Background: an optimization exercise with open tools, aiming at small area. Do not read the settings as production practice. The RTL was checked by simulation tests, not by an equivalence proof against the original design. The series may have gaps, and a smaller design here may also do less where the tests do not look. Power figures rest on the tool's default switching activity, not on a simulated workload.

File: config.mk
export PLATFORM = sky130hd
export DESIGN_NAME = pipeline_cpu
export DESIGN_NICKNAME = pipeline_cpu
export VERILOG_FILES = /design/flow/design.v
export SDC_FILE = /design/flow/constraint.sdc
export NUM_CORES = 4
export LEC_CHECK = 0
export CAP_MARGIN = 10
export CORE_MARGIN = 2
export CORE_UTILIZATION = 40
export SLEW_MARGIN = 10
export SYNTH_HIERARCHICAL = 1
File: constraint.sdc
create_clock -name core_clock -period 7.0 [get_ports {clk}]
set_input_delay 1.4000 -clock core_clock [delete_from_list [all_inputs] [get_ports {clk}]]
set_output_delay 1.4000 -clock core_clock [all_outputs]
set_load 0.01 [all_outputs]
File: design.v
module pipeline_cpu(
	clk,
	rst_n,
	in_valid,
	instruction,
	dout,
	out_valid,
	ren,
	wen,
	addr,
	out_addr,
	din,
	out
);
input clk, rst_n, in_valid;
input [18:0] instruction;
input [15:0] dout;
output logic out_valid, ren, wen;
output logic [15:0] out, din;
output logic [3:0] out_addr, addr;
localparam K_NOP = 3'd0, K_ONE = 3'd1, K_ABS = 3'd2, K_MUL = 3'd3, K_LD = 3'd4, K_ST = 3'd5;
localparam C_NOP = 2'd0, C_ONE = 2'd1, C_MUL = 2'd2, C_ST = 2'd3;
logic [255:0] rf;    
logic [15:0] rv;     
logic        a_v;
logic [14:0] a_ins;      
logic [15:0] a_s, a_t;
logic        b_v;
logic [2:0]  b_k;
logic [7:0]  b_d;
logic [31:0] b_w;
logic        c_v;
logic [1:0]  c_k;
logic [7:0]  c_d;
logic [31:0] c_w;
wire i_mem = instruction[18:17] == 2'b10;
wire [3:0] i_sa = i_mem ? instruction[11:8] : instruction[15:12];
wire [3:0] i_ta = i_mem ? instruction[15:12] : instruction[11:8];
logic [15:0] s_s, s_t;
always_comb
	for (int i = 0; i < 16; i++) begin
		s_s[i] = rv[i] && i_sa == i;
		s_t[i] = rv[i] && i_ta == i;
	end
wire [15:0] rd_s, rd_t;
rf_rd u_rs (.s(s_s), .f(rf), .y(rd_s));
rf_rd u_rt (.s(s_t), .f(rf), .y(rd_t));
logic a_rr, a_sub;
always_ff @(posedge clk) begin
	a_ins <= {instruction[18:16], instruction[11:0]};
	a_rr  <= instruction[18:16] == 3'b000;
	a_sub <= (instruction[18:16] == 3'b000 && instruction[3:0] == 4'd3) || instruction[18:16] == 3'b011;
	a_s   <= rd_s;
	a_t   <= rd_t;
end
wire [2:0] a_op = a_ins[14:12];
wire [3:0] a_frt = a_ins[11:8];
wire [7:0] a_imm = a_ins[7:0];
wire [3:0] a_fn = a_ins[3:0];
wire [15:0] a_y = a_rr ? a_t : {8'd0, a_imm};
wire [15:0] a_yx = a_y ^ {16{a_sub}};
wire [16:0] a_sum;
wire [8:0] a_c;       
assign a_c[0] = 1'b0;
genvar ga;
generate for (ga = 0; ga < 8; ga = ga + 1) begin : g_as
	fa u_f (.a(a_s[ga]), .b(a_yx[ga]), .c(a_c[ga]), .s(a_sum[ga]), .co(a_c[ga+1]));
end endgenerate
assign a_sum[16:8] = {1'b0, a_s[15:8]} + {1'b0, a_yx[15:8]} + {8'd0, a_c[8]};
logic [2:0]  a_k;
logic [7:0]  a_d;
logic [16:0] a_r;
always_comb begin
	a_k = K_NOP;
	a_d = {4'd0, a_frt};
	a_r = a_sum;
	case (a_op)
		3'b000: begin
			a_k = a_fn == 4'd3 ? K_ABS : K_ONE;
			a_d = {4'd0, a_imm[7:4]};
			case (a_fn)
				4'd0: a_r = {1'b0, a_s & a_t};
				4'd1: a_r = {1'b0, a_s | a_t};
				4'd2, 4'd3: a_r = a_sum;
				default: a_r = 17'd0;
			endcase
		end
		3'b001: begin a_k = K_MUL; a_d = a_imm; end
		3'b010: a_k = K_ONE;
		3'b011: a_k = K_ABS;
		3'b100: a_k = K_ST;
		3'b101: begin a_k = K_LD; a_r = {9'd0, a_imm}; end
		default: ;
	endcase
end
wire [31:0] prod;
mul16 u_mul (.a(a_s), .b(a_t), .p(prod));
always_ff @(posedge clk) begin
	b_k <= a_k;
	b_d <= a_d;
	b_w[31:17] <= prod[31:17];    
	b_w[16:0] <= (a_op == 3'b001) ? prod[16:0] : a_r;
end
wire a_st = a_v && a_op == 3'b100;
wire a_ld = a_v && a_op == 3'b101;
wire b_st = b_v && b_k == K_ST;
wire b_ld = b_v && b_k == K_LD;
always_ff @(posedge clk or negedge rst_n) begin
	if (!rst_n) begin
		a_v <= 1'b0;
		b_v <= 1'b0;
		c_v <= 1'b0;
		wen <= 1'b0;
		ren <= 1'b0;
		addr <= 4'd0;
		din <= 16'd0;
	end else begin
		a_v <= in_valid;
		b_v <= a_v;
		c_v <= b_v;
		wen <= a_st && !b_st;
		ren <= a_ld && !b_ld;
		if (a_st || a_ld) addr <= a_t[3:0];
		if (a_st) din <= a_sum[15:0];
	end
end
wire b_ldk = b_k == K_LD;
wire [15:0] b_p = b_ldk ? dout : b_w[15:0] ^ {16{!b_w[16]}};
wire [7:0]  b_q = b_w[7:0] & {8{b_ldk}};
wire [15:0] b_sum;
wire [8:0]  b_c;       
wire [8:0]  b_t;       
assign b_c[0] = !b_ldk && b_w[16];
assign b_t[0] = 1'b1;
genvar gk;
generate for (gk = 0; gk < 8; gk = gk + 1) begin : g_bs
	fa u_f (.a(b_p[gk]), .b(b_q[gk]), .c(b_c[gk]), .s(b_sum[gk]), .co(b_c[gk+1]));
	assign b_t[gk+1] = b_t[gk] && b_p[8+gk];
	assign b_sum[8+gk] = b_p[8+gk] ^ (b_c[8] && b_t[gk]);
end endgenerate
always_ff @(posedge clk) begin
	c_d <= b_d;
	case (b_k)
		K_ONE: c_k <= C_ONE;
		K_ABS: c_k <= C_ONE;
		K_LD:  c_k <= C_ONE;
		K_MUL: c_k <= C_MUL;
		K_ST:  c_k <= C_ST;
		default: c_k <= C_NOP;
	endcase
	c_w[31:16] <= b_w[31:16];     
	case (b_k)
		K_LD, K_ABS: c_w[15:0] <= b_sum;
		default: c_w[15:0] <= b_w[15:0];    
	endcase
end
wire c_one = c_v && c_k == C_ONE;
wire c_mul = c_v && c_k == C_MUL;
wire c_st  = c_v && c_k == C_ST;
wire [15:0] lo = c_w[15:0];
wire [15:0] hi = c_w[31:16];
logic [15:0] dl, s_o, wl, wh;
always_comb
	for (int i = 0; i < 16; i++) begin
		dl[i] = c_d[3:0] == i;
		s_o[i] = rv[i] && dl[i];
		wl[i] = (c_one || c_mul) && dl[i];
		wh[i] = c_mul && c_d[7:4] == i && !dl[i];
	end
wire [3:0] rd_o;
rf_rd4 u_ro (.s(s_o), .f(rf), .y(rd_o));
always_ff @(posedge clk or negedge rst_n) begin
	if (!rst_n) begin
		out_valid <= 1'b0;
		out <= 16'd0;
		out_addr <= 4'd0;
		rv <= 16'd0;
	end else begin
		if (c_v) out_valid <= 1'b1;
		if (c_one) begin
			out <= lo;
			out_addr <= c_d[3:0];
		end
		if (c_mul) begin
			out <= hi & lo;
			out_addr <= c_d[7:4] + c_d[3:0];
		end
		if (c_st) begin
			out <= lo;
			out_addr <= rd_o[3:0];
		end
		rv <= rv | wl | wh;
	end
end
wire [255:0] rf_nx;
genvar gi, gb;
generate for (gi = 0; gi < 16; gi = gi + 1) begin : g_wr
	wire hold = !(wl[gi] || wh[gi]);
	for (gb = 0; gb < 16; gb = gb + 1) begin : g_b
		rf_bit u_b (.wl(wl[gi]), .wh(wh[gi]), .hold(hold), .lo(lo[gb]), .hi(hi[gb]), .r(rf[16*gi+gb]), .d(rf_nx[16*gi+gb]));
	end
end endgenerate
always_ff @(posedge clk) rf <= rf_nx;
endmodule
module rf_bit(input wl, wh, hold, lo, hi, r, output d);
assign d = (wl & lo) | (wh & hi) | (hold & r);
endmodule
module rf_rd(input [15:0] s, input [255:0] f, output [15:0] y);
genvar i, b;
generate for (b = 0; b < 16; b = b + 1) begin : g_b
	wire [5:0] n;
	wire m0, m1;
	for (i = 0; i < 5; i = i + 1) begin : g_d
		aoi222 u_a (.a(s[3*i]), .b(f[16*(3*i)+b]), .c(s[3*i+1]), .d(f[16*(3*i+1)+b]), .e(s[3*i+2]), .f(f[16*(3*i+2)+b]), .y(n[i]));
	end
	nand2 u_l (.a(s[15]), .b(f[16*15+b]), .y(n[5]));
	nand3 u_n0 (.a(n[0]), .b(n[1]), .c(n[2]), .y(m0));
	nand3 u_n1 (.a(n[3]), .b(n[4]), .c(n[5]), .y(m1));
	or2 u_o (.a(m0), .b(m1), .y(y[b]));
end endgenerate
endmodule
module rf_rd4(input [15:0] s, input [255:0] f, output [3:0] y);
genvar i, b;
generate for (b = 0; b < 4; b = b + 1) begin : g_b
	wire [5:0] n;
	wire m0, m1;
	for (i = 0; i < 5; i = i + 1) begin : g_d
		aoi222 u_a (.a(s[3*i]), .b(f[16*(3*i)+b]), .c(s[3*i+1]), .d(f[16*(3*i+1)+b]), .e(s[3*i+2]), .f(f[16*(3*i+2)+b]), .y(n[i]));
	end
	nand2 u_l (.a(s[15]), .b(f[16*15+b]), .y(n[5]));
	nand3 u_n0 (.a(n[0]), .b(n[1]), .c(n[2]), .y(m0));
	nand3 u_n1 (.a(n[3]), .b(n[4]), .c(n[5]), .y(m1));
	or2 u_o (.a(m0), .b(m1), .y(y[b]));
end endgenerate
endmodule
module aoi222(input a, b, c, d, e, f, output y);
assign y = ~((a & b) | (c & d) | (e & f));
endmodule
module nand3(input a, b, c, output y);
assign y = ~(a & b & c);
endmodule
module nand2(input a, b, output y);
assign y = ~(a & b);
endmodule
module or2(input a, b, output y);
assign y = a | b;
endmodule
module mul16(input [15:0] a, input [15:0] b, output [31:0] p);
wire [255:0] pp;
genvar gi, gj;
generate for (gi = 0; gi < 16; gi = gi + 1) begin : g_i for (gj = 0; gj < 16; gj = gj + 1) begin : g_j assign pp[gi*16+gj] = ~(a[gi] & b[gj]); end end endgenerate
wire t1;
wire t2;
wire t3;
wire t4;
wire t5;
wire t6;
wire t7;
wire t8;
wire t9;
wire t10;
wire t11;
wire t12;
wire t13;
wire t14;
wire t15;
wire t16;
wire t17;
wire t18;
wire t19;
wire t20;
wire t21;
wire t22;
wire t23;
wire t24;
wire t25;
wire t26;
wire t27;
wire t28;
wire t29;
wire t30;
wire t31;
wire t32;
wire t33;
wire t34;
wire t35;
wire t36;
wire t37;
wire t38;
wire t39;
wire t40;
wire t41;
wire t42;
wire t43;
wire t44;
wire t45;
wire t46;
wire t47;
wire t48;
wire t49;
wire t50;
wire t51;
wire t52;
wire t53;
wire t54;
wire t55;
wire t56;
wire t57;
wire t58;
wire t59;
wire t60;
wire t61;
wire t62;
wire t63;
wire t64;
wire t65;
wire t66;
wire t67;
wire t68;
wire t69;
wire t70;
wire t71;
wire t72;
wire t73;
wire t74;
wire t75;
wire t76;
wire t77;
wire t78;
wire t79;
wire t80;
wire t81;
wire t82;
wire t83;
wire t84;
wire t85;
wire t86;
wire t87;
wire t88;
wire t89;
wire t90;
wire t91;
wire t92;
wire t93;
wire t94;
wire t95;
wire t96;
wire t97;
wire t98;
wire t99;
wire t100;
wire t101;
wire t102;
wire t103;
wire t104;
wire t105;
wire t106;
wire t107;
wire t108;
wire t109;
wire t110;
wire t111;
wire t112;
wire t113;
wire t114;
wire t115;
wire t116;
wire t117;
wire t118;
wire t119;
wire t120;
wire t121;
wire t122;
wire t123;
wire t124;
wire t125;
wire t126;
wire t127;
wire t128;
wire t129;
wire t130;
wire t131;
wire t132;
wire t133;
wire t134;
wire t135;
wire t136;
wire t137;
wire t138;
wire t139;
wire t140;
wire t141;
wire t142;
wire t143;
wire t144;
wire t145;
wire t146;
wire t147;
wire t148;
wire t149;
wire t150;
wire t151;
wire t152;
wire t153;
wire t154;
wire t155;
wire t156;
wire t157;
wire t158;
wire t159;
wire t160;
wire t161;
wire t162;
wire t163;
wire t164;
wire t165;
wire t166;
wire t167;
wire t168;
wire t169;
wire t170;
wire t171;
wire t172;
wire t173;
wire t174;
wire t175;
wire t176;
wire t177;
wire t178;
wire t179;
wire t180;
wire t181;
wire t182;
wire t183;
wire t184;
wire t185;
wire t186;
wire t187;
wire t188;
wire t189;
wire t190;
wire t191;
wire t192;
wire t193;
wire t194;
wire t195;
wire t196;
wire t197;
wire t198;
wire t199;
wire t200;
wire t201;
wire t202;
wire t203;
wire t204;
wire t205;
wire t206;
wire t207;
wire t208;
wire t209;
wire t210;
wire t211;
wire t212;
wire t213;
wire t214;
wire t215;
wire t216;
wire t217;
wire t218;
wire t219;
wire t220;
wire t221;
wire t222;
wire t223;
wire t224;
wire t225;
wire t226;
wire t227;
wire t228;
wire t229;
wire t230;
wire t231;
wire t232;
wire t233;
wire t234;
wire t235;
wire t236;
wire t237;
wire t238;
wire t239;
wire t240;
wire t241;
wire t242;
wire t243;
wire t244;
wire t245;
wire t246;
wire t247;
wire t248;
wire t249;
wire t250;
wire t251;
wire t252;
wire t253;
wire t254;
wire t255;
wire t256;
wire t257;
wire t258;
wire t259;
wire t260;
wire t261;
wire t262;
wire t263;
wire t264;
wire t265;
wire t266;
wire t267;
wire t268;
wire t269;
wire t270;
wire t271;
wire t272;
wire t273;
wire t274;
wire t275;
wire t276;
wire t277;
wire t278;
wire t279;
wire t280;
wire t281;
wire t282;
wire t283;
wire t284;
wire t285;
wire t286;
wire t287;
wire t288;
wire t289;
wire t290;
wire t291;
wire t292;
wire t293;
wire t294;
wire t295;
wire t296;
wire t297;
wire t298;
wire t299;
wire t300;
wire t301;
wire t302;
wire t303;
wire t304;
wire t305;
wire t306;
wire t307;
wire t308;
wire t309;
wire t310;
wire t311;
wire t312;
wire t313;
wire t314;
wire t315;
wire t316;
wire t317;
wire t318;
wire t319;
wire t320;
wire t321;
wire t322;
wire t323;
wire t324;
wire t325;
wire t326;
wire t327;
wire t328;
wire t329;
wire t330;
wire t331;
wire t332;
wire t333;
wire t334;
wire t335;
wire t336;
wire t337;
wire t338;
wire t339;
wire t340;
wire t341;
wire t342;
wire t343;
wire t344;
wire t345;
wire t346;
wire t347;
wire t348;
wire t349;
wire t350;
wire t351;
wire t352;
wire t353;
wire t354;
wire t355;
wire t356;
wire t357;
wire t358;
wire t359;
wire t360;
wire t361;
wire t362;
wire t363;
wire t364;
wire t365;
wire t366;
wire t367;
wire t368;
wire t369;
wire t370;
wire t371;
wire t372;
wire t373;
wire t374;
wire t375;
wire t376;
wire t377;
wire t378;
wire t379;
wire t380;
wire t381;
wire t382;
wire t383;
wire t384;
wire t385;
wire t386;
wire t387;
wire t388;
wire t389;
wire t390;
wire t391;
wire t392;
wire t393;
wire t394;
wire t395;
wire t396;
wire t397;
wire t398;
wire t399;
wire t400;
wire t401;
wire t402;
wire t403;
wire t404;
wire t405;
wire t406;
wire t407;
wire t408;
wire t409;
wire t410;
wire t411;
wire t412;
wire t413;
wire t414;
wire t415;
wire t416;
wire t417;
wire t418;
wire t419;
wire t420;
wire t421;
wire t422;
wire t423;
wire t424;
wire t425;
wire t426;
wire t427;
wire t428;
wire t429;
wire t430;
wire t431;
wire t432;
wire t433;
wire t434;
wire t435;
wire t436;
xnor2 ut1 (.a(pp[13]), .b(pp[28]), .y(t1));
or2 ut2 (.a(pp[13]), .b(pp[28]), .y(t2));
fa ut3 (.a(pp[14]), .b(pp[29]), .c(pp[44]), .s(t3), .co(t4));
xnor2 ut5 (.a(pp[59]), .b(pp[74]), .y(t5));
or2 ut6 (.a(pp[59]), .b(pp[74]), .y(t6));
fa ut7 (.a(pp[15]), .b(pp[30]), .c(pp[45]), .s(t7), .co(t8));
fa ut9 (.a(pp[60]), .b(pp[75]), .c(pp[90]), .s(t9), .co(t10));
xnor2 ut11 (.a(pp[105]), .b(pp[120]), .y(t11));
or2 ut12 (.a(pp[105]), .b(pp[120]), .y(t12));
fa ut13 (.a(pp[31]), .b(pp[46]), .c(pp[61]), .s(t13), .co(t14));
fa ut15 (.a(pp[76]), .b(pp[91]), .c(pp[106]), .s(t15), .co(t16));
xnor2 ut17 (.a(pp[121]), .b(pp[136]), .y(t17));
or2 ut18 (.a(pp[121]), .b(pp[136]), .y(t18));
fa ut19 (.a(pp[47]), .b(pp[62]), .c(pp[77]), .s(t19), .co(t20));
fa ut21 (.a(pp[92]), .b(pp[107]), .c(pp[122]), .s(t21), .co(t22));
fa ut23 (.a(pp[63]), .b(pp[78]), .c(pp[93]), .s(t23), .co(t24));
xnor2 ut25 (.a(pp[9]), .b(pp[24]), .y(t25));
or2 ut26 (.a(pp[9]), .b(pp[24]), .y(t26));
fa ut27 (.a(pp[10]), .b(pp[25]), .c(pp[40]), .s(t27), .co(t28));
xnor2 ut29 (.a(pp[55]), .b(pp[70]), .y(t29));
or2 ut30 (.a(pp[55]), .b(pp[70]), .y(t30));
fa ut31 (.a(pp[11]), .b(pp[26]), .c(pp[41]), .s(t31), .co(t32));
fa ut33 (.a(pp[56]), .b(pp[71]), .c(pp[86]), .s(t33), .co(t34));
xnor2 ut35 (.a(pp[101]), .b(pp[116]), .y(t35));
or2 ut36 (.a(pp[101]), .b(pp[116]), .y(t36));
fa ut37 (.a(pp[12]), .b(pp[27]), .c(pp[42]), .s(t37), .co(t38));
fa ut39 (.a(pp[57]), .b(pp[72]), .c(pp[87]), .s(t39), .co(t40));
fa ut41 (.a(pp[102]), .b(pp[117]), .c(pp[132]), .s(t41), .co(t42));
xnor2 ut43 (.a(pp[147]), .b(pp[162]), .y(t43));
or2 ut44 (.a(pp[147]), .b(pp[162]), .y(t44));
fa ut45 (.a(pp[43]), .b(pp[58]), .c(pp[73]), .s(t45), .co(t46));
fa ut47 (.a(pp[88]), .b(pp[103]), .c(pp[118]), .s(t47), .co(t48));
fa ut49 (.a(pp[133]), .b(pp[148]), .c(pp[163]), .s(t49), .co(t50));
fa ut51 (.a(pp[178]), .b(pp[193]), .c(pp[208]), .s(t51), .co(t52));
fa ut53 (.a(pp[89]), .b(pp[104]), .c(pp[119]), .s(t53), .co(t54));
fa ut55 (.a(pp[134]), .b(pp[149]), .c(pp[164]), .s(t55), .co(t56));
fa ut57 (.a(pp[179]), .b(pp[194]), .c(pp[209]), .s(t57), .co(t58));
fa ut59 (.a(pp[224]), .b(t3), .c(t5), .s(t59), .co(t60));
fa ut61 (.a(pp[135]), .b(pp[150]), .c(pp[165]), .s(t61), .co(t62));
fa ut63 (.a(pp[180]), .b(pp[195]), .c(pp[210]), .s(t63), .co(t64));
fa ut65 (.a(pp[225]), .b(pp[240]), .c(t7), .s(t65), .co(t66));
fa ut67 (.a(t9), .b(t11), .c(t4), .s(t67), .co(t68));
fa ut69 (.a(pp[151]), .b(pp[166]), .c(pp[181]), .s(t69), .co(t70));
fa ut71 (.a(pp[196]), .b(pp[211]), .c(pp[226]), .s(t71), .co(t72));
fa ut73 (.a(pp[241]), .b(t13), .c(t15), .s(t73), .co(t74));
fa ut75 (.a(t17), .b(t8), .c(t10), .s(t75), .co(t76));
fa ut77 (.a(pp[137]), .b(pp[152]), .c(pp[167]), .s(t77), .co(t78));
fa ut79 (.a(pp[182]), .b(pp[197]), .c(pp[212]), .s(t79), .co(t80));
fa ut81 (.a(pp[227]), .b(pp[242]), .c(t19), .s(t81), .co(t82));
fa ut83 (.a(t21), .b(t14), .c(t16), .s(t83), .co(t84));
fa ut85 (.a(pp[108]), .b(pp[123]), .c(pp[138]), .s(t85), .co(t86));
fa ut87 (.a(pp[153]), .b(pp[168]), .c(pp[183]), .s(t87), .co(t88));
fa ut89 (.a(pp[198]), .b(pp[213]), .c(pp[228]), .s(t89), .co(t90));
fa ut91 (.a(pp[243]), .b(t23), .c(t20), .s(t91), .co(t92));
fa ut93 (.a(pp[79]), .b(pp[94]), .c(pp[109]), .s(t93), .co(t94));
fa ut95 (.a(pp[124]), .b(pp[139]), .c(pp[154]), .s(t95), .co(t96));
fa ut97 (.a(pp[169]), .b(pp[184]), .c(pp[199]), .s(t97), .co(t98));
fa ut99 (.a(pp[214]), .b(pp[229]), .c(pp[244]), .s(t99), .co(t100));
fa ut101 (.a(pp[95]), .b(pp[110]), .c(pp[125]), .s(t101), .co(t102));
fa ut103 (.a(pp[140]), .b(pp[155]), .c(pp[170]), .s(t103), .co(t104));
fa ut105 (.a(pp[185]), .b(pp[200]), .c(pp[215]), .s(t105), .co(t106));
fa ut107 (.a(pp[111]), .b(pp[126]), .c(pp[141]), .s(t107), .co(t108));
fa ut109 (.a(pp[156]), .b(pp[171]), .c(pp[186]), .s(t109), .co(t110));
fa ut111 (.a(pp[127]), .b(pp[142]), .c(pp[157]), .s(t111), .co(t112));
xnor2 ut113 (.a(pp[6]), .b(pp[21]), .y(t113));
or2 ut114 (.a(pp[6]), .b(pp[21]), .y(t114));
fa ut115 (.a(pp[7]), .b(pp[22]), .c(pp[37]), .s(t115), .co(t116));
xnor2 ut117 (.a(pp[52]), .b(pp[67]), .y(t117));
or2 ut118 (.a(pp[52]), .b(pp[67]), .y(t118));
fa ut119 (.a(pp[8]), .b(pp[23]), .c(pp[38]), .s(t119), .co(t120));
fa ut121 (.a(pp[53]), .b(pp[68]), .c(pp[83]), .s(t121), .co(t122));
xnor2 ut123 (.a(pp[98]), .b(pp[113]), .y(t123));
or2 ut124 (.a(pp[98]), .b(pp[113]), .y(t124));
fa ut125 (.a(pp[39]), .b(pp[54]), .c(pp[69]), .s(t125), .co(t126));
fa ut127 (.a(pp[84]), .b(pp[99]), .c(pp[114]), .s(t127), .co(t128));
fa ut129 (.a(pp[129]), .b(pp[144]), .c(t25), .s(t129), .co(t130));
fa ut131 (.a(pp[85]), .b(pp[100]), .c(pp[115]), .s(t131), .co(t132));
fa ut133 (.a(pp[130]), .b(pp[145]), .c(pp[160]), .s(t133), .co(t134));
fa ut135 (.a(t27), .b(t29), .c(t26), .s(t135), .co(t136));
fa ut137 (.a(pp[131]), .b(pp[146]), .c(pp[161]), .s(t137), .co(t138));
fa ut139 (.a(pp[176]), .b(t31), .c(t33), .s(t139), .co(t140));
fa ut141 (.a(t35), .b(t28), .c(t30), .s(t141), .co(t142));
fa ut143 (.a(pp[177]), .b(pp[192]), .c(t37), .s(t143), .co(t144));
fa ut145 (.a(t39), .b(t41), .c(t43), .s(t145), .co(t146));
fa ut147 (.a(t32), .b(t34), .c(t36), .s(t147), .co(t148));
fa ut149 (.a(t1), .b(t45), .c(t47), .s(t149), .co(t150));
fa ut151 (.a(t49), .b(t51), .c(t38), .s(t151), .co(t152));
fa ut153 (.a(t40), .b(t42), .c(t44), .s(t153), .co(t154));
fa ut155 (.a(t2), .b(t53), .c(t55), .s(t155), .co(t156));
fa ut157 (.a(t57), .b(t59), .c(t46), .s(t157), .co(t158));
fa ut159 (.a(t48), .b(t50), .c(t52), .s(t159), .co(t160));
fa ut161 (.a(t6), .b(t61), .c(t63), .s(t161), .co(t162));
fa ut163 (.a(t65), .b(t67), .c(t54), .s(t163), .co(t164));
fa ut165 (.a(t56), .b(t58), .c(t60), .s(t165), .co(t166));
fa ut167 (.a(t12), .b(t69), .c(t71), .s(t167), .co(t168));
fa ut169 (.a(t73), .b(t75), .c(t62), .s(t169), .co(t170));
fa ut171 (.a(t64), .b(t66), .c(t68), .s(t171), .co(t172));
fa ut173 (.a(t18), .b(t77), .c(t79), .s(t173), .co(t174));
fa ut175 (.a(t81), .b(t83), .c(t70), .s(t175), .co(t176));
fa ut177 (.a(t72), .b(t74), .c(t76), .s(t177), .co(t178));
fa ut179 (.a(t22), .b(t85), .c(t87), .s(t179), .co(t180));
fa ut181 (.a(t89), .b(t91), .c(t78), .s(t181), .co(t182));
fa ut183 (.a(t80), .b(t82), .c(t84), .s(t183), .co(t184));
fa ut185 (.a(t24), .b(t93), .c(t95), .s(t185), .co(t186));
fa ut187 (.a(t97), .b(t99), .c(t86), .s(t187), .co(t188));
fa ut189 (.a(t88), .b(t90), .c(t92), .s(t189), .co(t190));
fa ut191 (.a(pp[230]), .b(pp[245]), .c(t101), .s(t191), .co(t192));
fa ut193 (.a(t103), .b(t105), .c(t94), .s(t193), .co(t194));
fa ut195 (.a(t96), .b(t98), .c(t100), .s(t195), .co(t196));
fa ut197 (.a(pp[201]), .b(pp[216]), .c(pp[231]), .s(t197), .co(t198));
fa ut199 (.a(pp[246]), .b(t107), .c(t109), .s(t199), .co(t200));
fa ut201 (.a(t102), .b(t104), .c(t106), .s(t201), .co(t202));
fa ut203 (.a(pp[172]), .b(pp[187]), .c(pp[202]), .s(t203), .co(t204));
fa ut205 (.a(pp[217]), .b(pp[232]), .c(pp[247]), .s(t205), .co(t206));
fa ut207 (.a(t111), .b(t108), .c(t110), .s(t207), .co(t208));
fa ut209 (.a(pp[143]), .b(pp[158]), .c(pp[173]), .s(t209), .co(t210));
fa ut211 (.a(pp[188]), .b(pp[203]), .c(pp[218]), .s(t211), .co(t212));
fa ut213 (.a(pp[233]), .b(pp[248]), .c(t112), .s(t213), .co(t214));
fa ut215 (.a(pp[159]), .b(pp[174]), .c(pp[189]), .s(t215), .co(t216));
fa ut217 (.a(pp[204]), .b(pp[219]), .c(pp[234]), .s(t217), .co(t218));
fa ut219 (.a(pp[175]), .b(pp[190]), .c(pp[205]), .s(t219), .co(t220));
xnor2 ut221 (.a(pp[4]), .b(pp[19]), .y(t221));
or2 ut222 (.a(pp[4]), .b(pp[19]), .y(t222));
fa ut223 (.a(pp[5]), .b(pp[20]), .c(pp[35]), .s(t223), .co(t224));
xnor2 ut225 (.a(pp[50]), .b(pp[65]), .y(t225));
or2 ut226 (.a(pp[50]), .b(pp[65]), .y(t226));
fa ut227 (.a(pp[36]), .b(pp[51]), .c(pp[66]), .s(t227), .co(t228));
fa ut229 (.a(pp[81]), .b(pp[96]), .c(t113), .s(t229), .co(t230));
fa ut231 (.a(pp[82]), .b(pp[97]), .c(pp[112]), .s(t231), .co(t232));
fa ut233 (.a(t115), .b(t117), .c(t114), .s(t233), .co(t234));
fa ut235 (.a(pp[128]), .b(t119), .c(t121), .s(t235), .co(t236));
fa ut237 (.a(t123), .b(t116), .c(t118), .s(t237), .co(t238));
fa ut239 (.a(t125), .b(t127), .c(t129), .s(t239), .co(t240));
fa ut241 (.a(t120), .b(t122), .c(t124), .s(t241), .co(t242));
fa ut243 (.a(t131), .b(t133), .c(t135), .s(t243), .co(t244));
fa ut245 (.a(t126), .b(t128), .c(t130), .s(t245), .co(t246));
fa ut247 (.a(t137), .b(t139), .c(t141), .s(t247), .co(t248));
fa ut249 (.a(t132), .b(t134), .c(t136), .s(t249), .co(t250));
fa ut251 (.a(t143), .b(t145), .c(t147), .s(t251), .co(t252));
fa ut253 (.a(t138), .b(t140), .c(t142), .s(t253), .co(t254));
fa ut255 (.a(t149), .b(t151), .c(t153), .s(t255), .co(t256));
fa ut257 (.a(t144), .b(t146), .c(t148), .s(t257), .co(t258));
fa ut259 (.a(t155), .b(t157), .c(t159), .s(t259), .co(t260));
fa ut261 (.a(t150), .b(t152), .c(t154), .s(t261), .co(t262));
fa ut263 (.a(t161), .b(t163), .c(t165), .s(t263), .co(t264));
fa ut265 (.a(t156), .b(t158), .c(t160), .s(t265), .co(t266));
fa ut267 (.a(t167), .b(t169), .c(t171), .s(t267), .co(t268));
fa ut269 (.a(t162), .b(t164), .c(t166), .s(t269), .co(t270));
fa ut271 (.a(t173), .b(t175), .c(t177), .s(t271), .co(t272));
fa ut273 (.a(t168), .b(t170), .c(t172), .s(t273), .co(t274));
fa ut275 (.a(t179), .b(t181), .c(t183), .s(t275), .co(t276));
fa ut277 (.a(t174), .b(t176), .c(t178), .s(t277), .co(t278));
fa ut279 (.a(t185), .b(t187), .c(t189), .s(t279), .co(t280));
fa ut281 (.a(t180), .b(t182), .c(t184), .s(t281), .co(t282));
fa ut283 (.a(t191), .b(t193), .c(t195), .s(t283), .co(t284));
fa ut285 (.a(t186), .b(t188), .c(t190), .s(t285), .co(t286));
fa ut287 (.a(t197), .b(t199), .c(t201), .s(t287), .co(t288));
fa ut289 (.a(t192), .b(t194), .c(t196), .s(t289), .co(t290));
fa ut291 (.a(t203), .b(t205), .c(t207), .s(t291), .co(t292));
fa ut293 (.a(t198), .b(t200), .c(t202), .s(t293), .co(t294));
fa ut295 (.a(t209), .b(t211), .c(t213), .s(t295), .co(t296));
fa ut297 (.a(t204), .b(t206), .c(t208), .s(t297), .co(t298));
fa ut299 (.a(pp[249]), .b(t215), .c(t217), .s(t299), .co(t300));
fa ut301 (.a(t210), .b(t212), .c(t214), .s(t301), .co(t302));
fa ut303 (.a(pp[220]), .b(pp[235]), .c(pp[250]), .s(t303), .co(t304));
fa ut305 (.a(t219), .b(t216), .c(t218), .s(t305), .co(t306));
fa ut307 (.a(pp[191]), .b(pp[206]), .c(pp[221]), .s(t307), .co(t308));
fa ut309 (.a(pp[236]), .b(pp[251]), .c(t220), .s(t309), .co(t310));
fa ut311 (.a(pp[207]), .b(pp[222]), .c(pp[237]), .s(t311), .co(t312));
xnor2 ut313 (.a(pp[3]), .b(pp[18]), .y(t313));
or2 ut314 (.a(pp[3]), .b(pp[18]), .y(t314));
fa ut315 (.a(pp[34]), .b(pp[49]), .c(pp[64]), .s(t315), .co(t316));
fa ut317 (.a(pp[80]), .b(t223), .c(t225), .s(t317), .co(t318));
fa ut319 (.a(t227), .b(t229), .c(t224), .s(t319), .co(t320));
fa ut321 (.a(t231), .b(t233), .c(t228), .s(t321), .co(t322));
fa ut323 (.a(t235), .b(t237), .c(t232), .s(t323), .co(t324));
fa ut325 (.a(t239), .b(t241), .c(t236), .s(t325), .co(t326));
fa ut327 (.a(t243), .b(t245), .c(t240), .s(t327), .co(t328));
fa ut329 (.a(t247), .b(t249), .c(t244), .s(t329), .co(t330));
fa ut331 (.a(t251), .b(t253), .c(t248), .s(t331), .co(t332));
fa ut333 (.a(t255), .b(t257), .c(t252), .s(t333), .co(t334));
fa ut335 (.a(t259), .b(t261), .c(t256), .s(t335), .co(t336));
fa ut337 (.a(t263), .b(t265), .c(t260), .s(t337), .co(t338));
fa ut339 (.a(t267), .b(t269), .c(t264), .s(t339), .co(t340));
fa ut341 (.a(t271), .b(t273), .c(t268), .s(t341), .co(t342));
fa ut343 (.a(t275), .b(t277), .c(t272), .s(t343), .co(t344));
fa ut345 (.a(t279), .b(t281), .c(t276), .s(t345), .co(t346));
fa ut347 (.a(t283), .b(t285), .c(t280), .s(t347), .co(t348));
fa ut349 (.a(t287), .b(t289), .c(t284), .s(t349), .co(t350));
fa ut351 (.a(t291), .b(t293), .c(t288), .s(t351), .co(t352));
fa ut353 (.a(t295), .b(t297), .c(t292), .s(t353), .co(t354));
fa ut355 (.a(t299), .b(t301), .c(t296), .s(t355), .co(t356));
fa ut357 (.a(t303), .b(t305), .c(t300), .s(t357), .co(t358));
fa ut359 (.a(t307), .b(t309), .c(t304), .s(t359), .co(t360));
fa ut361 (.a(pp[252]), .b(t311), .c(t308), .s(t361), .co(t362));
fa ut363 (.a(pp[223]), .b(pp[238]), .c(pp[253]), .s(t363), .co(t364));
xnor2 ut365 (.a(pp[2]), .b(pp[17]), .y(t365));
or2 ut366 (.a(pp[2]), .b(pp[17]), .y(t366));
fa ut367 (.a(pp[33]), .b(pp[48]), .c(t313), .s(t367), .co(t368));
fa ut369 (.a(t221), .b(t315), .c(t314), .s(t369), .co(t370));
fa ut371 (.a(t222), .b(t317), .c(t316), .s(t371), .co(t372));
fa ut373 (.a(t226), .b(t319), .c(t318), .s(t373), .co(t374));
fa ut375 (.a(t230), .b(t321), .c(t320), .s(t375), .co(t376));
fa ut377 (.a(t234), .b(t323), .c(t322), .s(t377), .co(t378));
fa ut379 (.a(t238), .b(t325), .c(t324), .s(t379), .co(t380));
fa ut381 (.a(t242), .b(t327), .c(t326), .s(t381), .co(t382));
fa ut383 (.a(t246), .b(t329), .c(t328), .s(t383), .co(t384));
fa ut385 (.a(t250), .b(t331), .c(t330), .s(t385), .co(t386));
fa ut387 (.a(t254), .b(t333), .c(t332), .s(t387), .co(t388));
fa ut389 (.a(t258), .b(t335), .c(t334), .s(t389), .co(t390));
fa ut391 (.a(t262), .b(t337), .c(t336), .s(t391), .co(t392));
fa ut393 (.a(t266), .b(t339), .c(t338), .s(t393), .co(t394));
fa ut395 (.a(t270), .b(t341), .c(t340), .s(t395), .co(t396));
fa ut397 (.a(t274), .b(t343), .c(t342), .s(t397), .co(t398));
fa ut399 (.a(t278), .b(t345), .c(t344), .s(t399), .co(t400));
fa ut401 (.a(t282), .b(t347), .c(t346), .s(t401), .co(t402));
fa ut403 (.a(t286), .b(t349), .c(t348), .s(t403), .co(t404));
fa ut405 (.a(t290), .b(t351), .c(t350), .s(t405), .co(t406));
fa ut407 (.a(t294), .b(t353), .c(t352), .s(t407), .co(t408));
fa ut409 (.a(t298), .b(t355), .c(t354), .s(t409), .co(t410));
fa ut411 (.a(t302), .b(t357), .c(t356), .s(t411), .co(t412));
fa ut413 (.a(t306), .b(t359), .c(t358), .s(t413), .co(t414));
fa ut415 (.a(t310), .b(t361), .c(t360), .s(t415), .co(t416));
fa ut417 (.a(t312), .b(t363), .c(t362), .s(t417), .co(t418));
fa ut419 (.a(pp[239]), .b(pp[254]), .c(t364), .s(t419), .co(t420));
fa ut421 (.a(pp[1]), .b(pp[16]), .c(1'b1), .s(t421), .co(t422));
fa ut423 (.a(pp[32]), .b(t365), .c(t422), .s(t423), .co(t424));
fa ut425 (.a(t367), .b(t366), .c(t424), .s(t425), .co(t426));
fa ut427 (.a(t369), .b(t368), .c(t426), .s(t427), .co(t428));
fa ut429 (.a(t371), .b(t370), .c(t428), .s(t429), .co(t430));
fa ut431 (.a(t373), .b(t372), .c(t430), .s(t431), .co(t432));
fa ut433 (.a(t375), .b(t374), .c(t432), .s(t433), .co(t434));
fa ut435 (.a(t377), .b(t376), .c(t434), .s(t435), .co(t436));
wire [22:0] rr;
wire [22:0] rx = ~{1'b1, pp[255], t419, t417, t415, t413, t411, t409, t407, t405, t403, t401, t399, t397, t395, t393, t391, t389, t387, t385, t383, t381, t379};
wire [22:0] ry = ~{1'b1, t420, t418, t416, t414, t412, t410, t408, t406, t404, t402, t400, t398, t396, t394, t392, t390, t388, t386, t384, t382, t380, t378};
wire rc = ~t436;
assign rr = ~(rx + ry + rc);
assign p = ~{rr[22], rr[21], rr[20], rr[19], rr[18], rr[17], rr[16], rr[15], rr[14], rr[13], rr[12], rr[11], rr[10], rr[9], rr[8], rr[7], rr[6], rr[5], rr[4], rr[3], rr[2], rr[1], rr[0], t435, t433, t431, t429, t427, t425, t423, t421, pp[0]};
endmodule
module fa(input a, b, c, output s, co);
assign s = a ^ b ^ c;
assign co = (a & b) | (a & c) | (b & c);
endmodule
module xnor2(input a, b, output y);
assign y = ~(a ^ b);
endmodule
module ha(input a, b, output s, co);
assign s = a ^ b;
assign co = a & b;
endmodule
File: flow/run.sh
#!/bin/bash
# Own layout flow: the standard ORFS flow (standard.sh, with its standard synthesis
# script synth_recipe.tcl), with these changes:
#  - ABC maps the logic with flow/abc.script, an area-oriented mapping script, in place of
#    ORFS's delay-oriented abc_speed.script. ORFS's scripts folder is copied to orfs_scripts/
#    and only that one file is replaced in the copy.
#  - ports buffered with buf_1 (the smallest buffer) instead of ORFS's default choice
#  - clock tree without dummy loads, from small clock buffers in clusters of up to 14 flip-flops
#  - before global routing, downsizing of gates off the critical paths (flow/pre_grt.tcl),
#    followed by the standard repairs
# Each make step's full output is in orfs/logs/; make's own output is in standard.log here.
set -euo pipefail
rm -rf orfs_scripts
cp -r "$FLOW_HOME/scripts" orfs_scripts
cp flow/abc.script orfs_scripts/abc_speed.script
bash standard.sh finish \
	"SCRIPTS_DIR=$PWD/orfs_scripts" \
	"BUFFER_PORTS_ARGS=-buffer_cell sky130_fd_sc_hd__buf_1" \
	"CTS_ARGS=-sink_clustering_enable -repair_clock_nets -dont_use_dummy_load -buf_list {sky130_fd_sc_hd__clkbuf_4 sky130_fd_sc_hd__clkbuf_8} -sink_clustering_buffer sky130_fd_sc_hd__clkbuf_8 -sink_clustering_size 14 -sink_clustering_max_diameter 70" \
	"PRE_GLOBAL_ROUTE_TCL=$PWD/flow/pre_grt.tcl" > standard.log 2>&1
File: flow/abc.script
&get -n
&st
&dch
&nf
&st
&syn2
&dch
&nf
&put
File: flow/pre_grt.tcl
# Before global routing: downsize gates off the critical paths (placement parasitics),
# then repair slew, capacitance and fanout again, since downsizing ignores them.
estimate_parasitics -placement
repair_timing -recover_power 100 -match_cell_footprint -verbose
repair_design -match_cell_footprint -cap_margin 20 -slew_margin 20 -verbose
detailed_placement
File: standard.sh
#!/bin/bash
# synth_recipe.tcl (not shown) runs the flow's synth.tcl, then flattens the netlist and writes it again
# the make line also repeats each setting of config.mk as NAME=value (left out here)
make -C /OpenROAD-flow-scripts/flow DESIGN_CONFIG=/design/flow/config.mk WORK_HOME=/design/flow/orfs CLKGATE_MAP_FILE= SYNTH_SCRIPT=/design/flow/synth_recipe.tcl "${@:-finish}"
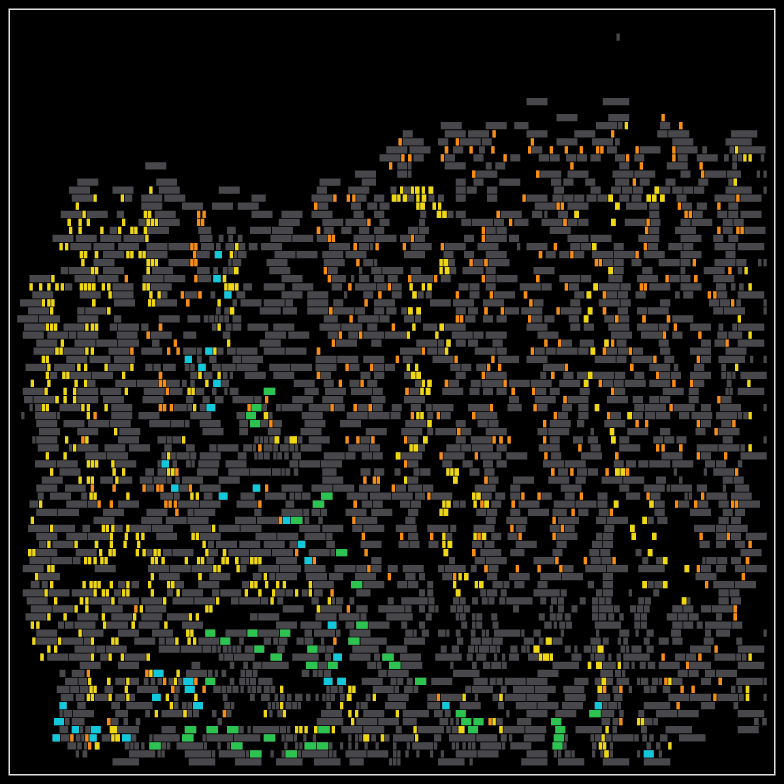
run_1/gates.png
[inv cells] orange | cells: 328
[non-inverting ao/oa cells] cyan | cells: 34
[nand cells] yellow | cells: 472 | where: spread over the die
[mux cells] green | cells: 45
leading cell type in the layout, fill and taps excluded: a222oi_1
Finished Layout Cells: 3650
multi-input combinational area share: 53.87%

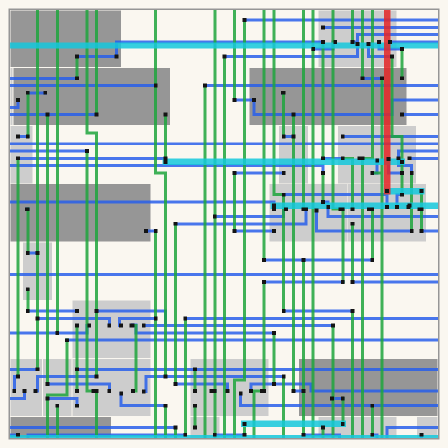
run_1/closeup.png
Region (119, 67) to (139, 87) um. Cells in grey, sequential cells in the stronger grey; small squares are vias.
[M4] red
[M2] green
[M1] blue
[M3] cyan
most frequent: a222oi_1 (7), dfxtp_1 (5), clkinv_1 (4)
netlist names of flops here include: rf (5)
sequential cells in the window: 5
cells with their middle in the window: 16

==> impl_metrics.py, run 1 <==
metrics = {
    "run_status": {
        "status": "timing/DRC/antenna clean",
    },
    "global_routing": {
        "grt_overflow": 0,
        "grt_util_met3_pct": 4.564,
        "top_usage_layer": "met2",
        "grt_max_degree": 36,
        "grt_use_met1_pct": 35.49,
        "antenna_found_initial": 3,
        "grt_pass1_wl_mm": 140.6,
        "grt_pass1_vias": 22870,
        "track_usage_pct": 27.03,
        "grt.met2_usage_pct": 44.82,
    },
    "timing": {
        "worst_slew_pin_slew_ns": 1.191,
        "rsz0062_at_grt": "no",
        "slew_violations": 0,
        "setup_ws_ns": 0.4953,
        "fin_skew_ns": 0.07723,
        "hold_slack_ns": 0.3209,
        "fmax_mhz": 153.7,
        "tns_ns": 0,
        "min_period_ns": 6.505,
        "hold_viol": 0,
        "relSlewSlack_pct": 19.97,
        "fin_crit_sh_pct": 92.92,
        "setup_viol_count_final": 0,
    },
    "finish": {
        "seq_cell_count": 452,
        "num-multi-input-gates": 1803,
        "clock_tree_area_fraction_pct": 1.935,
        "layout_common_cells": "436 x a222oi_1, 390 x dfxtp_1, 380 x nand2_1, 328 x clkinv_1, 224 x fa_1",
        "reg.largest.list": "rf: 256 flops, b_w: 32 flops, c_w: 32 flops",
        "regMostFlops": "rf",
        "inv_count": 328,
        "postLayoutCellArea_um2": 28450,
        "n_antenna_cell": 0,
        "largest_register_ff_count": 256,
        "multi_input_area_um2": 15330,
        "nNetsFinal": 3091,
        "clkbuf_count": 40,
        "register_area_um2": 9359,
        "nNonClkBuffers": 172,
        "buf_share_pct": 3.206,
        "area_delta_synth_final_pct": 10.21,
        "seq_share_pct": 32.90,
        "nFillCells": 6205,
        "layout-drive-gt1-share_pct": 4.580,
        "top_area_cell_class": "multi-input combinational cells",
    },
    "synth": {
        "async_flop_share_pct": 13.72,
        "synth_adder_area_share_pct": 19.00,
        "yosysMostFrequentCell": "a222oi_1",
        "synthXorXnorAreaFrac_pct": 2.680,
        "yosys-top-cells-area": "dfxtp_1 30%, fa_1 17%, a222oi_1 17%",
        "synth.cell_area_um2": 25810,
        "synth_cell_types": 48,
        "synth.ff_latch_count": 452,
        "muxShareOfSynthArea_pct": 1.871,
        "syn-instance-count": 2583,
        "yosys.area_share.simple_pct": 13.57,
        "synth_edf_count": 0,
        "synth_top_cell_area_share_pct": 30.24,
        "syn_nets": 2877,
        "synth_top_family_by_area": "compound AO/OA/AOI/OAI gates",
        "synth_compound_area_share_pct": 21.83,
        "synthFlopType": "dfxtp_1",
        "synth_common_cells": "436 x a222oi_1, 390 x dfxtp_1, 380 x nand2_1, 328 x clkinv_1, 224 x fa_1",
        "synth_area_leader_cell": "dfxtp_1",
        "syn_avg_cell_area_um2": 9.994,
        "yosysSeqAreaShare_pct": 36.25,
        "yosys_warnings": 7,
    },
    "power": {
        "pwr-share-comb_pct": 34.3,
        "seq_power_share_pct": 50.9,
        "p_sw_mw": 3.975,
        "pg_clk_mw": 1.38,
        "powerDensity_nw_per_um2": 328.2,
        "power_sequential_mw": 4.75,
        "vdd_ir_drop_max_mv": 0.1211,
        "maxPowerGroup": "sequential cells",
        "total_power_mw": 9.336,
        "p_leak_nw": 9.147,
        "comb_cell_power_mw": 3.20,
        "sw_frac_of_total_pct": 42.58,
        "p_int_mw": 5.361,
    },
    "die": {
        "dieHeight_um": 258.0,
        "taps": 855,
        "ios": 81,
        "rows": 93,
        "die_area_um2": 66580,
        "die_x_um": 258.0,
    },
    "setup_path": {
        "r2r-end": "b_w[14]$_DFF_P_",
        "slowest_stage": "dfxtp_1",
        "startpoint_type": "flip-flop",
        "path_class": "reg -> reg",
        "crit_arrival_ns": 7.01,
        "crit_fanout": 16,
        "crit_path_end_kind": "flip-flop",
        "required_ns": 7.50,
        "crit_top_cell": "fa_1",
        "rrSetupSlack_ns": 0.50,
        "path_buf_inv": 2,
        "r2r_cells": 21,
        "cpLargestDelayFamily": "adder cells",
        "path_cells": "mux2i_1, xnor2_1, fa_1, fa_1, fa_1, fa_1, fa_1, fa_1, fa_1, fa_1, clkinv_1, fa_1, clkinv_1, fa_1, a21o_1, a21oi_1, o21ai_0, a21o_1, nand2_1, o21ai_0, o22a_1",
        "max_stage_delay_ns": 0.87,
        "timing.rr.start": "a_rr$_DFF_P_",
    },
    "drt": {
        "wl_met2_mm": 43.18,
        "wl_per_cell_um": 25.33,
        "via_per_inst": 6.449,
        "wl_met3_mm": 8.488,
        "drc_errors": 0,
        "wl_met1_mm": 37.43,
        "firstDrtPassIters": 14,
        "wl_mm": 92.45,
        "top_layer": "met4",
        "detailedRoute.firstIterationViolations": 4218,
        "postRouteAntennaNets": 0,
        "num_vias": 23540,
    },
    "cts": {
        "cts_sinks": 452,
        "cts_root_buf": "clkbuf_8",
        "cts_tree": "done",
        "cts_resized": 0,
        "clkTransAtPathRegs_ns": 0.10,
        "cts_buffers": 40,
        "clock_path_buffers": 3,
        "htreeDepth": 2,
        "cts_setup_buffers": 0,
        "hold_buffers": 0,
    },
    "placement": {
        "portBuffers": 80,
        "dp_hpwl_mm": 70.22,
        "gp_routability_congestion": 0.9573,
        "dp_slack_ns": 0.5747,
        "dp.cells": 3607,
        "placed_area_um2": 28000,
    },
    "hold_path": {
        "hold_path.startpoint": "b_d[4]$_DFF_P_",
        "worstHoldEndpoint": "c_d[4]$_DFF_P_",
        "whs_path_depth": 0,
        "hold_path_class": "reg -> reg",
    },
    "flow_run": {
        "cap_violations": 0,
    },
}
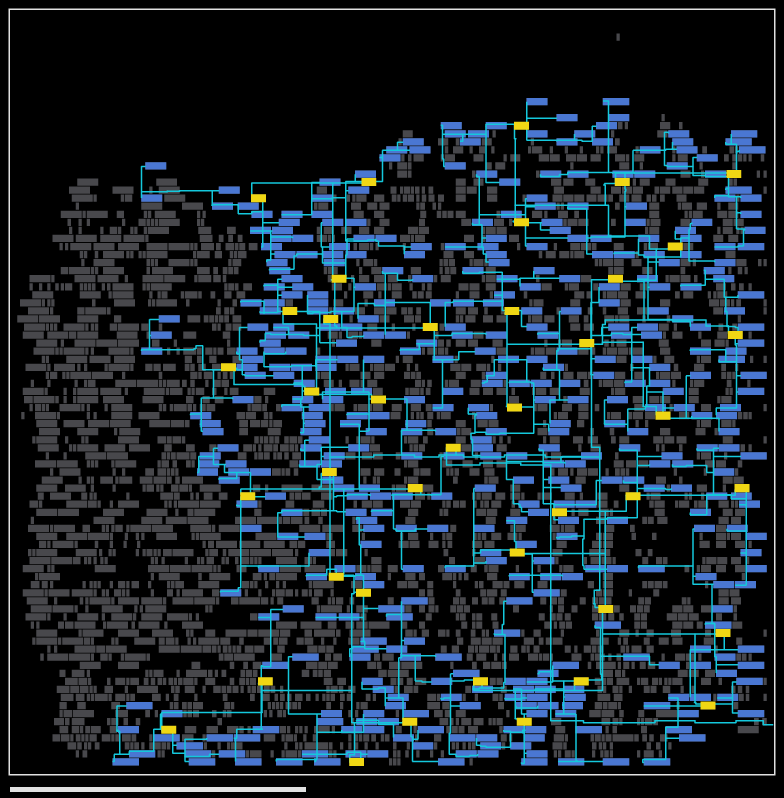
run_1/clock_wires.png
The bar under the picture is 100 um long.
[clock-net drivers] yellow | count: 40
[flip-flops] blue | count: 452
[clock wires] cyan | length: 5690 um
routed clock nets: 41
clock latency at the later pin of the worst-skew pair: 0.66 ns
clock network power share: 14.8%

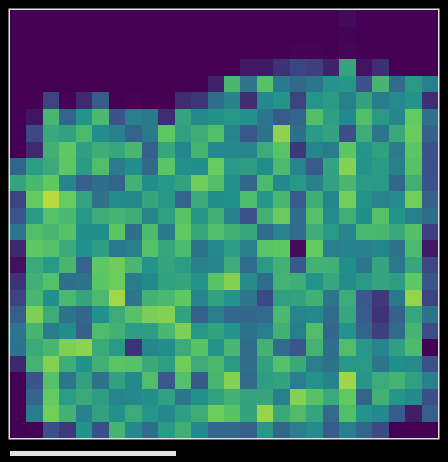
run_1/util_map.png
The bar under the picture is 100 um long. The die is cut into 26 by 26 equal tiles; dark purple is low, yellow is high, 0 to 100% covered.
nearly empty tiles: 19%
fullest tile: 89%
emptiest ninth of the die: north-west
mean over tiles: 41%
tiles over 75% full: 5.3%
Starting Density: 40.26%
Finished Core Util: 44.37%
core area: 64120 um^2

==> run 1: worst max path at each step <==
stage / slack [ns] / endpoint / depth (start not counted) / start
final: 0.50 / b_w[14]$_DFF_P_ / 21 / a_rr$_DFF_P_
after floorplan: 0.12 / c_w[15]$_DFF_P_ / 16 / b_k[2]$_DFF_P_
after global placement: 0.71 / b_w[25]$_DFF_P_ / 21 / a_s[1]$_DFF_P_
after detailed placement: 0.57 / b_w[25]$_DFF_P_ / 20 / a_s[1]$_DFF_P_
after global routing: 0.16 / b_w[14]$_DFF_P_ / 21 / a_rr$_DFF_P_
after CTS: 0.57 / b_w[25]$_DFF_P_ / 20 / a_t[1]$_DFF_P_
==> run 1: modules after synthesis (local to each module, per instance), a selection <==
module / cells / flops+latches / cell area (um^2)
fa: 1 / 0 / 20.02
nand3: 1 / 0 / 5.005
mul16: 437 / 0 / 2097
or2: 1 / 0 / 6.256
rf_bit: 2 / 0 / 13.76
aoi222: 1 / 0 / 10.01
pipeline_cpu: 1061 / 452 / 13060
xnor2: 1 / 0 / 8.758
nand2: 1 / 0 / 3.754
run_1/congestion_map.png
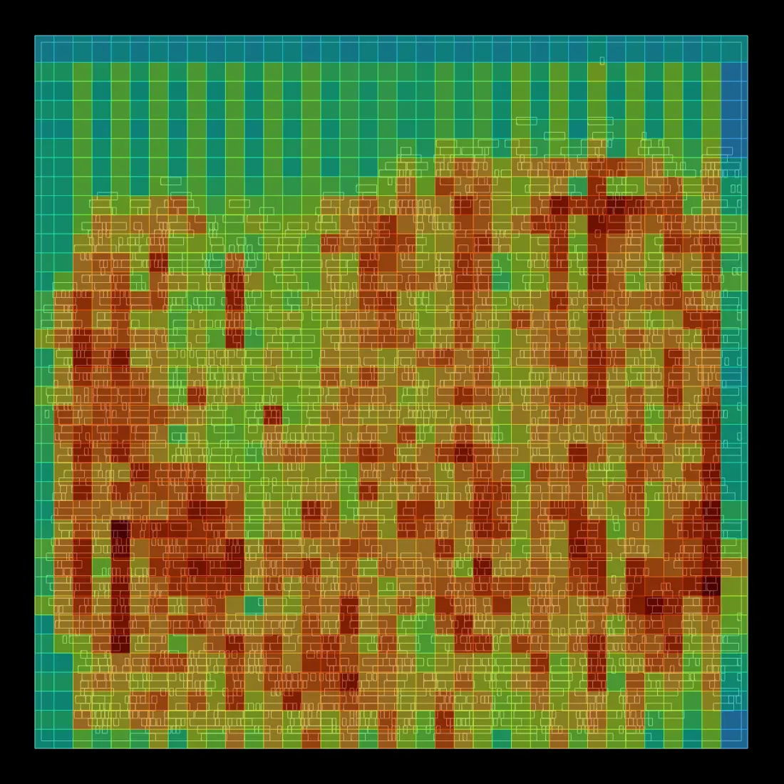

--- run 2 (diff from run 1) ---
--- a/design.v
+++ b/design.v
@@ -920,8 +920,5 @@
 fa ut435 (.a(t377), .b(t376), .c(t434), .s(t435), .co(t436));
 wire [22:0] rr;
-wire [22:0] rx = ~{1'b1, pp[255], t419, t417, t415, t413, t411, t409, t407, t405, t403, t401, t399, t397, t395, t393, t391, t389, t387, t385, t383, t381, t379};
-wire [22:0] ry = ~{1'b1, t420, t418, t416, t414, t412, t410, t408, t406, t404, t402, t400, t398, t396, t394, t392, t390, t388, t386, t384, t382, t380, t378};
-wire rc = ~t436;
-assign rr = ~(rx + ry + rc);
+assign rr = {1'b1, pp[255], t419, t417, t415, t413, t411, t409, t407, t405, t403, t401, t399, t397, t395, t393, t391, t389, t387, t385, t383, t381, t379} + {1'b1, t420, t418, t416, t414, t412, t410, t408, t406, t404, t402, t400, t398, t396, t394, t392, t390, t388, t386, t384, t382, t380, t378} + t436;
 assign p = ~{rr[22], rr[21], rr[20], rr[19], rr[18], rr[17], rr[16], rr[15], rr[14], rr[13], rr[12], rr[11], rr[10], rr[9], rr[8], rr[7], rr[6], rr[5], rr[4], rr[3], rr[2], rr[1], rr[0], t435, t433, t431, t429, t427, t425, t423, t421, pp[0]};
 endmodule
--- a/flow/pre_grt.tcl
+++ b/flow/pre_grt.tcl
@@ -3,4 +3,4 @@
 estimate_parasitics -placement
 repair_timing -recover_power 100 -match_cell_footprint -verbose
-repair_design -match_cell_footprint -cap_margin 20 -slew_margin 20 -verbose
+repair_design -match_cell_footprint -cap_margin 10 -slew_margin 10 -verbose
 detailed_placement
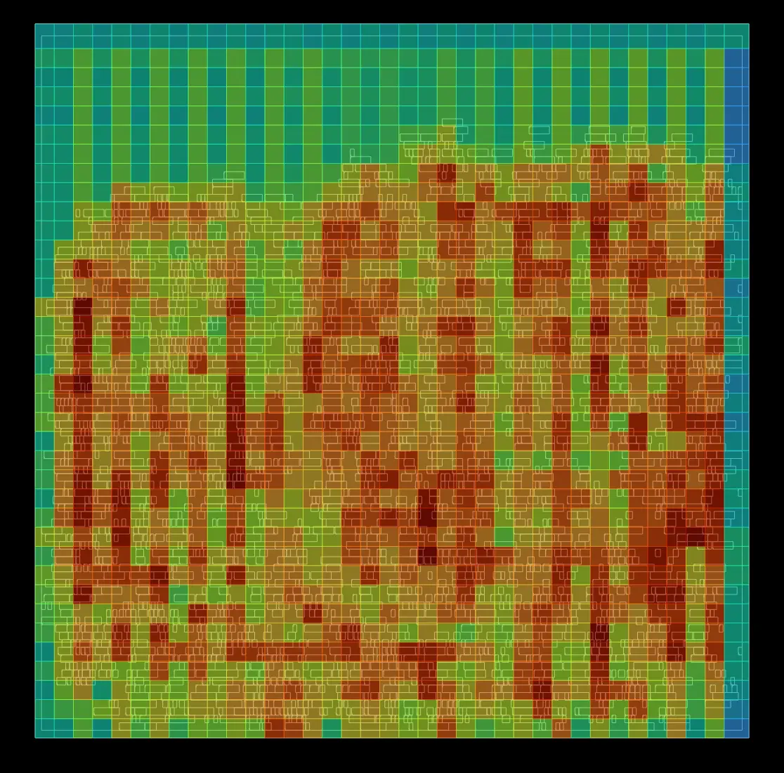
run_2/congestion_map.png
GRT Total Usage: 28.24%
met2 Usage GRT: 44.64%
wire per inst: 26.51 um
busiest grt layer: met2

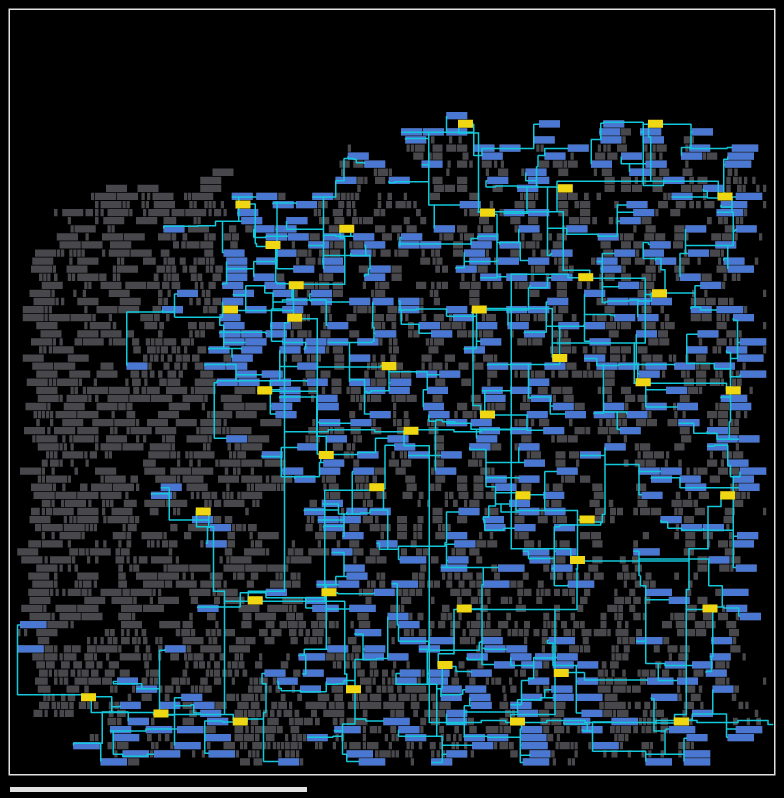
run_2/clock_wires.png
The bar under the picture is 100 um long.
[clock wires] cyan | length: 5900 um
[flip-flops] blue | count: 452
[clock-net drivers] yellow | count: 40
flops lie: spread over the die
clock network power share: 14.2%
Clock net power: 1.40 mW
clock latency at the later pin of the worst-skew pair: 0.68 ns
clk_skew: 0.1220 ns

==> run 2 against run 1 <==
Clock skew is 0.045 ns higher. Sequential power is 2% higher. Setup slack worse by 0.088 ns. Wire length is 3.3% higher. Via count is 0.74% higher. Critical path depth is 2 lower. Hold slack worse by 0.013 ns. Clock-buffer cell count stayed put. Clock power hardly changed. Core utilization is 0.37 points higher. Largest cell class unchanged. Highest routed layer is now met5.
==> impl_metrics.py, run 2 <==
metrics = {
    "finish": {
        "final_util_pct": 44.74,
        "area_delta_synth_final_pct": 10.19,
        "layout_common_cells": "436 x a222oi_1, 390 x dfxtp_1, 378 x nand2_1, 288 x clkinv_1, 224 x fa_1",
        "postLayoutCellArea_um2": 28270,
        "largest_register_ff_count": 256,
        "nNetsFinal": 3054,
        "reg.largest.list": "rf: 256 flops, b_w: 32 flops, c_w: 32 flops",
        "layout_commonest_cell": "a222oi_1",
        "instances_no_fill": 3604,
        "register_area_um2": 9359,
        "layout-drive-gt1-share_pct": 4.532,
        "n_antenna_cell": 0,
        "multi_input_area_um2": 15310,
        "regMostFlops": "rf",
        "nFillCells": 6101,
    },
    "synth": {
        "synth_adder_area_share_pct": 19.11,
        "synth_area_leader_cell": "dfxtp_1",
        "synth_common_cells": "436 x a222oi_1, 390 x dfxtp_1, 378 x nand2_1, 288 x clkinv_1, 224 x fa_1",
        "syn_nets": 2837,
        "synth_top_cell_area_share_pct": 30.43,
        "synth_edf_count": 0,
        "yosys.area_share.simple_pct": 13.63,
        "syn_avg_cell_area_um2": 10.09,
        "synth.cell_area_um2": 25660,
        "yosys-top-cells-area": "dfxtp_1 30%, fa_1 17%, a222oi_1 17%",
        "synth.ff_latch_count": 452,
        "yosysMostFrequentCell": "a222oi_1",
        "muxShareOfSynthArea_pct": 1.882,
        "synthXorXnorAreaFrac_pct": 2.696,
        "yosysSeqAreaShare_pct": 36.47,
        "syn-instance-count": 2543,
        "async_flop_share_pct": 13.72,
        "synthFlopType": "dfxtp_1",
        "synth_compound_area_share_pct": 21.97,
        "synth_cell_types": 48,
        "synth_top_family_by_area": "compound AO/OA/AOI/OAI gates",
        "yosys_warnings": 7,
    },
    "cts": {
        "htreeDepth": 2,
        "cts_sinks": 452,
        "clkTransAtPathRegs_ns": 0.11,
        "cts_setup_buffers": 0,
        "cts_root_buf": "clkbuf_8",
        "cts_buffers": 40,
        "clock_path_buffers": 3,
        "hold_buffers": 0,
        "cts_resized": 0,
        "cts_tree": "done",
    },
    "die": {
        "ios": 81,
        "coreArea_um2": 63200,
        "dieHeight_um": 257.3,
        "die_x_um": 257.3,
        "die_area_um2": 66190,
        "rows": 92,
        "start_util_pct": 40.61,
    },
    "hold_path": {
        "hold_path_class": "reg -> reg",
        "whs_path_depth": 0,
        "worstHoldEndpoint": "c_w[30]$_DFF_P_",
        "hold_path.startpoint": "b_w[30]$_DFF_P_",
    },
    "setup_path": {
        "crit_start": "a_s[0]$_DFF_P_",
        "crit_path_end_kind": "flip-flop",
        "path_cells": "nand2_1, fa_1, fa_1, fa_1, fa_1, fa_1, fa_1, fa_1, fa_1, fa_1, fa_1, a21o_1, a21oi_1, o21ai_0, a31oi_1, o31ai_1, nor2b_1, a31oi_1, xor2_1",
        "crit_arrival_ns": 7.12,
        "r2r-end": "b_w[25]$_DFF_P_",
        "r2r_cells": 19,
        "slowest_stage": "dfxtp_1",
        "timing.rr.start": "a_s[0]$_DFF_P_",
        "startpoint_type": "flip-flop",
        "required_ns": 7.53,
        "crit_top_cell": "fa_1",
        "crit_fanout": 9,
        "critPathCapture": "b_w[25]$_DFF_P_",
        "max_stage_delay_ns": 0.59,
        "rrSetupSlack_ns": 0.41,
        "path_class": "reg -> reg",
    },
    "power": {
        "sw_frac_of_total_pct": 43.91,
        "total_power_mw": 9.910,
        "pwr-share-comb_pct": 37.1,
        "p_sw_mw": 4.352,
        "vdd_ir_drop_max_mv": 0.1250,
        "p_int_mw": 5.558,
        "seq_power_share_pct": 48.8,
        "p_leak_nw": 8.950,
        "powerDensity_nw_per_um2": 350.5,
    },
    "drt": {
        "wl_met2_mm": 43.72,
        "detailedRoute.firstIterationViolations": 4406,
        "wl_mm": 95.53,
        "drc_errors": 0,
        "wl_met3_mm": 9.747,
        "num_vias": 23710,
        "via_per_inst": 6.580,
        "firstDrtPassIters": 14,
        "top_layer": "met5",
        "wl_met1_mm": 38.49,
        "postRouteAntennaNets": 0,
    },
    "global_routing": {
        "grt_use_met1_pct": 38.30,
        "antenna_found_initial": 4,
        "grt_pass1_wl_mm": 145.1,
        "grt_pass1_vias": 23160,
        "grt_util_met3_pct": 5.142,
        "grt_max_degree": 39,
        "grt_overflow": 0,
    },
    "timing": {
        "fmax_mhz": 151.7,
        "fin_crit_sh_pct": 94.17,
        "relSlewSlack_pct": 9.949,
        "hold_viol": 0,
        "hold_slack_ns": 0.3080,
        "tns_ns": 0,
        "slew_violations": 0,
        "rsz0062_at_grt": "no",
        "min_period_ns": 6.592,
        "worst_slew_pin_slew_ns": 1.351,
        "setup_ws_ns": 0.4078,
        "setup_viol_count_final": 0,
    },
    "flow_run": {
        "cap_violations": 0,
    },
    "placement": {
        "dp_slack_ns": 0.4639,
        "dp_hpwl_mm": 69.71,
        "placed_area_um2": 27870,
        "dp.cells": 3562,
        "portBuffers": 80,
        "gp_routability_congestion": 0.9334,
    },
    "run_status": {
        "status": "timing/DRC/antenna clean",
    },
}
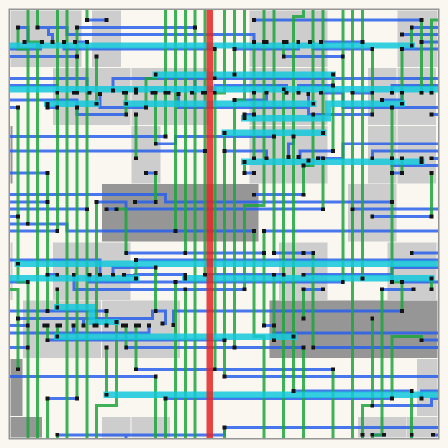
run_2/closeup.png
Region (119, 67) to (139, 87) um. Cells in grey, sequential cells in the stronger grey; small squares are vias.
[M1] blue
[M4] red
[M2] green
[M3] cyan
most frequent: a222oi_1 (9)
cells with their middle in the window: 21
netlist names of flops here include: rf (1), rv (1)
sequential cells in the window: 2

run 2: cell count changes in the layout (fill, tap and decap cells not counted), sizes merged, moves of 2 or more:
cell | before | now
nand2 | 380 | 378
buf | 172 | 175
clkinv | 328 | 288
xor2 | 28 | 30
a31oi | 9 | 13
xnor2 | 51 | 49
and2 | 40 | 37
run 2: critical path, delay by kind of cell, from the launching register on:
kind / cells / cell delay [ns]
AOI/OAI and AO/OA: 6 / 1.42
xor gates and xnor gates: 1 / 0.15
adders and majority gates: 10 / 4.05
DFF: 1 / 0.59
and+or+nand+nor: 2 / 0.31
run 2: final cells by class:
type	count	share of cell area, %
Tap cell	846	3.744
Multi-Input combinational cell	1803	54.16
Timing Repair Buffer	175	3.226
Clock buffer	40	1.947
Sequential cell	452	33.10
Inverter	288	3.823
run 2: cell families after synthesis:
logic type      count (synthesis)
mux                            45
simple gates                  766
fa+ha+maj                     258
flops                         452
compound gates                653
xor+xnor                       79
other cells                     2
buf+inv                       288
run 2: power by group through the flow:
stage	clock (mW)	combinational (mW)	sequential [mW]
floorplan	0	2.28	4.50
global placement	0	3.55	4.76
detailed placement	0	3.63	4.83
CTS	1.43	3.66	4.78
global route	1.52	4.02	4.95
finish	1.40	3.67	4.83
run_2/gates.png
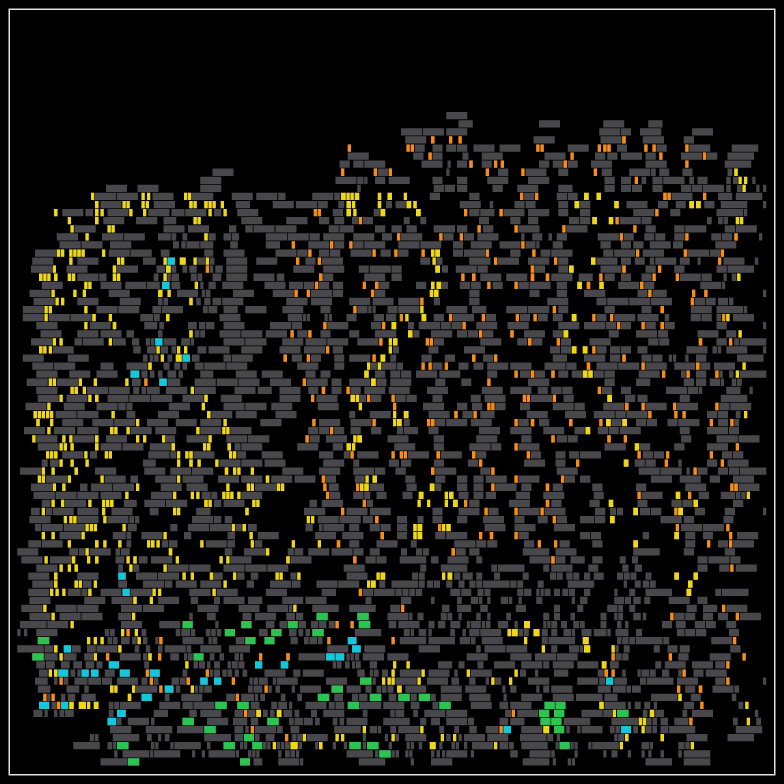

--- run 3 (diff from run 2) ---
--- a/config.mk
+++ b/config.mk
@@ -8,5 +8,5 @@
 export CAP_MARGIN = 10
 export CORE_MARGIN = 2
-export CORE_UTILIZATION = 40
+export CORE_UTILIZATION = 55
 export SLEW_MARGIN = 10
 export SYNTH_HIERARCHICAL = 1
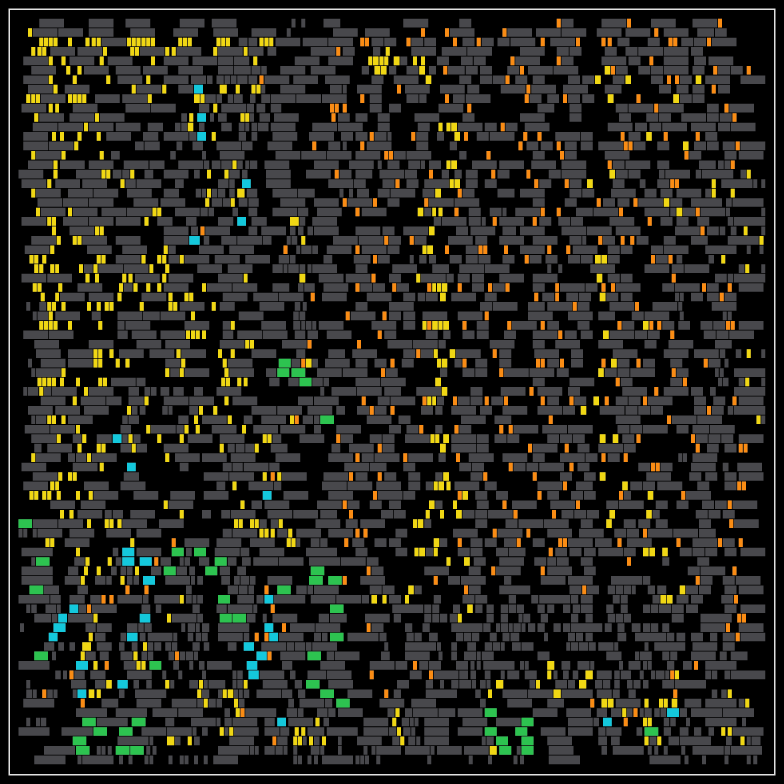
run_3/gates.png
[inv cells] orange | cells: 288
[mux cells] green | cells: 45
[nand cells] yellow | cells: 471 | where: spread over the die
[non-inverting ao/oa cells] cyan | cells: 32
Finished Layout Cells: 3358
multi-input combinational area share: 54.78%

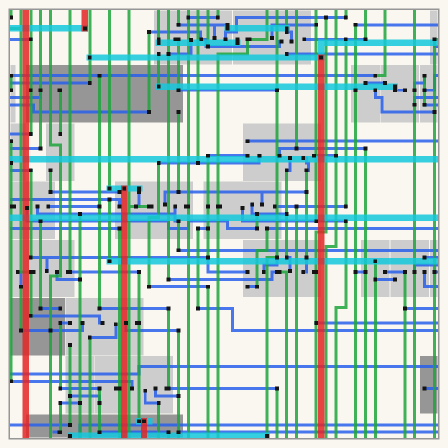
run_3/closeup.png
Region (100, 56) to (120, 76) um. Cells in grey, sequential cells in the stronger grey; small squares are vias.

==> run 3 against run 2 <==
Still clean on timing, DRC and antenna. Area after synthesis is the same. Sequential power shrank 1%. Critical path depth is the same. Die area shrank 27%. Register-to-register slack gained 0.06 ns. First-iteration DRC count grew 4.5%. Via count shrank 1.2%. Critical path type unchanged. Largest power group unchanged. Highest routed layer unchanged.
==> impl_metrics.py, run 3 <==
metrics = {
    "run_status": {
        "status": "timing/DRC/antenna clean",
    },
    "global_routing": {
        "track_usage_pct": 36.87,
        "grt_pass1_vias": 22490,
        "grt_overflow": 0,
        "grt.met2_usage_pct": 61.17,
        "grt_pass1_wl_mm": 136.1,
        "top_usage_layer": "met2",
        "grt_util_met3_pct": 5.797,
        "grt_max_degree": 40,
        "grt_use_met1_pct": 47.58,
    },
    "drt": {
        "detailedRoute.firstIterationViolations": 4606,
        "wl_met2_mm": 42.59,
        "top_layer": "met5",
        "firstDrtPassIters": 15,
        "wl_mm": 89.45,
        "via_per_inst": 6.979,
        "drc_errors": 0,
        "num_vias": 23440,
        "wl_per_cell_um": 26.64,
        "wl_met3_mm": 8.028,
    },
    "finish": {
        "area_delta_synth_final_pct": 8.893,
        "largest_register_ff_count": 256,
        "nNonClkBuffers": 167,
        "layout_common_cells": "436 x a222oi_1, 390 x dfxtp_1, 378 x nand2_1, 288 x clkinv_1, 224 x fa_1",
        "clkbuf_count": 40,
        "n_antenna_cell": 1,
        "inv_count": 288,
        "buf_share_pct": 3.161,
        "clock_tree_area_fraction_pct": 1.970,
        "layout_commonest_cell": "a222oi_1",
        "regMostFlops": "rf",
        "layout-drive-gt1-share_pct": 4.291,
        "seq_cell_count": 452,
        "reg.largest.list": "rf: 256 flops, b_w: 32 flops, c_w: 32 flops",
        "seq_share_pct": 33.49,
        "nFillCells": 4066,
        "num-multi-input-gates": 1803,
    },
    "synth": {
        "synth.cell_area_um2": 25660,
        "synthFlopType": "dfxtp_1",
        "yosys-top-cells-area": "dfxtp_1 30%, fa_1 17%, a222oi_1 17%",
        "synth_edf_count": 0,
        "synth_top_cell_area_share_pct": 30.43,
        "yosysSeqAreaShare_pct": 36.47,
        "synth_area_leader_cell": "dfxtp_1",
        "syn_nets": 2837,
        "synth_common_cells": "436 x a222oi_1, 390 x dfxtp_1, 378 x nand2_1, 288 x clkinv_1, 224 x fa_1",
        "synth_cell_types": 48,
        "async_flop_share_pct": 13.72,
        "yosys_warnings": 7,
        "syn_avg_cell_area_um2": 10.09,
        "syn-instance-count": 2543,
    },
    "placement": {
        "gp_routability_congestion": 0.9788,
        "dp_hpwl_mm": 66.24,
        "portBuffers": 80,
        "dp.cells": 3315,
    },
    "setup_path": {
        "r2r-end": "b_w[25]$_DFF_P_",
        "path_class": "reg -> reg",
        "crit_top_cell": "fa_1",
        "r2r_cells": 19,
        "crit_arrival_ns": 7.08,
        "path_buf_inv": 0,
        "cpLargestDelayFamily": "adder cells",
        "slowest_stage": "dfxtp_1",
        "critPathCapture": "b_w[25]$_DFF_P_",
        "max_stage_delay_ns": 0.55,
        "timing.rr.start": "a_s[0]$_DFF_P_",
        "cp_num_cells": 19,
        "crit_fanout": 8,
        "path_cells": "nand2_1, fa_1, fa_1, fa_1, fa_1, fa_1, fa_1, fa_1, fa_1, fa_1, fa_1, a21o_1, a21oi_1, o21ai_0, a31oi_1, o31ai_1, nor2b_1, a31oi_1, xor2_1",
        "crit_path_end_kind": "flip-flop",
        "crit_start": "a_s[0]$_DFF_P_",
        "startpoint_type": "flip-flop",
    },
    "cts": {
        "cts_resized": 0,
        "clkTransAtPathRegs_ns": 0.09,
        "cts_tree": "done",
        "cts_root_buf": "clkbuf_8",
        "hold_buffers": 0,
        "cts_buffers": 40,
        "cts_sinks": 452,
        "cts_setup_buffers": 0,
        "clock_path_buffers": 3,
        "htreeDepth": 2,
    },
    "timing": {
        "relSlewSlack_pct": 10.85,
        "tns_ns": 0,
        "fmax_mhz": 153.1,
        "hold_viol": 0,
        "worst_slew_pin_slew_ns": 1.332,
        "slew_violations": 0,
        "min_period_ns": 6.530,
        "fin_crit_sh_pct": 93.29,
    },
    "power": {
        "p_int_mw": 5.556,
        "vdd_ir_drop_max_mv": 0.1884,
        "clkPwrFrac_pct": 14.2,
        "total_power_mw": 9.800,
        "p_leak_nw": 8.922,
        "powerDensity_nw_per_um2": 350.7,
        "p_sw_mw": 4.245,
        "seq_power_share_pct": 48.6,
    },
    "die": {
        "die_area_um2": 48400,
        "taps": 607,
        "dieHeight_um": 220,
        "ios": 81,
        "rows": 79,
    },
    "hold_path": {
        "worstHoldEndpoint": "c_d[3]$_DFF_P_",
        "hold_path_class": "reg -> reg",
        "hold_path.startpoint": "b_d[3]$_DFF_P_",
        "whs_path_depth": 0,
    },
    "flow_run": {
        "cap_violations": 0,
    },
}
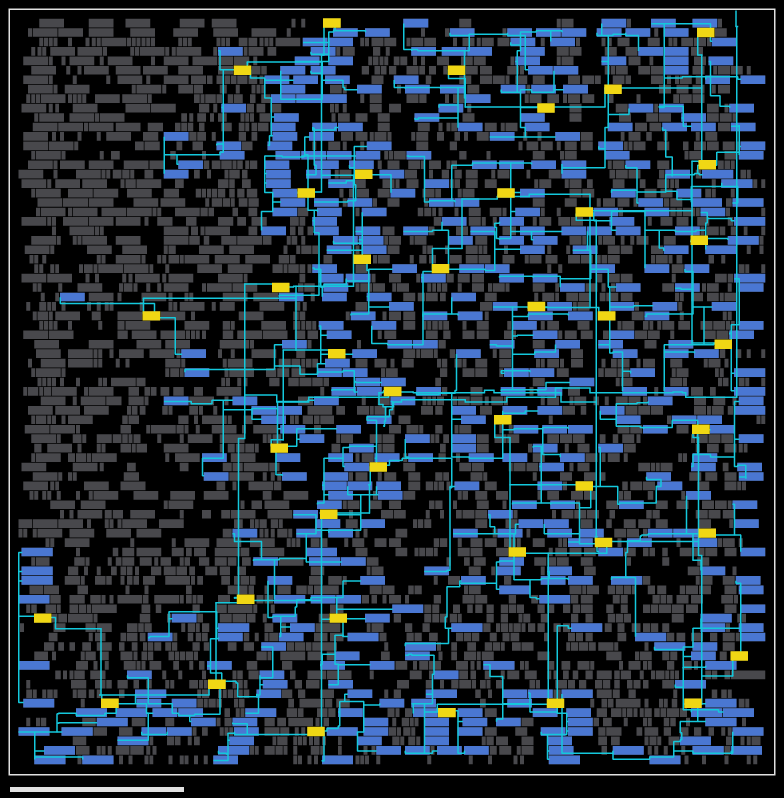
run_3/clock_wires.png
The bar under the picture is 50 um long.
clk_skew: 0.1109 ns
Clock net power: 1.39 mW
clock latency at the later pin of the worst-skew pair: 0.67 ns

-- run 3: per-stage QoR --
stage	util [%]	cell area [um^2]	hold slack, ns	setup slack, ns
6_report	60.41	27940	0.3333	0.4700
5_1_grt	60.40	27940	0.3383	0.1385
4_1_cts	60.64	28050	0.3326	0.4638
3_5_place_dp	59.45	27500	0.3128	0.4652
3_3_place_gp	59.45	27500	0.3117	0.5823
2_1_floorplan	-	25660	0.3096	0.1186
-- run 3: cells by family (layout without fill, tap and decap cells) --
family / count (synthesis) / after routing / synth area share [%]
flip-flops: 452 / 452 / 36.47
multiplexers: 45 / 45 / 1.882
other: 2 / 3 / 0.02927
AND/OR/NAND/NOR: 766 / 766 / 13.63
XOR/XNOR: 79 / 79 / 2.696
adder cells (fa/ha/maj): 258 / 258 / 19.11
buffers and inverters: 288 / 495 / 4.213
AO/OA/AOI/OAI: 653 / 653 / 21.97
-- run 3: power by group through the flow --
stage,clock network [mW],logic [mW],registers (mW)
CTS,1.41,3.62,4.69
global placement,0,3.50,4.68
finish,1.39,3.65,4.76
floorplan,0,2.28,4.50
global route,1.50,4.01,4.86
detailed placement,0,3.61,4.74
run_3/util_map.png
The bar under the picture is 50 um long. The die is cut into 22 by 22 equal tiles; dark purple is low, yellow is high, 0 to 100% covered.
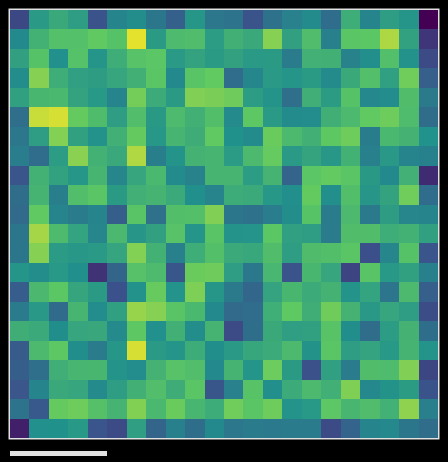

--- run 4 (diff from run 3) ---
--- a/flow/pre_grt.tcl
+++ b/flow/pre_grt.tcl
@@ -3,4 +3,4 @@
 estimate_parasitics -placement
 repair_timing -recover_power 100 -match_cell_footprint -verbose
-repair_design -match_cell_footprint -cap_margin 10 -slew_margin 10 -verbose
+repair_design -match_cell_footprint -cap_margin 0 -slew_margin 0 -verbose
 detailed_placement
--- a/config.mk
+++ b/config.mk
@@ -6,7 +6,7 @@
 export NUM_CORES = 4
 export LEC_CHECK = 0
-export CAP_MARGIN = 10
+export CAP_MARGIN = 0
 export CORE_MARGIN = 2
-export CORE_UTILIZATION = 55
-export SLEW_MARGIN = 10
+export CORE_UTILIZATION = 40
+export SLEW_MARGIN = 0
 export SYNTH_HIERARCHICAL = 1
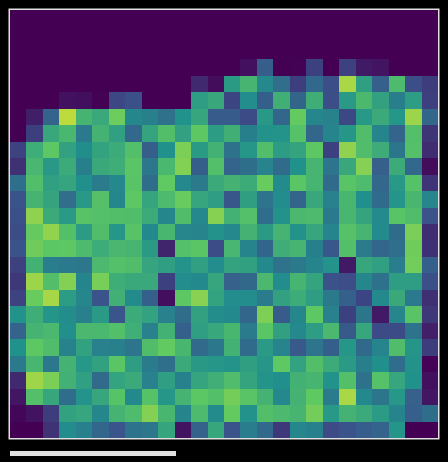
run_4/util_map.png
The bar under the picture is 100 um long. The die is cut into 26 by 26 equal tiles; dark purple is low, yellow is high, 0 to 100% covered.
mean over tiles: 41%
emptiest ninth of the die: north-west
tiles over 75% full: 5.3%
nearly empty tiles: 18%
core area: 63200 um^2
Starting Density: 40.61%
Finished Core Util: 44.73%

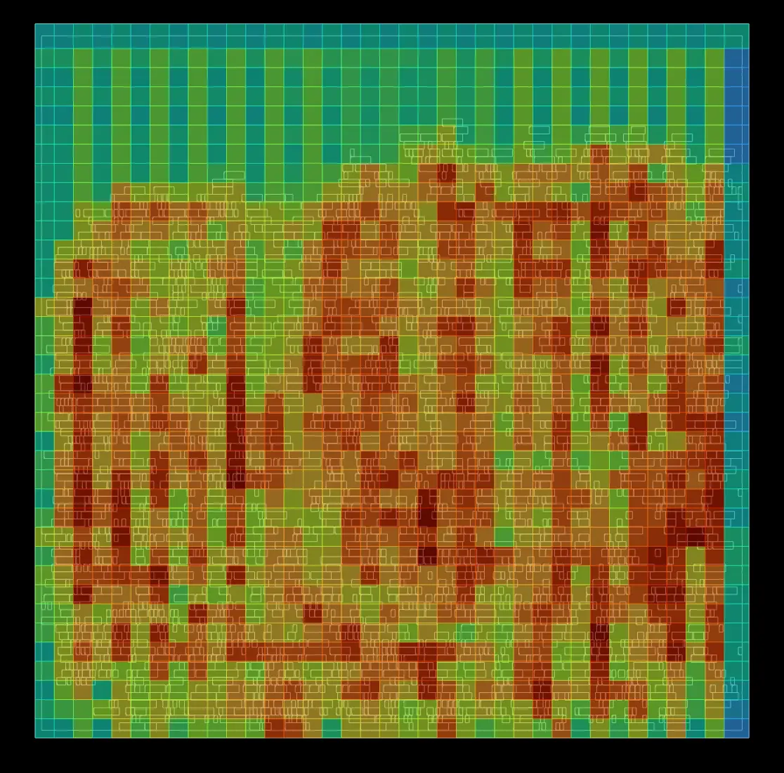
run_4/congestion_map.png
met2 Usage GRT: 44.62%
wire per inst: 26.51 um
GRT met3 Usage: 5.142%

==> run 4 against run 3 <==
Wire length grew 6.8%. Cell area grew 1.2%. Total power grew 1.1%. First-iteration DRC count shrank 7.0%. Combinational power is essentially flat. Maximum frequency shrank 0.53%. Largest cell class unchanged.
==> impl_metrics.py, run 4 <==
metrics = {
    "synth": {
        "yosysMostFrequentCell": "a222oi_1",
        "syn-instance-count": 2543,
        "synth_top_cell_area_share_pct": 30.43,
        "async_flop_share_pct": 13.72,
        "synth_adder_area_share_pct": 19.11,
        "synth_common_cells": "436 x a222oi_1, 390 x dfxtp_1, 378 x nand2_1, 288 x clkinv_1, 224 x fa_1",
        "synth_top_family_by_area": "compound AO/OA/AOI/OAI gates",
        "synth_edf_count": 0,
        "synth.cell_area_um2": 25660,
        "yosysSeqAreaShare_pct": 36.47,
        "yosys_warnings": 7,
        "synth_area_leader_cell": "dfxtp_1",
        "syn_avg_cell_area_um2": 10.09,
        "synthFlopType": "dfxtp_1",
        "muxShareOfSynthArea_pct": 1.882,
        "yosys.area_share.simple_pct": 13.63,
        "synth_cell_types": 48,
        "yosys-top-cells-area": "dfxtp_1 30%, fa_1 17%, a222oi_1 17%",
        "synth_compound_area_share_pct": 21.97,
        "syn_nets": 2837,
        "synth.ff_latch_count": 452,
        "synthXorXnorAreaFrac_pct": 2.696,
    },
    "finish": {
        "instances_no_fill": 3603,
        "nNetsFinal": 3053,
        "postLayoutCellArea_um2": 28260,
        "regMostFlops": "rf",
        "reg.largest.list": "rf: 256 flops, b_w: 32 flops, c_w: 32 flops",
        "area_delta_synth_final_pct": 10.15,
        "n_antenna_cell": 0,
        "layout_common_cells": "436 x a222oi_1, 390 x dfxtp_1, 378 x nand2_1, 288 x clkinv_1, 224 x fa_1",
        "layout_commonest_cell": "a222oi_1",
        "largest_register_ff_count": 256,
        "nFillCells": 6102,
        "layout-drive-gt1-share_pct": 4.461,
    },
    "setup_path": {
        "crit_arrival_ns": 7.10,
        "crit_top_cell": "fa_1",
        "crit_fanout": 9,
        "max_stage_delay_ns": 0.59,
        "path_cells": "nand2_1, fa_1, fa_1, fa_1, fa_1, fa_1, fa_1, fa_1, fa_1, fa_1, fa_1, a21o_1, a21oi_1, o21ai_0, a31oi_1, o31ai_1, nor2b_1, a31oi_1, xor2_1",
        "crit_path_end_kind": "flip-flop",
        "crit_start": "a_s[0]$_DFF_P_",
        "r2r-end": "b_w[25]$_DFF_P_",
        "rrSetupSlack_ns": 0.43,
        "r2r_cells": 19,
        "required_ns": 7.53,
        "cp_num_cells": 19,
        "startpoint_type": "flip-flop",
        "path_class": "reg -> reg",
        "timing.rr.start": "a_s[0]$_DFF_P_",
        "path_buf_inv": 0,
        "critPathCapture": "b_w[25]$_DFF_P_",
        "slowest_stage": "dfxtp_1",
        "cpLargestDelayFamily": "adder cells",
    },
    "global_routing": {
        "grt_pass1_vias": 23150,
        "track_usage_pct": 28.23,
        "grt_pass1_wl_mm": 145.1,
        "grt_use_met1_pct": 38.30,
        "grt_overflow": 0,
        "top_usage_layer": "met2",
        "antenna_found_initial": 4,
        "grt_max_degree": 39,
    },
    "cts": {
        "cts_setup_buffers": 0,
        "clkTransAtPathRegs_ns": 0.10,
        "hold_buffers": 0,
        "cts_resized": 0,
        "cts_sinks": 452,
        "cts_tree": "done",
        "htreeDepth": 2,
        "clock_path_buffers": 3,
        "cts_root_buf": "clkbuf_8",
        "cts_buffers": 40,
    },
    "power": {
        "comb_cell_power_mw": 3.67,
        "pwr-share-comb_pct": 37.0,
        "p_sw_mw": 4.350,
        "maxPowerGroup": "sequential cells",
        "power_sequential_mw": 4.84,
        "vdd_ir_drop_max_mv": 0.1250,
        "sw_frac_of_total_pct": 43.90,
        "seq_power_share_pct": 48.8,
        "powerDensity_nw_per_um2": 350.5,
        "total_power_mw": 9.908,
        "p_int_mw": 5.558,
        "p_leak_nw": 8.943,
    },
    "die": {
        "dieHeight_um": 257.3,
        "ios": 81,
        "die_x_um": 257.3,
        "rows": 92,
        "die_area_um2": 66190,
    },
    "timing": {
        "fmax_mhz": 152.3,
        "relSlewSlack_pct": 11.07,
        "setup_viol_count_final": 0,
        "hold_slack_ns": 0.3081,
        "slew_violations": 0,
        "rsz0062_at_grt": "no",
        "worst_slew_pin_slew_ns": 1.334,
        "hold_viol": 0,
        "tns_ns": 0,
        "setup_ws_ns": 0.4350,
        "fin_crit_sh_pct": 93.79,
        "min_period_ns": 6.565,
    },
    "hold_path": {
        "whs_path_depth": 0,
        "worstHoldEndpoint": "c_w[30]$_DFF_P_",
        "hold_path.startpoint": "b_w[30]$_DFF_P_",
        "hold_path_class": "reg -> reg",
    },
    "flow_run": {
        "cap_violations": 0,
    },
    "run_status": {
        "status": "timing/DRC/antenna clean",
    },
    "placement": {
        "dp.cells": 3562,
        "gp_routability_congestion": 0.9334,
        "portBuffers": 80,
        "dp_slack_ns": 0.4639,
        "dp_hpwl_mm": 69.71,
        "placed_area_um2": 27870,
    },
    "drt": {
        "wl_met1_mm": 38.13,
        "wl_met3_mm": 9.997,
        "detailedRoute.firstIterationViolations": 4285,
        "postRouteAntennaNets": 0,
        "wl_mm": 95.53,
        "drc_errors": 0,
        "wl_met2_mm": 43.78,
        "via_per_inst": 6.568,
        "firstDrtPassIters": 15,
        "top_layer": "met5",
        "num_vias": 23670,
    },
}
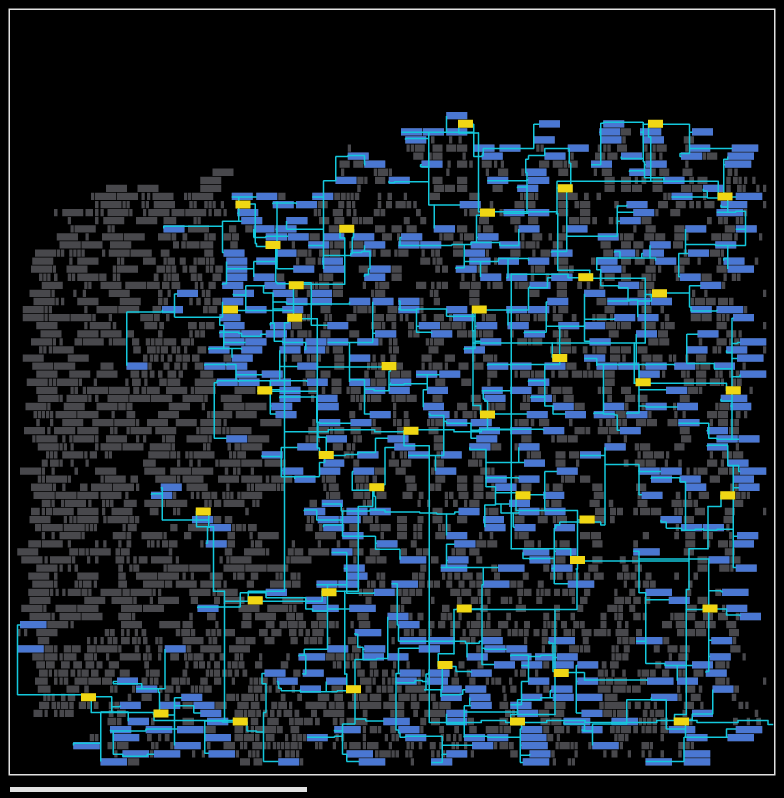
run_4/clock_wires.png
The bar under the picture is 100 um long.
[clock wires] cyan | length: 5850 um
[flip-flops] blue | count: 452
[clock-net drivers] yellow | count: 40
routed clock nets: 41
clock latency at the later pin of the worst-skew pair: 0.68 ns
clk_skew: 0.1197 ns
Clock net power: 1.40 mW
clock network power share: 14.1%

## run 4: cell counts after synthesis
Identical to the previous run, type by type.
## run 4: worst register-to-register path, stage by stage, from the launching register on
cell and delay [ns]:
dfxtp_1 0.59, nand2_1 0.15, fa_1 0.46, fa_1 0.39
fa_1 0.39, fa_1 0.38, fa_1 0.39, fa_1 0.39
fa_1 0.39, fa_1 0.40, fa_1 0.43, fa_1 0.43
a21o_1 0.20, a21oi_1 0.21, o21ai_0 0.29, a31oi_1 0.34
o31ai_1 0.15, nor2b_1 0.16, a31oi_1 0.19, xor2_1 0.15
## run 4: cells by family after synthesis
| family | count (synthesis) |
|---|---|
| buf+inv | 288 |
| mux | 45 |
| flops | 452 |
| simple gates | 766 |
| other cells | 2 |
| fa+ha+maj | 258 |
| compound gates | 653 |
| xor+xnor | 79 |
## run 4: area by class of cell
type / instances / area [um^2] / share of cell area (%)
multi-input cells: 1803 / 15310 / 54.17
flip-flops and latches: 452 / 9359 / 33.11
inverters: 288 / 1081 / 3.825
well taps: 846 / 1059 / 3.745
repair buffers: 174 / 904.6 / 3.201
clock buffers: 40 / 550.5 / 1.948
run_4/gates.png
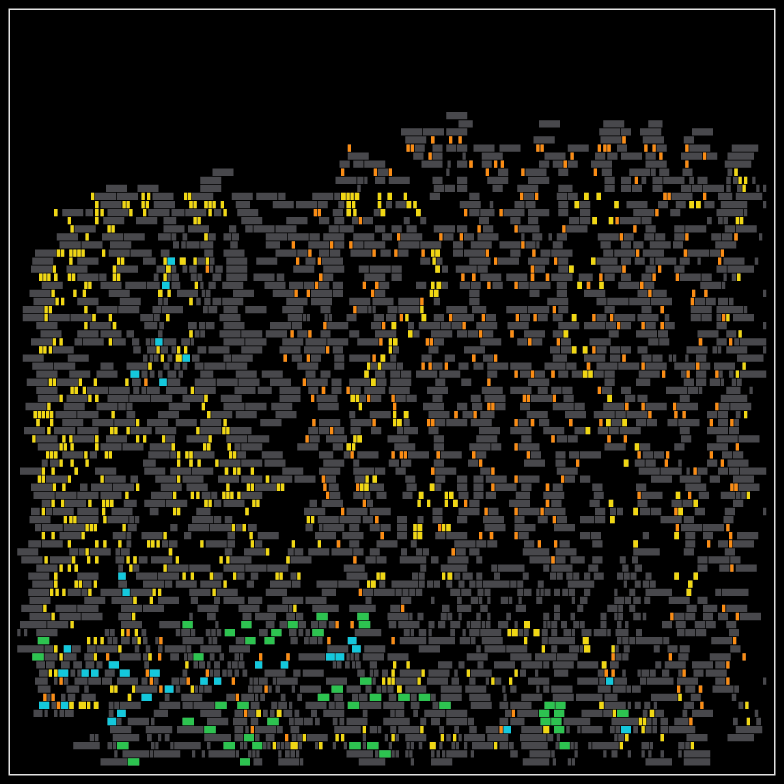

--- run 5 (diff from run 4) ---
--- a/flow/run.sh
+++ b/flow/run.sh
@@ -6,5 +6,5 @@
 #    and only that one file is replaced in the copy.
 #  - ports buffered with buf_1 (the smallest buffer) instead of ORFS's default choice
-#  - clock tree without dummy loads, from small clock buffers in clusters of up to 14 flip-flops
+#  - clock tree without dummy loads, from small clock buffers in clusters of up to 8 flip-flops
 #  - before global routing, downsizing of gates off the critical paths (flow/pre_grt.tcl),
 #    followed by the standard repairs
@@ -17,4 +17,4 @@
 	"SCRIPTS_DIR=$PWD/orfs_scripts" \
 	"BUFFER_PORTS_ARGS=-buffer_cell sky130_fd_sc_hd__buf_1" \
-	"CTS_ARGS=-sink_clustering_enable -repair_clock_nets -dont_use_dummy_load -buf_list {sky130_fd_sc_hd__clkbuf_4 sky130_fd_sc_hd__clkbuf_8} -sink_clustering_buffer sky130_fd_sc_hd__clkbuf_8 -sink_clustering_size 14 -sink_clustering_max_diameter 70" \
+	"CTS_ARGS=-sink_clustering_enable -repair_clock_nets -dont_use_dummy_load -buf_list {sky130_fd_sc_hd__clkbuf_4 sky130_fd_sc_hd__clkbuf_8} -sink_clustering_buffer sky130_fd_sc_hd__clkbuf_4 -sink_clustering_size 8 -sink_clustering_max_diameter 50" \
 	"PRE_GLOBAL_ROUTE_TCL=$PWD/flow/pre_grt.tcl" > standard.log 2>&1
--- a/flow/pre_grt.tcl
+++ b/flow/pre_grt.tcl
@@ -3,4 +3,4 @@
 estimate_parasitics -placement
 repair_timing -recover_power 100 -match_cell_footprint -verbose
-repair_design -match_cell_footprint -cap_margin 0 -slew_margin 0 -verbose
+repair_design -match_cell_footprint -cap_margin 10 -slew_margin 10 -verbose
 detailed_placement
--- a/config.mk
+++ b/config.mk
@@ -6,7 +6,7 @@
 export NUM_CORES = 4
 export LEC_CHECK = 0
-export CAP_MARGIN = 0
+export CAP_MARGIN = 10
 export CORE_MARGIN = 2
 export CORE_UTILIZATION = 40
-export SLEW_MARGIN = 0
+export SLEW_MARGIN = 10
 export SYNTH_HIERARCHICAL = 1
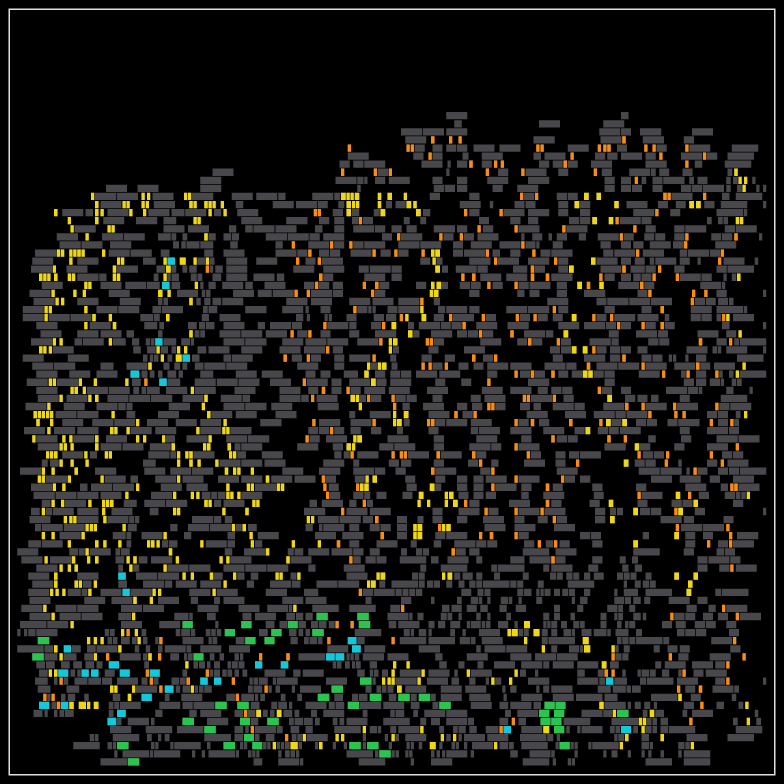
run_5/gates.png
multi-input combinational area share: 54.11%
Finished Layout Cells: 3633

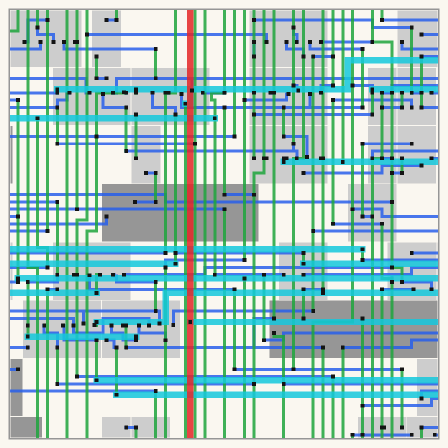
run_5/closeup.png
Region (119, 67) to (139, 87) um. Cells in grey, sequential cells in the stronger grey; small squares are vias.

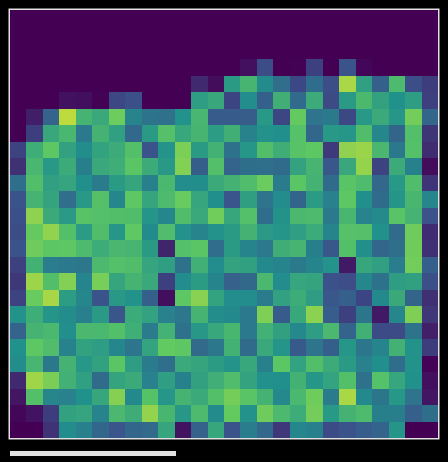
run_5/util_map.png
The bar under the picture is 100 um long. The die is cut into 26 by 26 equal tiles; dark purple is low, yellow is high, 0 to 100% covered.
tiles over 75% full: 6.1%
mean over tiles: 41%
fullest tile: 90%
Finished Core Util: 44.78%

==> run 5 against run 4 <==
Critical path depth unchanged. Flip-flop and latch count unchanged. Highest routed layer unchanged. Still clean. Core utilization grew 0.053 points. Cell count grew 0.83%.
==> impl_metrics.py, run 5 <==
metrics = {
    "finish": {
        "reg.largest.list": "rf: 256 flops, b_w: 32 flops, c_w: 32 flops",
        "layout_common_cells": "436 x a222oi_1, 390 x dfxtp_1, 378 x nand2_1, 288 x clkinv_1, 224 x fa_1",
        "layout_commonest_cell": "a222oi_1",
        "nFillCells": 6101,
        "regMostFlops": "rf",
        "nNetsFinal": 3083,
        "postLayoutCellArea_um2": 28300,
        "area_delta_synth_final_pct": 10.28,
        "n_antenna_cell": 0,
        "layout-drive-gt1-share_pct": 5.526,
        "largest_register_ff_count": 256,
    },
    "setup_path": {
        "cp_num_cells": 19,
        "cpLargestDelayFamily": "adder cells",
        "path_cells": "nand2_1, fa_1, fa_1, fa_1, fa_1, fa_1, fa_1, fa_1, fa_1, fa_1, fa_1, a21o_1, a21oi_1, o21ai_0, a31oi_1, o31ai_1, nor2b_1, a31oi_1, xor2_1",
        "r2r_cells": 19,
        "timing.rr.start": "a_s[0]$_DFF_P_",
        "crit_top_cell": "fa_1",
        "path_buf_inv": 0,
        "path_class": "reg -> reg",
        "crit_fanout": 9,
        "slowest_stage": "dfxtp_1",
        "startpoint_type": "flip-flop",
        "crit_arrival_ns": 7.04,
        "crit_path_end_kind": "flip-flop",
        "max_stage_delay_ns": 0.58,
        "rrSetupSlack_ns": 0.53,
        "crit_start": "a_s[0]$_DFF_P_",
        "required_ns": 7.57,
        "r2r-end": "b_w[25]$_DFF_P_",
        "critPathCapture": "b_w[25]$_DFF_P_",
    },
    "cts": {
        "insertion_delay_ns": 0.67,
        "cts_resized": 0,
        "cts_buffers": 69,
        "hold_buffers": 0,
        "clkTransAtPathRegs_ns": 0.10,
        "cts_sinks": 452,
        "clock_path_buffers": 3,
        "htreeDepth": 3,
        "cts_root_buf": "clkbuf_8",
        "cts_tree": "done",
        "cts_setup_buffers": 0,
    },
    "synth": {
        "yosys-top-cells-area": "dfxtp_1 30%, fa_1 17%, a222oi_1 17%",
        "synth_cell_types": 48,
        "synth_area_leader_cell": "dfxtp_1",
        "yosys.area_share.simple_pct": 13.63,
        "synth_common_cells": "436 x a222oi_1, 390 x dfxtp_1, 378 x nand2_1, 288 x clkinv_1, 224 x fa_1",
        "synth_edf_count": 0,
        "yosys_warnings": 7,
        "muxShareOfSynthArea_pct": 1.882,
        "synth_top_cell_area_share_pct": 30.43,
        "synth.ff_latch_count": 452,
        "yosysSeqAreaShare_pct": 36.47,
        "async_flop_share_pct": 13.72,
        "syn_nets": 2837,
        "yosysMostFrequentCell": "a222oi_1",
        "synth_adder_area_share_pct": 19.11,
        "syn_avg_cell_area_um2": 10.09,
        "synthXorXnorAreaFrac_pct": 2.696,
        "synth_top_family_by_area": "compound AO/OA/AOI/OAI gates",
        "synth_compound_area_share_pct": 21.97,
        "syn-instance-count": 2543,
        "synthFlopType": "dfxtp_1",
        "synth.cell_area_um2": 25660,
    },
    "drt": {
        "drc_errors": 0,
        "via_per_inst": 6.559,
        "wl_met2_mm": 43.40,
        "detailedRoute.firstIterationViolations": 4276,
        "wl_met1_mm": 38.42,
        "wl_per_cell_um": 26.33,
        "top_layer": "met5",
        "firstDrtPassIters": 11,
        "num_vias": 23830,
        "wl_met3_mm": 9.778,
        "postRouteAntennaNets": 0,
        "wl_mm": 95.65,
    },
    "die": {
        "coreArea_um2": 63200,
        "die_area_um2": 66190,
        "ios": 81,
        "die_x_um": 257.3,
        "rows": 92,
        "dieHeight_um": 257.3,
        "start_util_pct": 40.61,
    },
    "flow_run": {
        "cap_violations": 0,
    },
    "hold_path": {
        "hold_path_class": "reg -> reg",
        "worstHoldEndpoint": "c_d[4]$_DFF_P_",
        "hold_path.startpoint": "b_d[4]$_DFF_P_",
        "whs_path_depth": 0,
    },
    "timing": {
        "relSlewSlack_pct": 13.51,
        "worst_slew_pin_slew_ns": 1.297,
        "slew_violations": 0,
        "fin_crit_sh_pct": 92.42,
        "fmax_mhz": 154.6,
        "tns_ns": 0,
        "rsz0062_at_grt": "no",
        "setup_viol_count_final": 0,
        "min_period_ns": 6.469,
        "hold_viol": 0,
        "setup_ws_ns": 0.5308,
        "hold_slack_ns": 0.3296,
        "fin_skew_ns": 0.1165,
    },
    "placement": {
        "placed_area_um2": 27870,
        "dp.cells": 3562,
        "dp_hpwl_mm": 69.71,
        "dp_slack_ns": 0.4639,
        "gp_routability_congestion": 0.9334,
        "portBuffers": 80,
    },
    "global_routing": {
        "grt_overflow": 0,
        "grt_pass1_vias": 23380,
        "grt.met2_usage_pct": 44.56,
        "grt_use_met1_pct": 38.48,
        "track_usage_pct": 28.40,
        "grt_pass1_wl_mm": 145.7,
        "grt_util_met3_pct": 5.713,
        "top_usage_layer": "met2",
        "antenna_found_initial": 5,
        "grt_max_degree": 39,
    },
    "power": {
        "powerDensity_nw_per_um2": 351.1,
        "vdd_ir_drop_max_mv": 0.1563,
        "total_power_mw": 9.937,
        "p_leak_nw": 9.003,
    },
    "run_status": {
        "status": "timing/DRC/antenna clean",
    },
}
==> run 5: cell counts after synthesis <==
Identical to the previous run, type by type.
==> run 5: Yosys stat by module (local to each module, per instance), excerpt <==
module        cell area (um^2)  flip-flops and latches  times used  cells inside
fa                       20.02                       0         219             1
or2                      6.256                       0          51             1
nand3                    5.005                       0          72             1
aoi222                   10.01                       0         180             1
pipeline_cpu             13060                     452           1          1061
rf_bit                   13.76                       0         256             2
mul16                     1943                       0           1           397
xnor2                    8.758                       0          15             1
nand2                    3.754                       0          36             1
==> run 5: power by group <==
part / total, mW / switching [mW] / internal [mW] / leakage, nW
Sequential: 4.83 / 1.31 / 3.52 / 3.97
Combinational: 3.67 / 2.15 / 1.52 / 4.69
Clock: 1.44 / 0.924 / 0.514 / 0.341
==> run 5: final cells by class <==
class | count | area, um^2 | area share [%]
Timing Repair Buffer | 175 | 912.1 | 3.223
Sequential cell | 452 | 9359 | 33.07
Multi-Input combinational cell | 1803 | 15310 | 54.11
Clock buffer | 69 | 574.3 | 2.029
Inverter | 288 | 1081 | 3.820
Tap cell | 846 | 1059 | 3.741

==> static timing again, ports no longer ideal <==
No port has a modelled driver above. Below, the same layouts with a new extraction and two added sets of constraints. Step 1, drivers: a clkbuf_16 drives clk and a buf_2 each remaining input, both assumed. Step 2 also shifts input and output timing later by t, the mid clock arrival at the registers, as if the neighbouring blocks saw the same clock. Slacks: ideal ports / drivers / drivers and shift; pairs: ideal ports / drivers.
| run | t, ns | slack for setup (ns) | hold WS [ns] | worst slew at a driven data input, ns |
|---|---|---|---|---|
| run 1 | 0.677 | 0.495 / 0.495 / 0.495 | 0.321 / 0.321 / 0.321 | 0.04 |
| run 2 | 0.683 | 0.408 / 0.408 / 0.408 | 0.308 / 0.308 / 0.308 | 0.04 |
| run 3 | 0.682 | 0.470 / 0.470 / 0.470 | 0.333 / 0.333 / 0.333 | 0.04 |
| run 4 | 0.680 | 0.435 / 0.435 / 0.435 | 0.308 / 0.308 / 0.308 | 0.04 |
| run 5 | 0.670 | 0.531 / 0.531 / 0.531 | 0.330 / 0.330 / 0.330 | 0.04 |
After both steps every run listed still meets setup and hold.
